This design comes from an exercise in tuning for a short achievable clock period and few clock cycles on the open sky130 flow, not from production work.
Where RTL was checked, it was by simulation tests only, not by an equivalence proof against the original.
Not every run is shown, and edits may drop behaviour that the tests do not exercise.
Only the layout flow was run in run 3; the RTL was not checked for function there.
No activity file was given, so power comes from the tool's default toggle rates.

<file path="design/flow/design.v">
module SingleCycle_MIPS( 
    clk,
    rst_n,
    IR_addr,
    IR,
    RF_writedata,
    ReadDataMem,
    CEN,
    WEN,
    A,
    ReadData2,
    OEN,
    RF_wen,
    RF_waddr
);
    input         clk, rst_n;
    input  [31:0] IR;
    output [31:0] IR_addr ,RF_writedata;
    input  [31:0] ReadDataMem;   
    output        CEN;   
    output        WEN;   
    output [6:0] A;   
    output [31:0] ReadData2;   
    output        OEN;   
    output        RF_wen;     
    output  [4:0] RF_waddr;   
wire [25:0] Inst_25_0;
wire [4:0] Inst_25_21;
wire [4:0] Inst_20_16;
wire [4:0] Inst_15_11;
wire [15:0] Inst_15_0;
wire [31:0] shamt; 
wire [31:0] pc; 
wire [5:0] opcode;
wire [5:0] func;
wire RegDST;
wire ALUSrc;
wire MemToReg;
wire RegWrite; 
wire MemRead;
wire MemWrite;
wire Jump;
wire branch;
wire ALUzero;
wire [3:0]  ALU_Control;
wire [1:0]  ALUOp;
wire [31:0] ALU_Result;
wire [31:0] ALU_datain2_src0;
wire [31:0] ALU_datain2;
wire [4:0]  r_wr_addr;
wire [4:0]  r_rd_addr1;
wire [4:0]  r_wr_addr0;
wire [31:0] r_wr_data;
wire [31:0] r_rd_data1;
wire [31:0] r_rd_data2;
wire [31:0] r_wr_data0;
wire [31:0] pc_plus_4;   
wire _JAL;     
wire _JR;      
wire [31:0] Inst_15_0_signext; 
wire [31:0] br_signext_sl2;
assign opcode = IR[31:26];
assign func  = IR[5:0];
assign Inst_25_0   = IR[25:0];
assign Inst_25_21  = IR[25:21];
assign Inst_20_16  = IR[20:16];
assign Inst_15_11  = IR[15:11];
assign Inst_15_0   = IR[15:0];
assign shamt       = {27'd0,IR[10:6]};
assign OEN = 0;
assign WEN = !MemWrite;
assign CEN = (!opcode)? 1:0;
assign ReadData2 = r_rd_data2;
pc pc_0 ( .clk              (clk           ),
          .rst              (rst_n         ), 
          .br_signextend_sl2(br_signext_sl2), 
          .Inst_25_0        (Inst_25_0     ),
          .Jump             (Jump          ), 
          .branch           (branch        ),
          .ALUzero          (ALUzero       ),
          .pc               (pc            ),
          .pc_plus_4        (pc_plus_4     ),
          ._JR              (_JR           ),
          .r_rd_data1         (r_rd_data1    )
         );
Control_Unit Control_Unit_0( .opcode     (opcode     ),
                             .func       (func       ),
                             .RegDST     (RegDST     ),
                             .ALUSrc     (ALUSrc     ),
                             .MemToReg   (MemToReg   ),
                             .RegWrite   (RegWrite   ),
                             .MemRead    (MemRead    ),
                             .MemWrite   (MemWrite   ),
                             .Jump       (Jump       ),
                             .Branch     (branch     ),
                             .ALUOp      (ALUOp      ),
                             ._JAL       (_JAL       ),
                             ._JR        (_JR        )
                            );
Register register_0(.clk      (clk         ),
                    .rst      (rst_n       ),
                    .RegWrite (RegWrite    ),
                    .Reg_R1   (Inst_25_21  ),
                    .Reg_R2   (Inst_20_16  ),
                    .Reg_W    (r_wr_addr  ),
                    .WriteData(r_wr_data   ),
                    .ReadData1(r_rd_data1  ),
                    .ReadData2(r_rd_data2  )
                    );
ALUControl ALUControl_0(.ALUctrl    (ALU_Control),
	                      .ALUOp      (ALUOp      ),
	                      .ALU_CtrlIn (func       )
                        );
ALU ALU_0(.ALUin1    (r_rd_data1  ),
	        .ALUin2    (ALU_datain2 ),
	        .ALUctrl   (ALU_Control ),
	        .ALUresult (ALU_Result  ),
	        .ALUzero   (ALUzero     )
         );
signextend signextend_0(.in  (Inst_15_0        ),
                        .out (Inst_15_0_signext)
                       );
shift br_lshift_0(.in(Inst_15_0_signext),
                  .out(br_signext_sl2   )
                 );
mux_5 MUX_RegDST(.in0(Inst_20_16), 
               .in1(Inst_15_11), 
               .out(r_wr_addr0), 
               .sel(RegDST    )
              );
mux_5 MUX_RegDST_1(.in0(r_wr_addr0), 
                 .in1(5'd31     ), 
                 .out(r_wr_addr ), 
                 .sel(_JAL      )
                );
mux_32 MUX_Src(.in0(r_rd_data2       ), 
            .in1(Inst_15_0_signext), 
            .out(ALU_datain2      ), 
            .sel(ALUSrc           )
           );
mux_32 MUX_MemToReg(.in0(ALU_Result ), 
                 .in1(ReadDataMem), 
                 .out(r_wr_data0 ), 
                 .sel(MemToReg   )
                );
mux_32 MUX_MemToReg_1(.in0(r_wr_data0), 
                   .in1(pc_plus_4 ), 
                   .out(r_wr_data ), 
                   .sel(_JAL      )
                  );
assign IR_addr = pc;
assign RF_writedata = r_wr_data;
assign RF_wen = RegWrite && (r_wr_addr != 5'd0);
assign RF_waddr = r_wr_addr;
assign A = ALU_Result[8:2];
endmodule
module ALUControl(ALUctrl, ALUOp, ALU_CtrlIn); 
output reg[3:0] ALUctrl;  
input [1:0] ALUOp;  
input [5:0] ALU_CtrlIn;
always@(ALUOp or ALU_CtrlIn)begin
if(ALUOp != 2'b10)begin
case (ALUOp)
  2'b00 : ALUctrl = 4'b0010;  
  2'b01 : ALUctrl = 4'b0110;  
    default: ALUctrl = 4'b1111;
endcase
end
else begin
case(ALU_CtrlIn)
    6'b100000 : ALUctrl = 4'b0010;  
    6'b100010 : ALUctrl = 4'b0110;  
    6'b100100 : ALUctrl = 4'b0000;  
    6'b100101 : ALUctrl = 4'b0001;  
    6'b101010 : ALUctrl = 4'b0111;  
    default: ALUctrl = 4'b1111;
endcase
end
end
endmodule
module ALU(ALUresult, ALUzero, ALUin1, ALUin2, ALUctrl);
input [31:0] ALUin1,ALUin2;
input [3:0] ALUctrl;
output  ALUzero;
output reg[31:0] ALUresult;
always@(ALUin1 or ALUin2 or ALUctrl)begin
case (ALUctrl)
    4'b0010 : ALUresult = ALUin1 + ALUin2;
    4'b0110 : ALUresult = ALUin1 - ALUin2;
    4'b0000 : ALUresult = ALUin1 & ALUin2;
    4'b0001 : ALUresult = ALUin1 | ALUin2;
    4'b0111 : ALUresult = (ALUin1 < ALUin2) ? 1 : 0;
  default: ALUresult = 0;
endcase
end
assign ALUzero = (ALUctrl == 4'b0110 && ALUresult == 0) ? 1 : 0;
endmodule
module mux_32(out, sel, in0, in1);
input [31:0] in0, in1;
input sel;
output reg[31:0] out;
always @(in0 or in1 or sel)begin
case(sel)
    1'b0 : out = in0;
    1'b1 : out = in1;
  default : out = 0 ;
endcase
end
endmodule
module mux_5(out, sel, in0, in1);
input [4:0] in0, in1;
input sel;
output reg[4:0] out;
always @(in0 or in1 or sel)begin
case(sel)
    1'b0 : out = in0;
    1'b1 : out = in1;
  default : out = 0 ;
endcase
end
endmodule
module Control_Unit(opcode, func, RegDST, Jump, Branch, MemRead, MemToReg, ALUOp, MemWrite, ALUSrc, RegWrite,_JAL,_JR);
input[5:0] opcode;
input[5:0] func;
output RegDST;   
output Jump;
output Branch;  
output MemRead;  
output MemToReg;  
output reg[1:0] ALUOp;  
output MemWrite;  
output ALUSrc;  
output RegWrite;
output _JAL; 
output _JR;
assign RegDST    = (opcode==6'b0);
assign ALUSrc    = (opcode!=6'b0) && (opcode!=6'b000100);
assign MemToReg  = (opcode==6'b100011);
assign RegWrite  = (opcode!=6'b101011) && (opcode!=6'b000100) && (opcode!=6'b000010) && (!((opcode==6'd0) &&  (func==6'b001000))); 
assign MemRead   = (opcode==6'b100011);
assign MemWrite  = (opcode==6'b101011) && (opcode !=6'b000010) && (opcode !=6'b000011);
assign Jump      = (opcode==6'b000010) || (opcode== 6'b000011);
assign Branch    = (opcode==6'b000100);
assign _JAL      = (opcode==6'b000011);
assign _JR       = (opcode==6'b0) && (func==6'b001000);
always@(*)begin
    if(opcode == 6'b0) ALUOp = 2'b10;
    else begin
        if(opcode!=6'b000100)ALUOp = 2'b00;
        else ALUOp = 2'b01;
    end
end
endmodule
module shift(in, out);
input [31:0] in;
output [31:0] out;
reg [31:0] shift;
always@(in)begin
shift = in << 2;
end
assign out = shift;
endmodule
module Register(clk,rst,RegWrite, Reg_R1, Reg_R2, Reg_W, WriteData, ReadData1, ReadData2);
input clk;
input rst;
input RegWrite;
input  [4:0] Reg_R1;
input  [4:0] Reg_R2;
input  [4:0] Reg_W;
input  [31:0] WriteData;
output [31:0] ReadData1;
output [31:0] ReadData2;
reg[31:0] register[1:31];
always@(posedge clk or negedge rst) begin
if(rst == 1'b0)begin
register[1] <= 0;
register[2] <= 0;
register[3] <= 0;
register[4] <= 0;
register[5] <= 0;
register[6] <= 0;
register[7] <= 0;
register[8] <= 0;
register[9] <= 0;
register[10] <= 0;
register[11] <= 0;
register[12] <= 0;
register[13] <= 0;
register[14] <= 0;
register[15] <= 0;
register[16] <= 0;
register[17] <= 0;
register[18] <= 0;
register[19] <= 0;
register[20] <= 0;
register[21] <= 0;
register[22] <= 0;
register[23] <= 0;
register[24] <= 0;
register[25] <= 0;
register[26] <= 0;
register[27] <= 0;
register[28] <= 0;
register[29] <= 0;
register[30] <= 0;
register[31] <= 0;
end
else if((RegWrite==1'b1) && (Reg_W!=5'd0)) begin
    register[Reg_W] <= WriteData;
  end
end
assign ReadData1 = (Reg_R1==5'd0) ? 32'd0 : register[Reg_R1];   
assign ReadData2 = (Reg_R2==5'd0) ? 32'd0 : register[Reg_R2];
endmodule
module pc(clk, rst, br_signextend_sl2, Inst_25_0, Jump, branch, ALUzero, pc, pc_plus_4,_JR,r_rd_data1);
input clk, rst;
input [31:0] br_signextend_sl2;
input [25:0] Inst_25_0;
input Jump;
input branch;
input ALUzero;
input _JR;
input[31:0] r_rd_data1;
output [31:0] pc;
output [31:0] pc_plus_4;
reg  [31:0] pc_val;
wire [31:0] br_loc;
wire branch_EN;
assign pc_plus_4 = pc_val + 32'd4;       
assign branch_EN = branch & ALUzero;
assign br_loc = pc_plus_4 + br_signextend_sl2;
assign pc = pc_val;
wire [4:0] Inst_25_21;
assign Inst_25_21 = Inst_25_0[25:21];
always @ (posedge clk or negedge rst) 
begin 
  if (rst==1'b0) begin
    pc_val <= 31'd0;
  end 
 else if (Jump==1'b1) begin
    pc_val <= {pc_plus_4[31:28],Inst_25_0,2'b00};
  end 
  else if (branch_EN==1'b1) begin
    pc_val <= br_loc;
  end
  else if(_JR==1'b1)begin
    pc_val <= r_rd_data1;
  end
  else begin
    pc_val <= pc_plus_4;
  end
end
endmodule
module signextend(in, out);
input [15:0] in;
output [31:0] out;
reg [31:0] ext;
always @(*) begin
 ext [15:0]  = in;
 ext [31:16] = {16{in[15]}};
end
assign out = ext;
endmodule
</file>
<file path="design/flow/run.sh">
#!/bin/bash
# synth_recipe.tcl (not shown) runs the flow's synth.tcl, then flattens the netlist and writes it again
# the make line also repeats each setting of config.mk as NAME=value (left out here)
make -C /OpenROAD-flow-scripts/flow DESIGN_CONFIG=/design/flow/config.mk WORK_HOME=/design/flow/orfs CLKGATE_MAP_FILE= SYNTH_SCRIPT=/design/flow/synth_recipe.tcl finish
</file>
<file path="design/flow/config.mk">
export PLATFORM = sky130hd
export DESIGN_NAME = SingleCycle_MIPS
export DESIGN_NICKNAME = SingleCycle_MIPS
export VERILOG_FILES = /design/flow/design.v
export SDC_FILE = /design/flow/constraint.sdc
export NUM_CORES = 4
export LEC_CHECK = 0
export CAP_MARGIN = 20
export CORE_MARGIN = 2
export CORE_UTILIZATION = 35
export PLACE_DENSITY = 0.55
export SETUP_SLACK_MARGIN = 0.5
export SLEW_MARGIN = 20
</file>
<file path="design/flow/constraint.sdc">
create_clock -name core_clock -period 10.0 [get_ports {clk}]
set_input_delay 2.0000 -clock core_clock [delete_from_list [all_inputs] [get_ports {clk}]]
set_output_delay 2.0000 -clock core_clock [all_outputs]
set_load 0.01 [all_outputs]
</file>
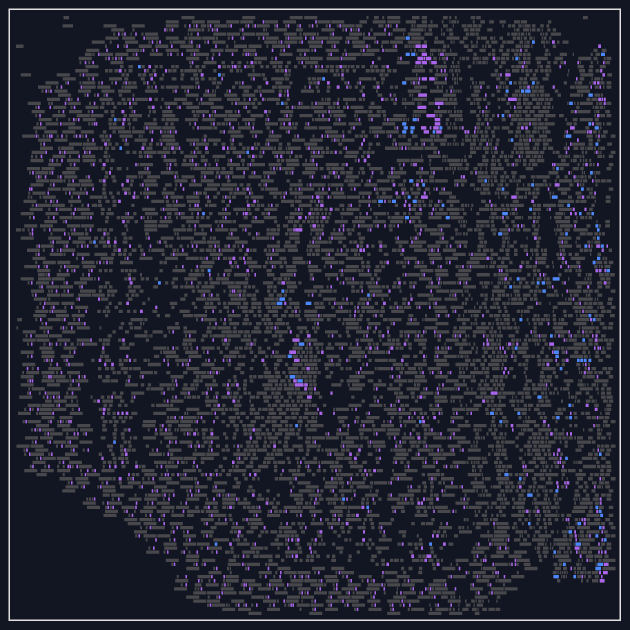
*Logic cells by family, run 1*
Drawn at 1.5 px/um.
Key: nand cells = purple [cells 1437, most used nand2_1, where spread over the die]; and/or cells = blue [cells 134, most used and3_1]
fraction of area in multi-input gates: 0.4060
Finished Layout Cells: 9790
commonest non-fill, non-tap cell in the layout: nand2_1

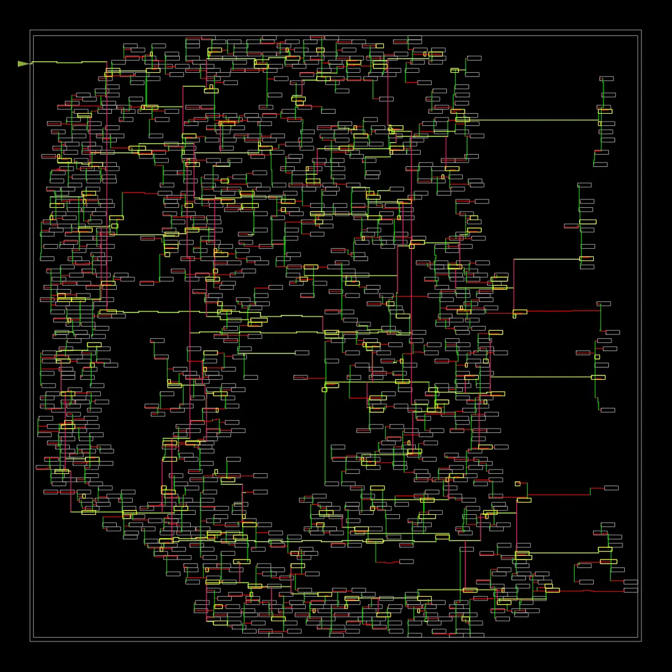
*Clock nets, run 1*
Clk power: 4.52 mW
clk sinks: 1024

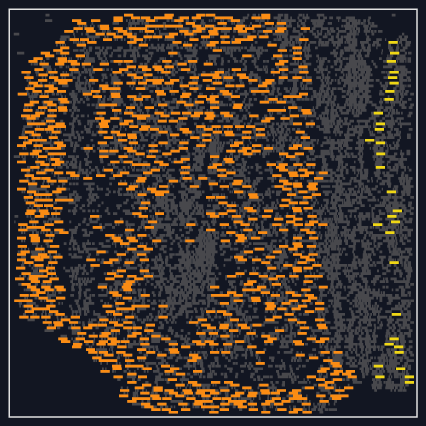
*Where the registers sit, run 1*
Drawn at 1 px/um.
Key: register_0.register = orange [placed flops 992, where spread over the die]; pc_0.pc_val = yellow [placed flops 32, where a column on the right]
register area: 25620 um^2
sequential share of cell area: 0.3326
seq pwr: 8.55 mW
final core occ: 0.4798

==> flow_summary.ini, run 1 <==
[outcome]
outcome = finished clean

[floorplanning]
start_util = 0.3528
dieHeight_um = 406.3
fp.dieArea_um2 = 165100
num_rows = 147
io_pins = 178

[min_path]
hp-start = register_0.register[13][23]

[clock_network]
clk_pin_slew_worst_paths_ps = 60
clock_path_buffers = 3
cts_setup_buffers = 147
cts_tree = done
htree_num_levels = 3

[placed_design]
gp_congestion = 1.068
io_buffers = 176
placedCellCount = 9353
placed_cell_area_um2 = 68070

[layout]
drive_above_1_share = 0.2545
multiInputGateArea_um2 = 31280
stdcell_area_um2 = 77040

[synthesis]
synth.distinct_cells = 94
syn_area_per_cell_um2 = 8.566
synth-seq-cells = 1024
synth_edf_count = 0
synth_top_family_by_area = compound AO/OA/AOI/OAI gates
synthXorXnorAreaFrac = 0.008348
synthFlopType = dfrtp_1
yosys.cell_count.top_type = nand2_1
yosys_warnings = 10
synthSimpleGateAreaFrac = 0.1640
ys_top_cells_by_count = nand2_1 (1124), o21ai_0 (1037), dfrtp_1 (1024)
muxShareOfSynthArea = 0.008569

[sta]
setup_ws_ps = 288.0
period_share = 0.9712
slew_viol_final = 0
worst_pin_slew_ps = 1226
final-setup-viol-count = 0
hold_viol_final = 0
whs_ps = 496.4
rsz0062_at_grt = yes
fmax_mhz = 103.0

[worst_setup_path]
worst_setup_path_end_kind = output pin
r2r_slack_ps = 2020
startpoint = IR[19]
worstPathRequired_ps = 8000
r2r_end = pc_0.pc_val[27]
critical_path_buf_inv_count = 13
critPathLaunchType = input pin

[global_route]
grt_start_max_net_pins = 164
grt_pass1_vias = 59586
grt_pass1_wl_mm = 488.9
gr-total-overflow = 0
track_usage = 0.4243

[detailed_routing]
ant_nets = 0
drtIter0Drc = 9710
drt_pass1_iterations = 13
drcViolationCount = 0

[power]
power.total_mw = 21.93
Testbench counts for the RTL of run 1, summed over its fixed seeds: cycles 129,679.
## run 1: cell type report
cell class                      instances  area share
Antenna cell                            7   0.0002274
Inverter                              146    0.007503
Tap cell                             2160     0.03508
Timing Repair Buffer                 1400      0.1677
Clock buffer                          158     0.04273
Multi-Input combinational cell       4842      0.4060
Sequential cell                      1024      0.3326
Clock inverter                         53    0.008137
## run 1: state kept, by name, summed over array words and instances, names as in the netlist
| signal | cells |
|---|---|
| register_0.register | 992 |
| pc_0.pc_val | 32 |
## run 1: where the power goes
part	switching (mW)	total (mW)	internal (mW)
clock network	1.93	4.52	2.58
registers	2.47	8.55	6.08
logic	5.21	8.86	3.65
total	9.61	21.9	12.3
## run 1: routing by layer
layer  track usage  wire length [um]  up-vias
met2        0.6283            150500     4823
met4        0.2640             28710       15
met3        0.1433             44040     1474
li1              -                 -    26053
met1        0.5305            135400    31005
met5             0               131        -
### Close-up of the layout, run 1

Window x 295 to 315, y 295 to 315 um. Cells in gray, sequential cells in the stronger gray; small squares are vias.
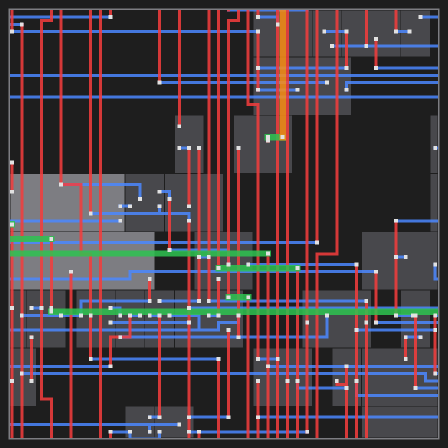

## Run 2: files that changed since run 1, shown whole
==> design/flow/design.v <==
module SingleCycle_MIPS(
    clk,
    rst_n,
    IR_addr,
    IR,
    RF_writedata,
    ReadDataMem,
    CEN,
    WEN,
    A,
    ReadData2,
    OEN,
    RF_wen,
    RF_waddr
);
    input         clk, rst_n;
    input  [31:0] IR;
    output [31:0] IR_addr, RF_writedata;
    input  [31:0] ReadDataMem;
    output        CEN;
    output        WEN;
    output  [6:0] A;
    output [31:0] ReadData2;
    output        OEN;
    output        RF_wen;
    output  [4:0] RF_waddr;
    reg  [31:0] pcF;
    reg         vD;
    reg  [31:0] irD, pcD;
    reg         vE, wenE, ldE, stE, brE, ptE;
    reg   [4:0] waE;
    reg  [31:0] aE, bE, sdE, altE;
    reg         fA, fB, fS;
    reg         opAdd, opSub, opAnd, opOr, opSlt;
    reg         wenM, ldM, cenM, wenMemM;
    reg   [4:0] waM;
    reg  [31:0] resM, sdM;
    reg         wenW;
    reg   [4:0] waW;
    reg  [31:0] wdW;
    reg  [31:0] rf [1:31];
    wire [5:0] op = irD[31:26];
    wire [5:0] fn = irD[5:0];
    wire [4:0] rs = irD[25:21];
    wire [4:0] rt = irD[20:16];
    wire [4:0] rd = irD[15:11];
    wire isR   = (op == 6'h00);
    wire isJR  = isR && (fn == 6'h08);
    wire isJ   = (op == 6'h02);
    wire isJAL = (op == 6'h03);
    wire isBEQ = (op == 6'h04);
    wire isLW  = (op == 6'h23);
    wire isSW  = (op == 6'h2b);
    wire useRs = !(isJ || isJAL);
    wire useRt = isR || isBEQ || isSW;
    wire [4:0] waD = isJAL ? 5'd31 : (isR ? rd : rt);
    wire wrD   = !(isSW || isBEQ || isJ || isJR) && (waD != 5'd0);
    wire rsEqRt = (rs == rt);
    wire brTaken = isBEQ && (rsEqRt || irD[15]);    
    wire [31:0] sext = {{16{irD[15]}}, irD[15:0]};
    wire [31:0] pc4D = pcD + 32'd4;
    wire [31:0] btgt = pc4D + {sext[29:0], 2'b00};
    wire [31:0] jtgt = {pc4D[31:28], irD[25:0], 2'b00};
    function [31:0] rdreg;
        input [4:0] r;
        begin
            if (r == 5'd0) rdreg = 32'd0;
            else if (wenM && waM == r) rdreg = ldM ? ReadDataMem : resM;
            else if (wenW && waW == r) rdreg = wdW;
            else rdreg = rf[r];
        end
    endfunction
    wire [31:0] rsV = rdreg(rs);
    wire [31:0] rtV = rdreg(rt);
    wire eHitRs = vE && wenE && (waE == rs);
    wire eHitRt = vE && wenE && (waE == rt);
    wire ldUse  = vE && ldE && wenE && ((useRs && waE == rs) || (useRt && waE == rt));
    wire jrHaz  = isJR && (eHitRs || (wenM && ldM && waM == rs));
    wire stall  = vD && (ldUse || jrHaz);
    wire redirE = vE && brE && (eq != ptE);
    wire redirD = vD && !stall && (isJ || isJAL || brTaken || isJR);
    wire [31:0] tgtD = isJR ? rsV : (isBEQ ? btgt : jtgt);
    wire goD = vD && !stall && !redirE;    
    wire [31:0] xa = fA ? resM : aE;
    wire [31:0] xb = fB ? resM : bE;
    wire [31:0] xs = fS ? resM : sdE;
    wire eq = (xa == xb);
    wire [31:0] sum  = xa + xb;
    wire [31:0] diff = xa - xb;
    wire ltu = (xa < xb);
    wire [31:0] res = ({32{opAdd}} & sum) | ({32{opSub}} & diff) |
                      ({32{opAnd}} & (xa & xb)) | ({32{opOr}} & (xa | xb)) |
                      {31'd0, opSlt & ltu};
    integer i;
    always @(posedge clk or negedge rst_n) begin
        if (!rst_n) begin
            pcF <= 32'd0;
            vD <= 1'b0; irD <= 32'd0; pcD <= 32'd0;
            vE <= 1'b0; wenE <= 1'b0; ldE <= 1'b0; stE <= 1'b0; brE <= 1'b0; ptE <= 1'b0;
            waE <= 5'd0; aE <= 32'd0; bE <= 32'd0; sdE <= 32'd0; altE <= 32'd0;
            fA <= 1'b0; fB <= 1'b0; fS <= 1'b0;
            opAdd <= 1'b0; opSub <= 1'b0; opAnd <= 1'b0; opOr <= 1'b0; opSlt <= 1'b0;
            wenM <= 1'b0; ldM <= 1'b0; cenM <= 1'b1; wenMemM <= 1'b1;
            waM <= 5'd0; resM <= 32'd0; sdM <= 32'd0;
            wenW <= 1'b0; waW <= 5'd0; wdW <= 32'd0;
        end else begin
            if (redirE) begin
                pcF <= altE;
                vD <= 1'b0;
            end else if (stall) begin
                pcF <= pcF;
            end else if (redirD) begin
                pcF <= tgtD;
                vD <= 1'b0;
            end else begin
                pcF <= pcF + 32'd4;
                vD <= 1'b1;
                irD <= IR;
                pcD <= pcF;
            end
            vE   <= goD && !(isJ || isJR || (isBEQ && rsEqRt));
            wenE <= goD && wrD;
            ldE  <= goD && isLW;
            stE  <= goD && isSW;
            brE  <= goD && isBEQ && !rsEqRt;
            ptE  <= irD[15];
            altE <= irD[15] ? pc4D : btgt;
            waE  <= waD;
            aE   <= isJAL ? pc4D : rsV;
            bE   <= (isR || isBEQ) ? rtV : (isJAL ? 32'd0 : sext);
            sdE  <= rtV;
            fA   <= eHitRs && !isJAL;
            fB   <= eHitRt && (isR || isBEQ);
            fS   <= eHitRt;
            opAdd <= !isR || (fn == 6'h20);
            opSub <= isR && (fn == 6'h22);
            opAnd <= isR && (fn == 6'h24);
            opOr  <= isR && (fn == 6'h25);
            opSlt <= isR && (fn == 6'h2a);
            wenM <= vE && wenE;
            ldM  <= vE && ldE;
            cenM <= !(vE && (ldE || stE));
            wenMemM <= !(vE && stE);
            waM  <= waE;
            resM <= res;
            sdM  <= xs;
            wenW <= wenM;
            waW  <= waM;
            wdW  <= ldM ? ReadDataMem : resM;
        end
    end
    genvar g;
    generate
        for (g = 1; g < 32; g = g + 1) begin : regs
            always @(posedge clk or negedge rst_n) begin
                if (!rst_n) rf[g] <= 32'd0;
                else if (wenW && waW == g) rf[g] <= wdW;
            end
        end
    endgenerate
    assign IR_addr      = pcF;
    assign A            = resM[8:2];
    assign ReadData2    = sdM;
    assign CEN          = cenM;
    assign WEN          = wenMemM;
    assign OEN          = 1'b0;
    assign RF_wen       = wenW;
    assign RF_waddr     = waW;
    assign RF_writedata = wdW;
endmodule
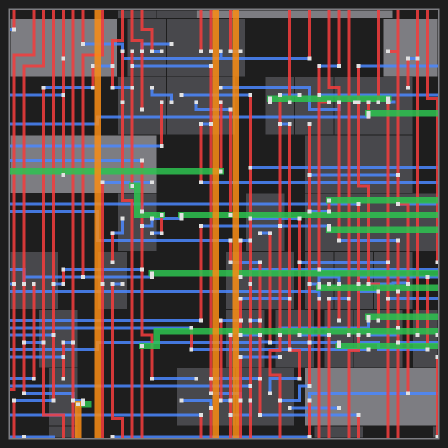
*Close-up of the layout, run 2*
Window x 334 to 354, y 334 to 354 um. Cells in gray, sequential cells in the stronger gray; small squares are vias.
Key: metal 1 = blue; metal 4 = orange; metal 3 = green; metal 2 = red
Most frequent: nand2_1 (4), nand3_1 (4). 28 logic cells have their middle in the window. Netlist names of flops here include altE (2), pcF (1). Sequential cells in the window: 3.

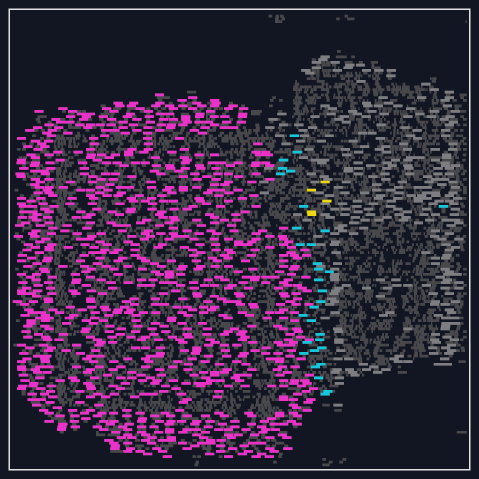
*Where the registers sit, run 2*
Drawn at 1 px/um.
Key: rf = magenta [placed flops 992]; waM = yellow [placed flops 5]; wdW = cyan [placed flops 32]
seq pwr: 10.5 mW
sequential share of cell area: 0.4065
register area: 33720 um^2

==> run 2 against run 1 <==
Against the previous run:
- count of clock-buffer cells in the layout grew 65
- sequential share of layout area grew 7.4 points
- non-clock buffer count shrank 999
- power grew 14%
- combinational power shrank 4.3%
- register-to-register slack gained 2100 ps
- area after synthesis grew 28%
- critical path type is now reg2reg
- highest routed layer unchanged
==> flow_summary.ini, run 2 <==
[outcome]
outcome = finished clean

[power]
seq_power_share = 0.420
p_clk_frac = 0.241
swShare = 0.4002
top_power_group = registers

[global_route]
gr-usage-met3 = 0.1449
busiest_layer = met2
grt_pass1_wl_mm = 505.2

[floorplanning]
io_pins = 178
start_util = 0.3530

[placed_design]
gp_congestion = 0.9801

[layout]
final_common_cell = dfrtp_1
clock_area_frac = 0.06415
multiInputGateArea_um2 = 36360
largest_cell_class = multi-input gates
fin_util = 0.4042
regMostFlops = rf

[clock_network]
cts_sinks = 1347

[worst_setup_path]
worst_setup_path_end_kind = flip-flop
r2r_end = pcF[19]

[synthesis]
synth.distinct_cells = 94
yosys.cell_count.top_type = dfrtp_1
synthFlopType = dfrtp_1
syn_area_per_cell_um2 = 10.84

[detailed_routing]
met3_length_mm = 54.19
Testbench counts for the RTL of run 2, summed over its fixed seeds: cycles 163,242.
[run 2: cell types whose count changed after synthesis, sizes merged, moves of 68 or more]
cell	previous run	this run
buf	77	182
mux2i	44	112
mux2	4	1123
dfrtp	1024	1345
clkbuf	525	413
a22oi	505	752
nor2	380	242
o21ai	1042	166
a22o	158	26
a221oi	172	24
nand2	1125	356
and3	45	139
[run 2: logic make-up after synthesis]
kind of cell               Yosys count  share of synthesized area
AOI/OAI and AO/OA                 1661                     0.1647
xor gates and xnor gates           113                    0.01366
adders and majority gates          137                    0.02397
buffers and inverters              745                    0.04079
DFF                               1347                     0.4653
muxes                             1235                     0.1900
other                                1                 0.00005176
and+or+nand+nor                   1442                     0.1015
[run 2: per-stage QoR]
step	worst slack [ps]	instance area (um^2)	std cells
global placement	4451	77480	9171
floorplan	5997	72440	6681
CTS	4436	82830	9452
detailed placement	4462	77500	9172
finish	4148	82950	9472
global route	4281	82910	9457
[run 2: worst max-delay path, cell delays in order (launching register included)]
cell and delay, ps:
dfrtp_1 600, nor2b_4 530, buf_4 600, and2_1 1120, buf_4 550, a22oi_1 150
nand4_1 100, nor4_1 100, o21ai_0 1000, o211ai_1 520, a21o_1 290, o22ai_1 140
--- run 3 (changed files replaced; the others as in run 2) ---
removed: design/flow/run.sh
==> design/flow/design.v <==
module SingleCycle_MIPS(
    clk,
    rst_n,
    IR_addr,
    IR,
    RF_writedata,
    ReadDataMem,
    CEN,
    WEN,
    A,
    ReadData2,
    OEN,
    RF_wen,
    RF_waddr
);
    input         clk, rst_n;
    input  [31:0] IR;
    output [31:0] IR_addr, RF_writedata;
    input  [31:0] ReadDataMem;
    output        CEN;
    output        WEN;
    output  [6:0] A;
    output [31:0] ReadData2;
    output        OEN;
    output        RF_wen;
    output  [4:0] RF_waddr;
    localparam BI = 4;           
    localparam BN = 1 << BI;     
    reg  [31:0] pcF;
    reg         vD, hitD, bjrD, fjD;
    reg  [31:0] irD, pcD, pc4D, npD;
    reg  [31:0] rsRawD, rtRawD;     
    reg         fillW, fjrW, corrW;
    reg   [BI-1:0] cidxW;
    reg   [7:0] ctgtW;
    reg   [BI-1:0] fidxW;
    reg   [7-BI:0] ftagW;
    reg   [7:0] ftgtW;
    reg         vE, wenE, ldE, brE, jrE, ptE;
    reg   [4:0] waE;
    reg  [31:0] aE, bE, altE;
    reg         fA, fB;
    reg         opAdd, opSub, opAnd, opOr, opSlt;
    reg   [BI-1:0] idxE;
    reg         cenE, wenMemE;
    reg   [6:0] addrE;
    reg  [31:0] sdE;
    reg         wenW;
    reg   [4:0] waW;
    reg  [31:0] wdW;
    reg  [31:0] rf [1:31];
    reg  [31:1] rv;
    reg  [BN-1:0] bv, bjr;
    reg   [7-BI:0] bt_tag [0:BN-1];
    reg   [7:0] bt_tgt [0:BN-1];
    wire [BI-1:0] idxF = pcF[BI+1:2];
    wire [7-BI:0] tagF = pcF[9:BI+2];
    wire [BN-1:0] match;
    genvar h;
    generate
        for (h = 0; h < BN; h = h + 1) begin : bm
            assign match[h] = bv[h] && (bt_tag[h] == tagF);
        end
    endgenerate
    wire        hitF = match[idxF];
    wire [31:0] pc4F = pcF + 32'd4;
    wire        isJF   = (IR[31:27] == 5'b00001);
    wire [31:0] jtgtF  = {pc4F[31:28], IR[25:0], 2'b00};
    wire        useJF  = !hitF && isJF;
    wire [31:0] btbF   = {pcF[31:10], bt_tgt[idxF], pcF[1:0]};
    wire [31:0] npF    = useJF ? jtgtF : (hitF ? btbF : pc4F);
    function [31:0] rdreg;
        input [4:0] r;
        begin
            if (r == 5'd0) rdreg = 32'd0;
            else if (wenW && waW == r) rdreg = wdW;
            else rdreg = rf[r] & {32{rv[r]}};
        end
    endfunction
    wire [31:0] rsF = rdreg(IR[25:21]);
    wire [31:0] rtF = rdreg(IR[20:16]);
    wire [5:0] op = irD[31:26];
    wire [5:0] fn = irD[5:0];
    wire [4:0] rs = irD[25:21];
    wire [4:0] rt = irD[20:16];
    wire [4:0] rd = irD[15:11];
    wire isR   = (op == 6'h00);
    wire isJR  = isR && (fn == 6'h08);
    wire isJ   = (op == 6'h02);
    wire isJAL = (op == 6'h03);
    wire isBEQ = (op == 6'h04);
    wire isLW  = (op == 6'h23);
    wire isSW  = (op == 6'h2b);
    wire [4:0] waD = isJAL ? 5'd31 : (isR ? rd : rt);
    wire wrD   = !(isSW || isBEQ || isJ || isJR) && (waD != 5'd0);
    wire rsEqRt = (rs == rt);
    wire [31:0] sext = {{16{irD[15]}}, irD[15:0]};
    wire [31:0] btgt = pc4D + {sext[29:0], 2'b00};
    wire [31:0] jtgt = {pc4D[31:28], irD[25:0], 2'b00};
    wire [31:0] rsV = (wenW && waW == rs) ? wdW : rsRawD;
    wire [31:0] rtV = (wenW && waW == rt) ? wdW : rtRawD;
    wire [8:0]  addrD = rsV[8:0] + irD[8:0];
    wire eHitRs = wenE && (waE == rs);
    wire eHitRt = wenE && (waE == rt);
    wire predJr = isJR && hitD && bjrD;     
    wire memHaz = 1'b0;
    wire jrHaz  = isJR && !predJr && eHitRs;
    wire stall  = vD && (memHaz || jrHaz);
    wire early  = isBEQ && !rsEqRt && ((rs == 5'd0 && eHitRt) || (rt == 5'd0 && eHitRs)) &&
                  !ldE && (opAdd || opSub);
    wire takeD  = isJ || isJAL || (isBEQ && (rsEqRt || (early ? zE : irD[15])));
    wire [31:0] tgtBJ = isBEQ ? btgt : jtgt;
    wire fetchedT = fjD || (npD == tgtBJ);      
    wire fetchedS = (npD == pc4D);              
    wire rightD = isJR ? predJr : (takeD ? fetchedT : fetchedS);
    wire redirD = vD && !stall && !rightD;
    wire [31:0] dnext = isJR ? rsV : (takeD ? (isBEQ ? btgt : jtgt) : pc4D);
    wire [31:0] xa = fA ? wdW : aE;
    wire [31:0] xb = fB ? wdW : bE;
    wire eq   = (xa == xb);
    wire [31:0] zx = xa ^ xb;
    wire [31:0] zo = xa | xb;
    wire zAdd = !zx[0] && (zx[31:1] == zo[30:0]);
    wire zE   = opAdd ? zAdd : eq;
    wire jreq = (xa == altE);
    wire [31:0] sum  = xa + xb;
    wire [31:0] diff = xa - xb;
    wire ltu = (xa < xb);
    wire [31:0] res = ({32{opAdd}} & sum) | ({32{opSub}} & diff) |
                      ({32{opAnd}} & (xa & xb)) | ({32{opOr}} & (xa | xb)) |
                      {31'd0, opSlt & ltu};
    wire [31:0] wdNext = ldE ? ReadDataMem : res;
    wire [8:0]  addrF  = wdNext[8:0] + irD[8:0];
    wire redirE = vE && ((brE && (eq != ptE)) || (jrE && !jreq));
    wire [31:0] tgtE = jrE ? xa : altE;
    wire goD   = vD && !stall && !redirE;    
    wire fillD = redirD && !redirE && ((isBEQ && takeD && !early) || isJR);
    always @(posedge clk or negedge rst_n) begin
        if (!rst_n) begin
            pcF <= 32'd0;
            vD <= 1'b0;
            vE <= 1'b0; wenE <= 1'b0; ldE <= 1'b0; brE <= 1'b0; jrE <= 1'b0;
            cenE <= 1'b1; wenMemE <= 1'b1;
            wenW <= 1'b0;
        end else begin
            if (redirE) begin
                pcF <= tgtE;
                vD <= 1'b0;
            end else if (stall) begin
                pcF <= pcF;
            end else if (redirD) begin
                pcF <= dnext;
                vD <= 1'b0;
            end else begin
                pcF <= npF;
                vD <= 1'b1;
            end
            vE   <= goD && !(isJ || (isJR && !predJr) || (isBEQ && rsEqRt));
            jrE  <= goD && isJR && predJr;
            wenE <= goD && wrD;
            ldE  <= goD && isLW;
            brE  <= goD && isBEQ && !rsEqRt && !early;
            cenE <= !(goD && (isLW || isSW));
            wenMemE <= !(goD && isSW);
            wenW <= vE && wenE;
        end
    end
    always @(posedge clk) begin
        rsRawD <= stall ? rsV : rsF;
        rtRawD <= stall ? rtV : rtF;
        if (!stall) begin
            irD <= IR;
            pcD <= pcF;
            pc4D <= pc4F;
            npD <= npF;
            hitD <= hitF;
            fjD <= useJF;
            bjrD <= bjr[idxF];
        end
        idxE <= pcD[BI+1:2];
        ptE  <= irD[15];
        altE <= predJr ? npD : (irD[15] ? pc4D : btgt);
        waE  <= waD;
        aE   <= isJAL ? pc4D : rsV;
        bE   <= (isR || isBEQ) ? rtV : (isJAL ? 32'd0 : sext);
        fA   <= eHitRs && !isJAL;
        fB   <= eHitRt && (isR || isBEQ);
        opAdd <= !isR || (fn == 6'h20);
        opSub <= isR && (fn == 6'h22);
        opAnd <= isR && (fn == 6'h24);
        opOr  <= isR && (fn == 6'h25);
        opSlt <= isR && (fn == 6'h2a);
        addrE <= eHitRs ? addrF[8:2] : addrD[8:2];
        sdE  <= eHitRt ? wdNext : rtV;
        waW  <= waE;
        wdW  <= wdNext;
    end
    always @(posedge clk or negedge rst_n) begin
        if (!rst_n) begin
            bv <= {BN{1'b0}}; bjr <= {BN{1'b0}}; fillW <= 1'b0; corrW <= 1'b0;
        end else begin
            fillW <= fillD;
            corrW <= redirE && jrE;
            if (fillW) begin
                bv[fidxW] <= 1'b1;
                bjr[fidxW] <= fjrW;
            end
        end
    end
    always @(posedge clk) begin
        fjrW  <= isJR;
        fidxW <= pcD[BI+1:2];
        ftagW <= pcD[9:BI+2];
        ftgtW <= dnext[9:2];
        cidxW <= idxE;
        ctgtW <= xa[9:2];
        if (corrW) begin
            bt_tgt[cidxW] <= ctgtW;
        end else if (fillW) begin
            bt_tag[fidxW] <= ftagW;
            bt_tgt[fidxW] <= ftgtW;
        end
    end
    genvar g;
    generate
        for (g = 1; g < 32; g = g + 1) begin : regs
            always @(posedge clk)
                if (wenW && waW == g) rf[g] <= wdW;
            always @(posedge clk or negedge rst_n)
                if (!rst_n) rv[g] <= 1'b0;
                else if (wenW && waW == g) rv[g] <= 1'b1;
        end
    endgenerate
    assign IR_addr      = pcF;
    assign A            = addrE;
    assign ReadData2    = sdE;
    assign CEN          = cenE;
    assign WEN          = wenMemE;
    assign OEN          = 1'b0;
    assign RF_wen       = wenW;
    assign RF_waddr     = waW;
    assign RF_writedata = wdW;
endmodule
==> design/flow/flow/run.sh <==
#!/bin/bash
set -euo pipefail
bash standard.sh synth > synth.log 2>&1
bash standard.sh SETUP_SLACK_MARGIN=7 TNS_END_PERCENT=20 finish > layout.log 2>&1
==> design/flow/standard.sh <==
#!/bin/bash
# synth_recipe.tcl (not shown) runs the flow's synth.tcl, then flattens the netlist and writes it again
# the make line also repeats each setting of config.mk as NAME=value (left out here)
make -C /OpenROAD-flow-scripts/flow DESIGN_CONFIG=/design/flow/config.mk WORK_HOME=/design/flow/orfs CLKGATE_MAP_FILE= SYNTH_SCRIPT=/design/flow/synth_recipe.tcl "${@:-finish}"
==> design/flow/config.mk <==
export PLATFORM = sky130hd
export DESIGN_NAME = SingleCycle_MIPS
export DESIGN_NICKNAME = SingleCycle_MIPS
export VERILOG_FILES = /design/flow/design.v
export SDC_FILE = /design/flow/constraint.sdc
export NUM_CORES = 4
export LEC_CHECK = 0
export ABC_CLOCK_PERIOD_IN_PS = 2500
export CAP_MARGIN = 20
export CORE_MARGIN = 2
export CORE_UTILIZATION = 50
export CTS_CLUSTER_DIAMETER = 50
export CTS_CLUSTER_SIZE = 24
export PLACE_DENSITY = 0.65
export SETUP_SLACK_MARGIN = 0.5
export SLEW_MARGIN = 20
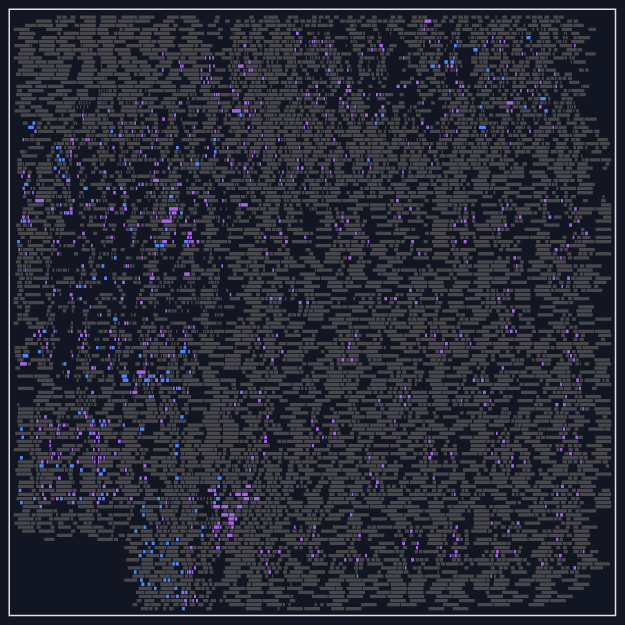
*Logic cells by family, run 3*
Drawn at 1.5 px/um.
Key: and/or cells = blue [cells 130, most used or2_2]; nand cells = purple [cells 730, most used nand2_1, where spread over the die]
fraction of area in multi-input gates: 0.3457
commonest non-fill, non-tap cell in the layout: edfxtp_1

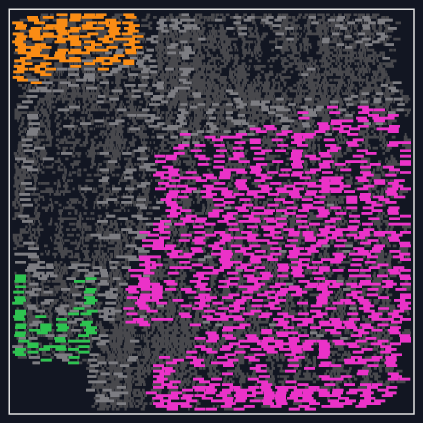
*Where the registers sit, run 3*
Drawn at 1 px/um.
Key: bt_tag = green [placed flops 64, where south-west]; bt_tgt = orange [placed flops 128, where north-west]; rf = magenta [placed flops 992]
Another 491 sequential cells are not colored.

==> run 3 against run 2 <==
Against the previous run:
- register-to-register slack gained 1100 ps
- cell count shrank 2.4%
- sequential power shrank 5%
- worst setup slack gained 1100 ps
- critical path type unchanged
- largest cell class is now registers
- combinational power grew 15%
- critical path depth grew 8
- still clean on timing, DRC and antenna
- highest routed layer unchanged
==> flow_summary.ini, run 3 <==
[outcome]
outcome = finished clean

[clock_network]
cts_tree = done
cts_sinks = 1675
clock_path_buffers = 3
clk_pin_slew_worst_paths_ps = 80

[placed_design]
placed_cell_area_um2 = 84780
io_buffers = 176
pre_cts_slack_ps = 3151
gp_congestion = 1.024

[floorplanning]
io_pins = 178
start_util = 0.5032
fp.dieArea_um2 = 162600

[layout]
stdcell_area_um2 = 98880
drive_above_1_share = 0.2368
stdcell_count = 9247
reg_top3 = rf: 992 flops, bt_tgt: 128 flops, bt_tag: 64 flops
fin_util = 0.6243
regMostFlops = rf
largest_reg_flops = 992

[global_route]
grt_pass1_wl_mm = 531.0
grt_pass1_vias = 64871
use_met1 = 0.5946
busiest_layer = met2
gr-total-overflow = 0
track_usage = 0.4744

[power]
top_power_group = registers
internal-power_mw = 15.96
p_clk_frac = 0.247
combinationalPowerShare = 0.372
swShare = 0.3901

[synthesis]
yosys.cell_count.top_type = edfxtp_1
ys_top_cells_by_count = edfxtp_1 (1291), nor2_1 (420), clkbuf_1 (375)

[detailed_routing]
route.met2.wl_mm = 160.9
drcViolationCount = 0
drt_pass1_iterations = 11
highest-signal-layer = met5
ant_nets = 0
met3_length_mm = 70.45

[worst_setup_path]
cp_slowest_cell = xor2_1
cp_common_cell = buf_6
max_stage_delay_ps = 490
startpoint = fA
crit_chain = buf_12 -> buf_16 -> mux2i_4 -> ha_4 -> xor2_1 -> nand4_1 -> nor4_2 -> a22oi_2 -> nand2_2 -> a21oi_4 -> nand4b_1 -> a2111oi_2 -> nand4_1 -> nor3_4 -> buf_6 -> a211oi_4 -> buf_6 -> buf_6 -> a221o_1
critical_path_buf_inv_count = 5
crit_cells = 19
worst_setup_path_end_kind = flip-flop
r2r_slack_ps = 5200
critPathLaunchType = flip-flop

[sta]
slew_viol_final = 0
whs_ps = 330.2
worst_pin_slew_ps = 1337
fmax_mhz = 208.2
period_share = 0.4802

[min_path]
hp-start = pcD[8]
## run 3: cell count changes after synthesis, sizes merged, moves of 125 or more
cell	before	now
nor2	242	422
xnor2	65	190
dfrtp	1345	104
a221oi	24	333
edfxtp	0	1291
a22o	26	286
dfxtp	0	278
mux2	1123	20
a22oi	752	309
## run 3: cells by family after synthesis
group | share of synthesized area
and+or+nand+nor | 0.08799
buffers and inverters | 0.03063
DFF | 0.5896
adders and majority gates | 0.02399
other | 0.00004706
xor gates and xnor gates | 0.03679
muxes | 0.04745
AOI/OAI and AO/OA | 0.1835
## run 3: final cells by class
class                   count  area, um^2  share of cell area
inverters                 170       691.9            0.006998
flip-flops and latches   1675       47120              0.4765
repair inverters            1       8.758          0.00008858
clock buffers             170        3996             0.04042
multi-input cells        4203       34180              0.3457
diodes                     37       92.59           0.0009364
repair buffers            804        8677             0.08776
clock inverters           115        1518             0.01535
well taps                2072        2592             0.02622
## run 3: repair_timing
action | in CTS | in global routing
pin swaps | 108 | 89
hold buffers | 0 | 0
gates resized for setup | 688 | 478
buffers inserted | 205 | 175
cloned | 18 | 23
endpoints found under the setup margin | 633 | 672
## Run 4: files that changed since run 3, shown whole
==> design/flow/design.v <==
module SingleCycle_MIPS(
    clk,
    rst_n,
    IR_addr,
    IR,
    RF_writedata,
    ReadDataMem,
    CEN,
    WEN,
    A,
    ReadData2,
    OEN,
    RF_wen,
    RF_waddr
);
    input         clk, rst_n;
    input  [31:0] IR;
    output [31:0] IR_addr, RF_writedata;
    input  [31:0] ReadDataMem;
    output        CEN;
    output        WEN;
    output  [6:0] A;
    output [31:0] ReadData2;
    output        OEN;
    output        RF_wen;
    output  [4:0] RF_waddr;
    localparam BI = 4;           
    localparam BN = 1 << BI;     
    reg  [31:0] pcF;
    reg         vD, hitD, bjrD, fjD;
    reg  [31:0] irD, pcD, pc4D, npD;
    reg  [31:0] rsRawD, rtRawD;     
    reg         rsOkD, rtOkD;       
    reg         byWs, byWt, by2s, by2t, eHitRs, eHitRt;
    reg         fillW, fjrW, corrW, fretW, retE, cretW, jalW;
    reg   [7:0] jtgtW;
    reg   [BI-1:0] cidxW;
    reg   [7-BI:0] ctagW, tagE;
    reg   [7:0] ctgtW;
    reg   [BI-1:0] fidxW;
    reg   [7-BI:0] ftagW;
    reg   [7:0] ftgtW;
    reg         vE, wenE, ldE, brE, jrE, ptE;
    reg   [4:0] waE;
    reg  [31:0] aE, bE, altE, ttgtE;
    reg         tbadE;              
    reg         opAdd, opSub, opAnd, opOr, opSlt;
    reg   [BI-1:0] idxE;
    reg         cenE, wenMemE;      
    reg         started;            
    reg         startedO;           
    reg         zE, zOkE;           
    reg   [6:0] addrE;
    reg  [31:0] sdE;
    reg         wenW;
    reg   [4:0] waW;
    reg  [31:0] wdW;
    reg         wen2;
    reg   [4:0] wa2;
    reg  [31:0] wd2;
    reg  [31:0] rf [1:31];
    reg  [31:1] rv;
    reg  [BN-1:0] bv, bjr, bret;    
    reg   [7-BI:0] bt_tag [0:BN-1];
    reg   [7:0] bt_tgt [0:BN-1];
    wire [BI-1:0] idxF = pcF[BI+1:2];
    wire [7-BI:0] tagF = pcF[9:BI+2];
    wire [BN-1:0] match;
    genvar h;
    generate
        for (h = 0; h < BN; h = h + 1) begin : bm
            assign match[h] = bv[h] && (bt_tag[h] == tagF);
        end
    endgenerate
    wire        hitF = match[idxF];
    wire [31:0] pc4F = pcF + 32'd4;
    wire        isJF   = (IR[31:27] == 5'b00001);
    wire [31:0] jtgtF  = {pc4F[31:28], IR[25:0], 2'b00};
    wire        useJF  = !hitF && isJF;
    wire [31:0] btbF   = {pcF[31:10], bt_tgt[idxF], pcF[1:0]};
    wire [31:0] npF    = useJF ? jtgtF : (hitF ? btbF : pc4F);
    wire [31:0] rfx [0:31];
    wire [31:0] rvx = {rv, 1'b0};
    genvar q;
    generate
        assign rfx[0] = 32'd0;
        for (q = 1; q < 32; q = q + 1) begin : rfw
            assign rfx[q] = rf[q];
        end
    endgenerate
    wire [31:0] rsF  = rfx[IR[25:21]];
    wire [31:0] rtF  = rfx[IR[20:16]];
    wire        rsOkF = rvx[IR[25:21]];
    wire        rtOkF = rvx[IR[20:16]];
    wire [5:0] opF    = IR[31:26];
    wire       fR     = (opF == 6'h00);
    wire       fJR    = fR && (IR[5:0] == 6'h08);
    wire       fJ     = (opF == 6'h02);
    wire       fJAL   = (opF == 6'h03);
    wire       fBEQ   = (opF == 6'h04);
    wire       fLW    = (opF == 6'h23);
    wire       fSW    = (opF == 6'h2b);
    wire [4:0] fWa    = fJAL ? 5'd31 : (fR ? IR[15:11] : IR[20:16]);
    wire       fWr    = !(fSW || fBEQ || fJ || fJR) && (fWa != 5'd0);
    wire       fEq    = (IR[25:21] == IR[20:16]);
    reg        isR, isJR, isJ, isJAL, isBEQ, isLW, isSW, wrD, rsEqRt;
    reg  [4:0] waD;
    wire [5:0] fn = irD[5:0];
    wire [4:0] rs = irD[25:21];
    wire [4:0] rt = irD[20:16];
    wire [31:0] sext = {{16{irD[15]}}, irD[15:0]};
    wire [29:0] btw;
    ksadd #(30, 5) add_bt(.a(pc4D[31:2]), .b(sext[29:0]), .ci(1'b0), .s(btw), .co());
    wire [31:0] btgt = {btw, pc4D[1:0]};
    wire [31:0] jtgt = {pc4D[31:28], irD[25:0], 2'b00};
    wire [31:0] rsV = byWs ? wdW : by2s ? wd2 : (rsRawD & {32{rsOkD}});
    wire [31:0] rtV = byWt ? wdW : by2t ? wd2 : (rtRawD & {32{rtOkD}});
    wire [8:0]  addrD;
    ksadd #(9, 4) add_ad(.a(rsV[8:0]), .b(irD[8:0]), .ci(1'b0), .s(addrD), .co());
    wire predJr = isJR && ((hitD && bjrD) || eHitRs);
    wire stall  = 1'b0;
    wire early  = isBEQ && !rsEqRt && ((rs == 5'd0 && eHitRt) || (rt == 5'd0 && eHitRs)) &&
                  zOkE;
    wire takeJ  = isJ || isJAL || (isBEQ && rsEqRt);
    wire takeT  = takeJ || (isBEQ && (early || irD[15]));
    wire takeN  = takeJ || (isBEQ && !early && irD[15]);
    wire [31:0] tgtBJ = isBEQ ? btgt : jtgt;
    wire [29:0] ka = pc4D[31:2], kb = sext[29:0], kk = npD[31:2];
    wire [29:0] kc = ka ^ kb ^ kk;
    wire [29:0] kg = (ka & kb) | ((ka | kb) & ~kk);
    wire mB = (npD[1:0] == pc4D[1:0]) && !kc[0] && (kc[29:1] == kg[28:0]);
    wire mJ = (npD == jtgt);
    wire claimT = fjD || (hitD && !bjrD);
    wire claimS = !fjD && !hitD;
    wire rightT = isJR ? predJr : (takeT ? claimT : claimS);
    wire rightN = isJR ? predJr : (takeN ? claimT : claimS);
    wire [31:0] dnT = isJR ? rsV : (takeT ? tgtBJ : pc4D);
    wire [31:0] dnN = isJR ? rsV : (takeN ? tgtBJ : pc4D);
    wire [31:0] nxT = (vD && !rightT) ? dnT : npF;
    wire [31:0] nxN = (vD && !rightN) ? dnN : npF;
    wire takeD  = zE ? takeT : takeN;
    wire rightD = zE ? rightT : rightN;
    wire redirD = vD && !stall && !rightD;
    wire [31:0] dnext = zE ? dnT : dnN;
    wire [31:0] nxD = zE ? nxT : nxN;
    wire [31:0] zA = isJAL ? pc4D : rsV;
    wire [31:0] zB = (isR || isBEQ) ? rtV : (isJAL ? 32'd0 : sext);
    wire [31:0] zx = zA ^ zB;
    wire [31:0] zo = zA | zB;
    wire zAddD = !zx[0] && (zx[31:1] == zo[30:0]);
    wire zSubD = (zA == zB);
    wire nAdd  = !isR || (fn == 6'h20);
    wire nSub  = isR && (fn == 6'h22);
    wire [31:0] xa = aE;
    wire [31:0] xb = bE;
    wire eq   = (xa == xb);
    wire jreq = (xa == altE);
    wire [31:0] sum, diff;
    wire        nbor;
    ksadd #(32, 5) add_s(.a(xa), .b(xb), .ci(1'b0), .s(sum), .co());
    ksadd #(32, 5) add_d(.a(xa), .b(~xb), .ci(1'b1), .s(diff), .co(nbor));
    wire ltu = !nbor;                       
    wire [31:0] res = ({32{opAdd}} & sum) | ({32{opSub}} & diff) |
                      ({32{opAnd}} & (xa & xb)) | ({32{opOr}} & (xa | xb)) |
                      {31'd0, opSlt & ltu};
    wire [31:0] wdNext = ldE ? ReadDataMem : res;
    wire [8:0]  im9 = irD[8:0];
    wire [8:0]  nb9 = ~xb[8:0];
    wire [8:0]  csA_s = xa[8:0] ^ xb[8:0] ^ im9;
    wire [8:0]  csA_c = (xa[8:0] & xb[8:0]) | (xa[8:0] & im9) | (xb[8:0] & im9);
    wire [8:0]  csS_s = xa[8:0] ^ nb9 ^ im9;
    wire [8:0]  csS_c = (xa[8:0] & nb9) | (xa[8:0] & im9) | (nb9 & im9);
    wire [8:0]  adAdd, adSub, adAnd, adOr, adL, adImm1;
    ksadd #(9, 4) add_fa(.a(csA_s), .b({csA_c[7:0], 1'b0}), .ci(1'b0), .s(adAdd), .co());
    ksadd #(9, 4) add_fs(.a(csS_s), .b({csS_c[7:0], 1'b1}), .ci(1'b0), .s(adSub), .co());
    ksadd #(9, 4) add_fn(.a(xa[8:0] & xb[8:0]), .b(im9), .ci(1'b0), .s(adAnd), .co());
    ksadd #(9, 4) add_fo(.a(xa[8:0] | xb[8:0]), .b(im9), .ci(1'b0), .s(adOr), .co());
    ksadd #(9, 4) add_fl(.a(ReadDataMem[8:0]), .b(im9), .ci(1'b0), .s(adL), .co());
    ksadd #(9, 4) add_f1(.a(9'd1), .b(im9), .ci(1'b0), .s(adImm1), .co());
    wire [8:0]  addrF = ldE ? adL :
                        ({9{opAdd}} & adAdd) | ({9{opSub}} & adSub) |
                        ({9{opAnd}} & adAnd) | ({9{opOr}} & adOr) |
                        ({9{opSlt}} & (ltu ? adImm1 : im9)) |
                        ({9{!(opAdd || opSub || opAnd || opOr || opSlt)}} & im9);
    wire tgtMis = tbadE && (eq || !brE);       
    wire redirE = vE && ((brE && (eq != ptE)) || (jrE && !jreq) || tgtMis);
    wire [31:0] tgtE = jrE ? xa : (tgtMis ? ttgtE : altE);
    wire goD   = vD && !stall && !redirE;    
    wire fillD = redirD && !redirE && ((isBEQ && takeD && !early) || isJR);
    always @(posedge clk)
        pcF <= (redirE || !started) ? (tgtE & {32{started}}) : nxD;
    always @(posedge clk) begin
        cenE <= !(goD && (isLW || isSW));
        wenMemE <= !(goD && isSW);
    end
    always @(posedge clk or negedge rst_n) begin
        if (!rst_n) begin
            started <= 1'b0; startedO <= 1'b0;
            vD <= 1'b0;
            vE <= 1'b0; wenE <= 1'b0; ldE <= 1'b0; brE <= 1'b0; jrE <= 1'b0; tbadE <= 1'b0;
            wenW <= 1'b0; wen2 <= 1'b0;
        end else begin
            started <= 1'b1;
            startedO <= started;
            vD  <= started && !redirE && !redirD;
            vE   <= goD && !(isJR && !predJr);
            jrE  <= goD && isJR && predJr;
            wenE <= goD && wrD;
            ldE  <= goD && isLW;
            brE  <= goD && isBEQ && !rsEqRt && !early;
            tbadE <= goD && !redirD && takeD && !fjD && !isJR && !(isBEQ ? mB : mJ);
            wenW <= vE && wenE;
            wen2 <= wenW;
        end
    end
    wire [4:0] nrs = IR[25:21];
    wire [4:0] nrt = IR[20:16];
    always @(posedge clk) begin
        rsRawD <= rsF;
        rtRawD <= rtF;
        rsOkD  <= rsOkF;
        rtOkD  <= rtOkF;
        byWs   <= wenE && (waE == nrs);
        byWt   <= wenE && (waE == nrt);
        by2s   <= wenW && (waW == nrs);
        by2t   <= wenW && (waW == nrt);
        eHitRs <= vD && wrD && (waD == nrs);
        eHitRt <= vD && wrD && (waD == nrt);
        wa2    <= waW;
        wd2    <= wdW;
        begin
            irD <= IR;
            isR <= fR; isJR <= fJR; isJ <= fJ; isJAL <= fJAL; isBEQ <= fBEQ;
            isLW <= fLW; isSW <= fSW; wrD <= fWr; rsEqRt <= fEq; waD <= fWa;
            pcD <= pcF;
            pc4D <= pc4F;
            npD <= npF;
            hitD <= hitF;
            fjD <= useJF;
            bjrD <= bjr[idxF];
        end
        idxE <= pcD[BI+1:2];
        tagE <= pcD[9:BI+2];
        retE <= (rs == 5'd31);
        ptE  <= irD[15];
        altE <= predJr ? npD : (irD[15] ? pc4D : btgt);
        ttgtE <= tgtBJ;
        waE  <= waD;
        aE   <= isJAL ? pc4D : (eHitRs ? wdNext : rsV);
        bE   <= (isR || isBEQ) ? (eHitRt ? wdNext : rtV) : (isJAL ? 32'd0 : sext);
        opAdd <= nAdd;
        opSub <= nSub;
        zE    <= nAdd ? zAddD : zSubD;
        zOkE  <= (nAdd || nSub) && !isLW && !(eHitRs && !isJAL) && !(eHitRt && (isR || isBEQ));
        opAnd <= isR && (fn == 6'h24);
        opOr  <= isR && (fn == 6'h25);
        opSlt <= isR && (fn == 6'h2a);
        addrE <= eHitRs ? addrF[8:2] : addrD[8:2];
        sdE  <= eHitRt ? wdNext : rtV;
        waW  <= waE;
        wdW  <= wdNext;
    end
    integer k;
    always @(posedge clk or negedge rst_n) begin
        if (!rst_n) begin
            bv <= {BN{1'b0}}; bjr <= {BN{1'b0}}; bret <= {BN{1'b0}};
            fillW <= 1'b0; corrW <= 1'b0; jalW <= 1'b0;
        end else begin
            fillW <= fillD;
            corrW <= redirE && jrE;
            jalW  <= goD && isJAL;
            if (corrW) begin
                bv[cidxW] <= 1'b1;
                bjr[cidxW] <= 1'b1;
                bret[cidxW] <= cretW;
            end else if (fillW) begin
                bv[fidxW] <= 1'b1;
                bjr[fidxW] <= fjrW;
                bret[fidxW] <= fretW;
            end
        end
    end
    always @(posedge clk) begin
        fjrW  <= isJR;
        fretW <= isJR && (rs == 5'd31);
        cretW <= retE;
        jtgtW <= pc4D[9:2];
        fidxW <= pcD[BI+1:2];
        ftagW <= pcD[9:BI+2];
        ftgtW <= dnext[9:2];
        cidxW <= idxE;
        ctagW <= tagE;
        ctgtW <= xa[9:2];
        if (corrW) begin
            bt_tag[cidxW] <= ctagW;
            bt_tgt[cidxW] <= ctgtW;
        end else if (fillW) begin
            bt_tag[fidxW] <= ftagW;
            bt_tgt[fidxW] <= ftgtW;
        end
        for (k = 0; k < BN; k = k + 1)
            if (jalW && bret[k] && !(corrW && cidxW == k) && !(fillW && fidxW == k))
                bt_tgt[k] <= jtgtW;
    end
    genvar g;
    generate
        for (g = 1; g < 32; g = g + 1) begin : regs
            always @(posedge clk)
                if (wenW && waW == g) rf[g] <= wdW;
            always @(posedge clk or negedge rst_n)
                if (!rst_n) rv[g] <= 1'b0;
                else if (wenW && waW == g) rv[g] <= 1'b1;
        end
    endgenerate
    assign IR_addr      = pcF;
    assign A            = addrE;
    assign ReadData2    = sdE;
    assign CEN          = cenE || !startedO;
    assign WEN          = wenMemE || !startedO;
    assign OEN          = 1'b0;
    assign RF_wen       = wenW;
    assign RF_waddr     = waW;
    assign RF_writedata = wdW;
endmodule
module ksadd #(parameter W = 32, parameter L = 5) (a, b, ci, s, co);
    input  [W-1:0] a, b;
    input          ci;
    output [W-1:0] s;
    output         co;
    wire [W-1:0] p = a ^ b;
    wire [W-1:0] G [0:L];
    wire [W-1:0] P [0:L];
    assign G[0] = (a & b) | {{(W-1){1'b0}}, p[0] & ci};
    assign P[0] = p;
    genvar l, i;
    generate
        for (l = 1; l <= L; l = l + 1) begin : lv
            for (i = 0; i < W; i = i + 1) begin : bt
                if (i >= (1 << (l - 1))) begin : pr
                    assign G[l][i] = G[l-1][i] | (P[l-1][i] & G[l-1][i - (1 << (l - 1))]);
                    assign P[l][i] = P[l-1][i] & P[l-1][i - (1 << (l - 1))];
                end else begin : cp
                    assign G[l][i] = G[l-1][i];
                    assign P[l][i] = P[l-1][i];
                end
            end
        end
    endgenerate
    assign s  = p ^ {G[L][W-2:0], ci};
    assign co = G[L][W-1];
endmodule
==> design/flow/flow/run.sh <==
#!/bin/bash
set -euo pipefail
bash standard.sh synth > synth.log 2>&1
bash standard.sh SETUP_SLACK_MARGIN=7 TNS_END_PERCENT=100 \
  "BUFFER_PORTS_ARGS=-buffer_cell sky130_fd_sc_hd__buf_4" finish > layout.log 2>&1
==> design/flow/config.mk <==
export PLATFORM = sky130hd
export DESIGN_NAME = SingleCycle_MIPS
export DESIGN_NICKNAME = SingleCycle_MIPS
export VERILOG_FILES = /design/flow/design.v
export SDC_FILE = /design/flow/constraint.sdc
export NUM_CORES = 4
export LEC_CHECK = 0
export ABC_CLOCK_PERIOD_IN_PS = 2500
export CAP_MARGIN = 20
export CORE_MARGIN = 2
export CORE_UTILIZATION = 38
export CTS_CLUSTER_DIAMETER = 50
export CTS_CLUSTER_SIZE = 24
export PLACE_DENSITY = 0.5
export SETUP_SLACK_MARGIN = 0.5
export SLEW_MARGIN = 20
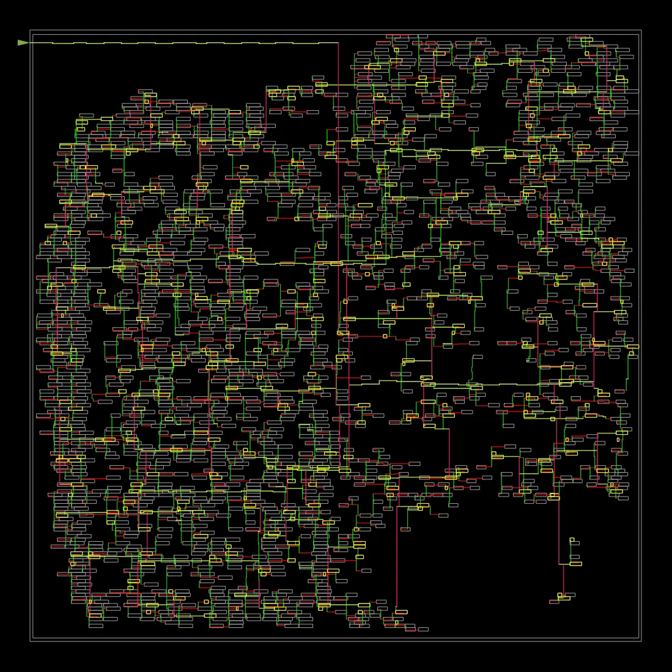
*Clock nets, run 4*
Inserted Clock Buffers: 208
num sequential: 1790
worst skew pair latency: 910 ps
clk sinks: 1790

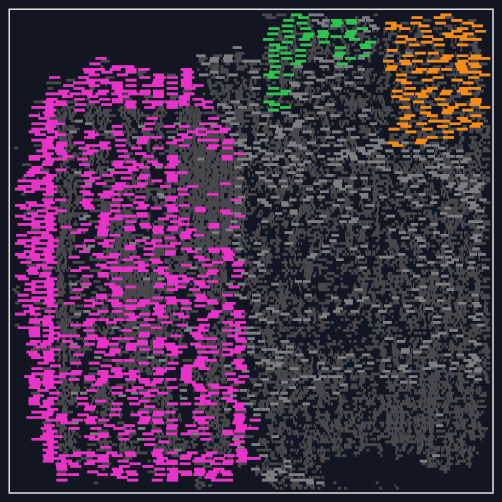
*Where the registers sit, run 4*
Drawn at 1 px/um.
Key: bt_tag = green [placed flops 64, where north]; bt_tgt = orange [placed flops 128, where north-east]; rf = magenta [placed flops 992]
Another 606 sequential cells are not colored.

==> run 4 against run 3 <==
Against the previous run:
- sequential power shrank 2.4%
- core utilization shrank 9.5 points
- register-to-register slack gained 1000 ps
- non-clock buffer count grew 598
- largest cell class unchanged
- largest power group unchanged
- highest routed layer unchanged
==> flow_summary.ini, run 4 <==
[layout]
nClkBuffers = 225
multi_input_cells = 5054
drive_above_1_share = 0.3433
largest_cell_class = registers
stdcell_count = 11994
seq_area_frac = 0.4037
multiInputGateArea_um2 = 41860
multi_input_area_share = 0.3473
final_common_cell = edfxtp_1
signal_buffers = 1402

[clock_network]
clk_pin_slew_worst_paths_ps = 70

[floorplanning]
nWellTaps = 3009
dieHeight_um = 482.3
io_pins = 178

[synthesis]
yosys_warnings = 5
syn_area_per_cell_um2 = 11.38
synth_edf_count = 1184
ys_top_cells_by_count = edfxtp_1 (1184), a22oi_1 (702), nor2_1 (573)
synthFlopType = edfxtp_1
synth-seq-cells = 1790

[sta]
slew_viol_final = 0
rsz0062_at_grt = yes
whs_ps = 321.1
setup_ws_ps = 6243

[detailed_routing]
highest-signal-layer = met5
drcViolationCount = 0
wl_met1_mm = 178.5

[global_route]
met2_usage = 0.5985
gr-total-overflow = 0
use_met1 = 0.4964
gr-usage-met3 = 0.1807

[placed_design]
gp_congestion = 0.9979
io_buffers = 176

[power]
power.total_mw = 26.84
combinationalPowerShare = 0.325
top_power_group = registers
swShare = 0.3653

[worst_setup_path]
cp_top_family = simple AND/OR/NAND/NOR gates
max_stage_delay_ps = 700

[outcome]
outcome = finished clean
Testbench counts for the RTL of run 4, summed over its fixed seeds: cycles 137,130.
## run 4: cell count changes after synthesis, moves of 107 or more
cell	change
a21oi_1	+122
a221oi_1	-153
a22o_1	-131
a22oi_1	+393
dfxtp_1	+236
edfxtp_1	-107
inv_1	+118
nor2_1	+153
## run 4: kinds of logic (layout without fill, tap and decap cells)
logic type,Yosys count,count (layout),synth area share
compound gates,2329,2329,0.1904
mux,258,258,0.03988
xor+xnor,344,344,0.03466
buf+inv,796,2088,0.03502
fa+ha+maj,286,286,0.04539
flops,1790,1790,0.5538
simple gates,1832,1835,0.1007
other cells,2,55,0.00008639
## run 4: worst max path at each step
stage / slack, ps / cells after the start / startpoint / end
floorplan: 6170 / 6 / IR[29] / wrD
global placement: 4770 / 8 / IR[18] / rtRawD[19]
detailed placement: 4830 / 8 / IR[18] / rtRawD[12]
CTS: 6230 / 12 / bE[12] / pcF[16]
global route: 6260 / 11 / isJAL / zE
finish: 6240 / 9 / rtOkD / zE
## run 4: worst reg2reg max path, cell delays in order (launching register included)
cell and delay (ps):
dfxtp_1 590, nor2b_4 500, a221oi_1 160, a21oi_1 700
a21oi_1 190, ha_1 420, nor4_1 370, nand4_1 150
nor4_1 330, a31o_2 220
### Close-up of the layout, run 4

Window x 352 to 372, y 352 to 372 um. Cells in gray, sequential cells in the stronger gray; small squares are vias.
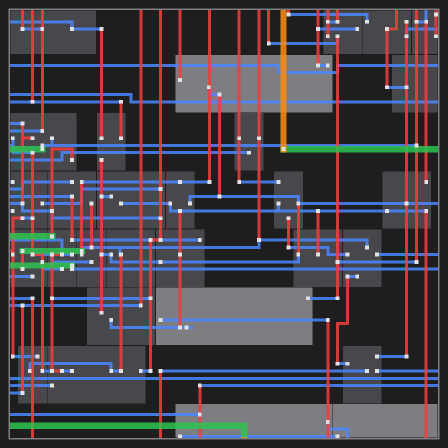

--- run 5 (diff from run 4) ---
--- a/design/flow/config.mk
+++ b/design/flow/config.mk
@@ -9,8 +9,8 @@
 export CAP_MARGIN = 20
 export CORE_MARGIN = 2
-export CORE_UTILIZATION = 38
-export CTS_CLUSTER_DIAMETER = 50
-export CTS_CLUSTER_SIZE = 24
-export PLACE_DENSITY = 0.5
+export CORE_UTILIZATION = 40
+export CTS_CLUSTER_DIAMETER = 40
+export CTS_CLUSTER_SIZE = 20
+export PLACE_DENSITY = 0.55
 export SETUP_SLACK_MARGIN = 0.5
 export SLEW_MARGIN = 20
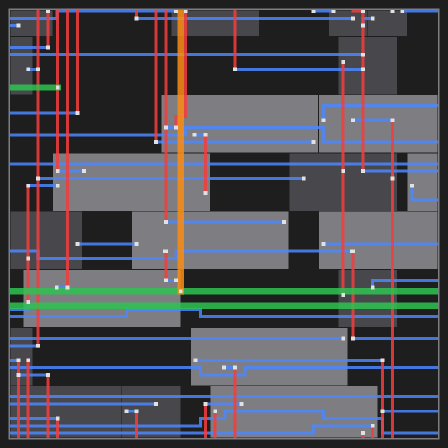
*Close-up of the layout, run 5*
Window x 343 to 363, y 343 to 363 um. Cells in gray, sequential cells in the stronger gray; small squares are vias.
Key: metal 1 = blue; metal 4 = orange; metal 2 = red; metal 3 = green
13 logic cells have their middle in the window. Sequential cells in the window: 8. Netlist names of flops here include idxE (2), pcD (2). Most frequent: dfxtp_1 (5), buf_4 (3), dfxtp_2 (2).

==> run 5 against run 4 <==
Against the previous run:
- still clean on timing, DRC and antenna
- area after synthesis stayed put
- power grew 6.7%
- via count is 1.3% higher
- sequential share of layout area shrank 0.26 points
- worst setup slack better by 8.0 ps
- register-to-register slack about the same
- clock skew up 31 ps
- synthesized cell count unchanged
- routed wire length down 3.9%
- count of clock-buffer cells in the layout is 99 higher
==> flow_summary.ini, run 5 <==
[worst_setup_path]
r2r_slack_ps = 6250
cp_slowest_cell = or4_4
crit_cells = 12
cp-endpoint = pcF[28]
worst_setup_path_end_kind = flip-flop
cp_common_cell = or4_4
r2r_end = pcF[28]
max_stage_delay_ps = 460

[synthesis]
ys_top_cells_by_count = edfxtp_1 (1184), a22oi_1 (702), nor2_1 (573)
synth-adder-area-share = 0.04540
synthXorXnorAreaFrac = 0.03466
syn_area_per_cell_um2 = 11.38
synth-seq-cells = 1790

[floorplanning]
nWellTaps = 2854
num_rows = 171
dieHeight_um = 470.2

[global_route]
grt_pass1_wl_mm = 628.2
grt_start_max_net_pins = 67
track_usage = 0.4077

[clock_network]
clock_path_buffers = 4
hold_buffers = 0
cts_sinks = 1790
clk_pin_slew_worst_paths_ps = 50

[layout]
largest_cell_class = registers
seq_area_um2 = 48660
seq_cell_count = 1790
reg_top3 = rf: 992 flops, bt_tgt: 128 flops, bt_tag: 64 flops
drive_above_1_share = 0.3485
multi_input_area_share = 0.3461
multi_input_cells = 5059

[sta]
rsz0062_at_grt = yes
whs_ps = 325.3
worst_pin_slew_ps = 1314
slew_viol_final = 0
fmax_mhz = 266.8
setup_ws_ps = 6251
hold_viol_final = 0

[power]
power.total_mw = 28.64

[placed_design]
io_buffers = 176

[min_path]
hp-start = pcD[4]

[detailed_routing]
drcViolationCount = 0

[outcome]
outcome = finished clean
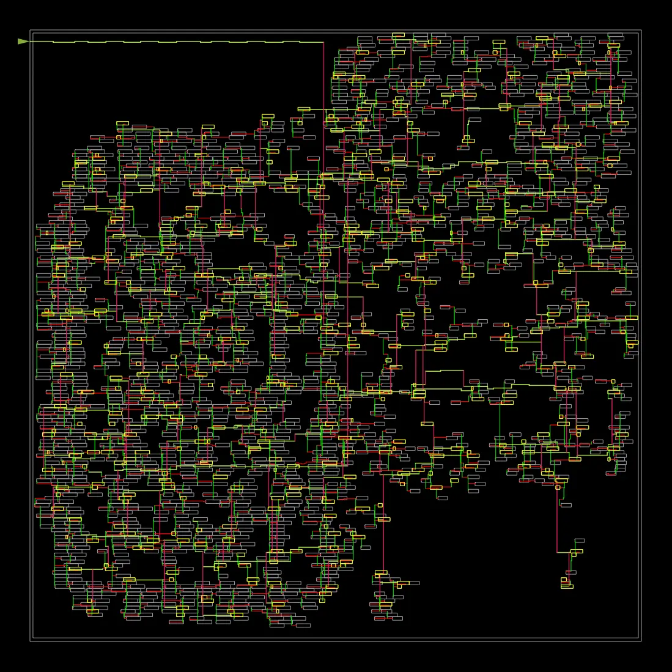
*Clock nets, run 5*
worst skew pair latency: 1000 ps
clock buf count: 324
Clk power: 10.3 mW
Inserted Clock Buffers: 292
Clock Skews: 105.6 ps

-- run 5: logic make-up after synthesis --
family,after synthesis
compound gates,2329
simple gates,1832
flops,1790
buf+inv,796
xor+xnor,344
fa+ha+maj,286
mux,258
other cells,2
-- run 5: layer usage --
| layer | GRT usage | up-vias | wire, um |
|---|---|---|---|
| li1 | - | 31917 | - |
| met1 | 0.4862 | 41556 | 168300 |
| met2 | 0.5807 | 9091 | 198200 |
| met3 | 0.1812 | 3229 | 79370 |
| met4 | 0.2955 | 82 | 52220 |
| met5 | 0.005408 | - | 2139 |
-- run 5: power by group --
| group | total [mW] | switching [mW] | internal (mW) |
|---|---|---|---|
| Combinational | 8.63 | 5.13 | 3.51 |
| Sequential | 9.74 | 0.736 | 9.00 |
| Clock | 10.3 | 4.06 | 6.21 |
-- run 5: through the flow --
step / std cells / utilization
after CTS: 11431 / 0.5284
after global placement: 10389 / 0.4318
after global routing: 11825 / 0.5597
final: 11882 / 0.5603
after floorplan: 7637 / -
after detailed placement: 10389 / 0.4319
-- run 5: repair_timing --
action | CTS | global route
setup endpoints to repair | 595 | 425
resized for setup | 1327 | 569
cloned | 73 | 47
setup buffers | 462 | 338
pin swaps | 203 | 307

separate check: timing with driven ports:
No port has a modelled driver above. Below, the same layouts with a new extraction and two added sets of constraints.
Step 1 (the two cells are an assumption about what drives the block):
set clk [get_ports {clk}]
set_driving_cell -lib_cell sky130_fd_sc_hd__clkbuf_16 $clk
set_driving_cell -lib_cell sky130_fd_sc_hd__buf_2 [delete_from_list [all_inputs] $clk]
Step 2, shift: input delay + t, output delay - t, t = (earliest + latest rising clock arrival at the registers) / 2. This alone moves slack from input paths to output paths.
Three values: ideal ports, drivers, drivers and shift; two values: the first two.
run	t, ns	slack for setup (ns)	latest minus earliest clock arrival (ns)	worst data-port slew with drivers (ns)	cell pins on the clock port's net
run 1	0.865	0.288 / 0.249 / -0.333	0.061 / 0.061	0.11	1
run 2	0.921	4.148 / 4.148 / 4.148	0.066 / 0.066	0.09	1
run 3	0.932	5.198 / 5.198 / 4.746	0.084 / 0.084	0.30	1
run 4	0.960	6.243 / 6.243 / 5.482	0.089 / 0.089	0.51	1
run 5	1.036	6.251 / 6.251 / 5.469	0.118 / 0.118	0.47	1
With both steps, setup timing fails in run 1, where it was met with ideal ports. For run 5, which loses most, drivers alone change the setup slack by 0.000 ns; drivers and shift together by -0.782 ns.
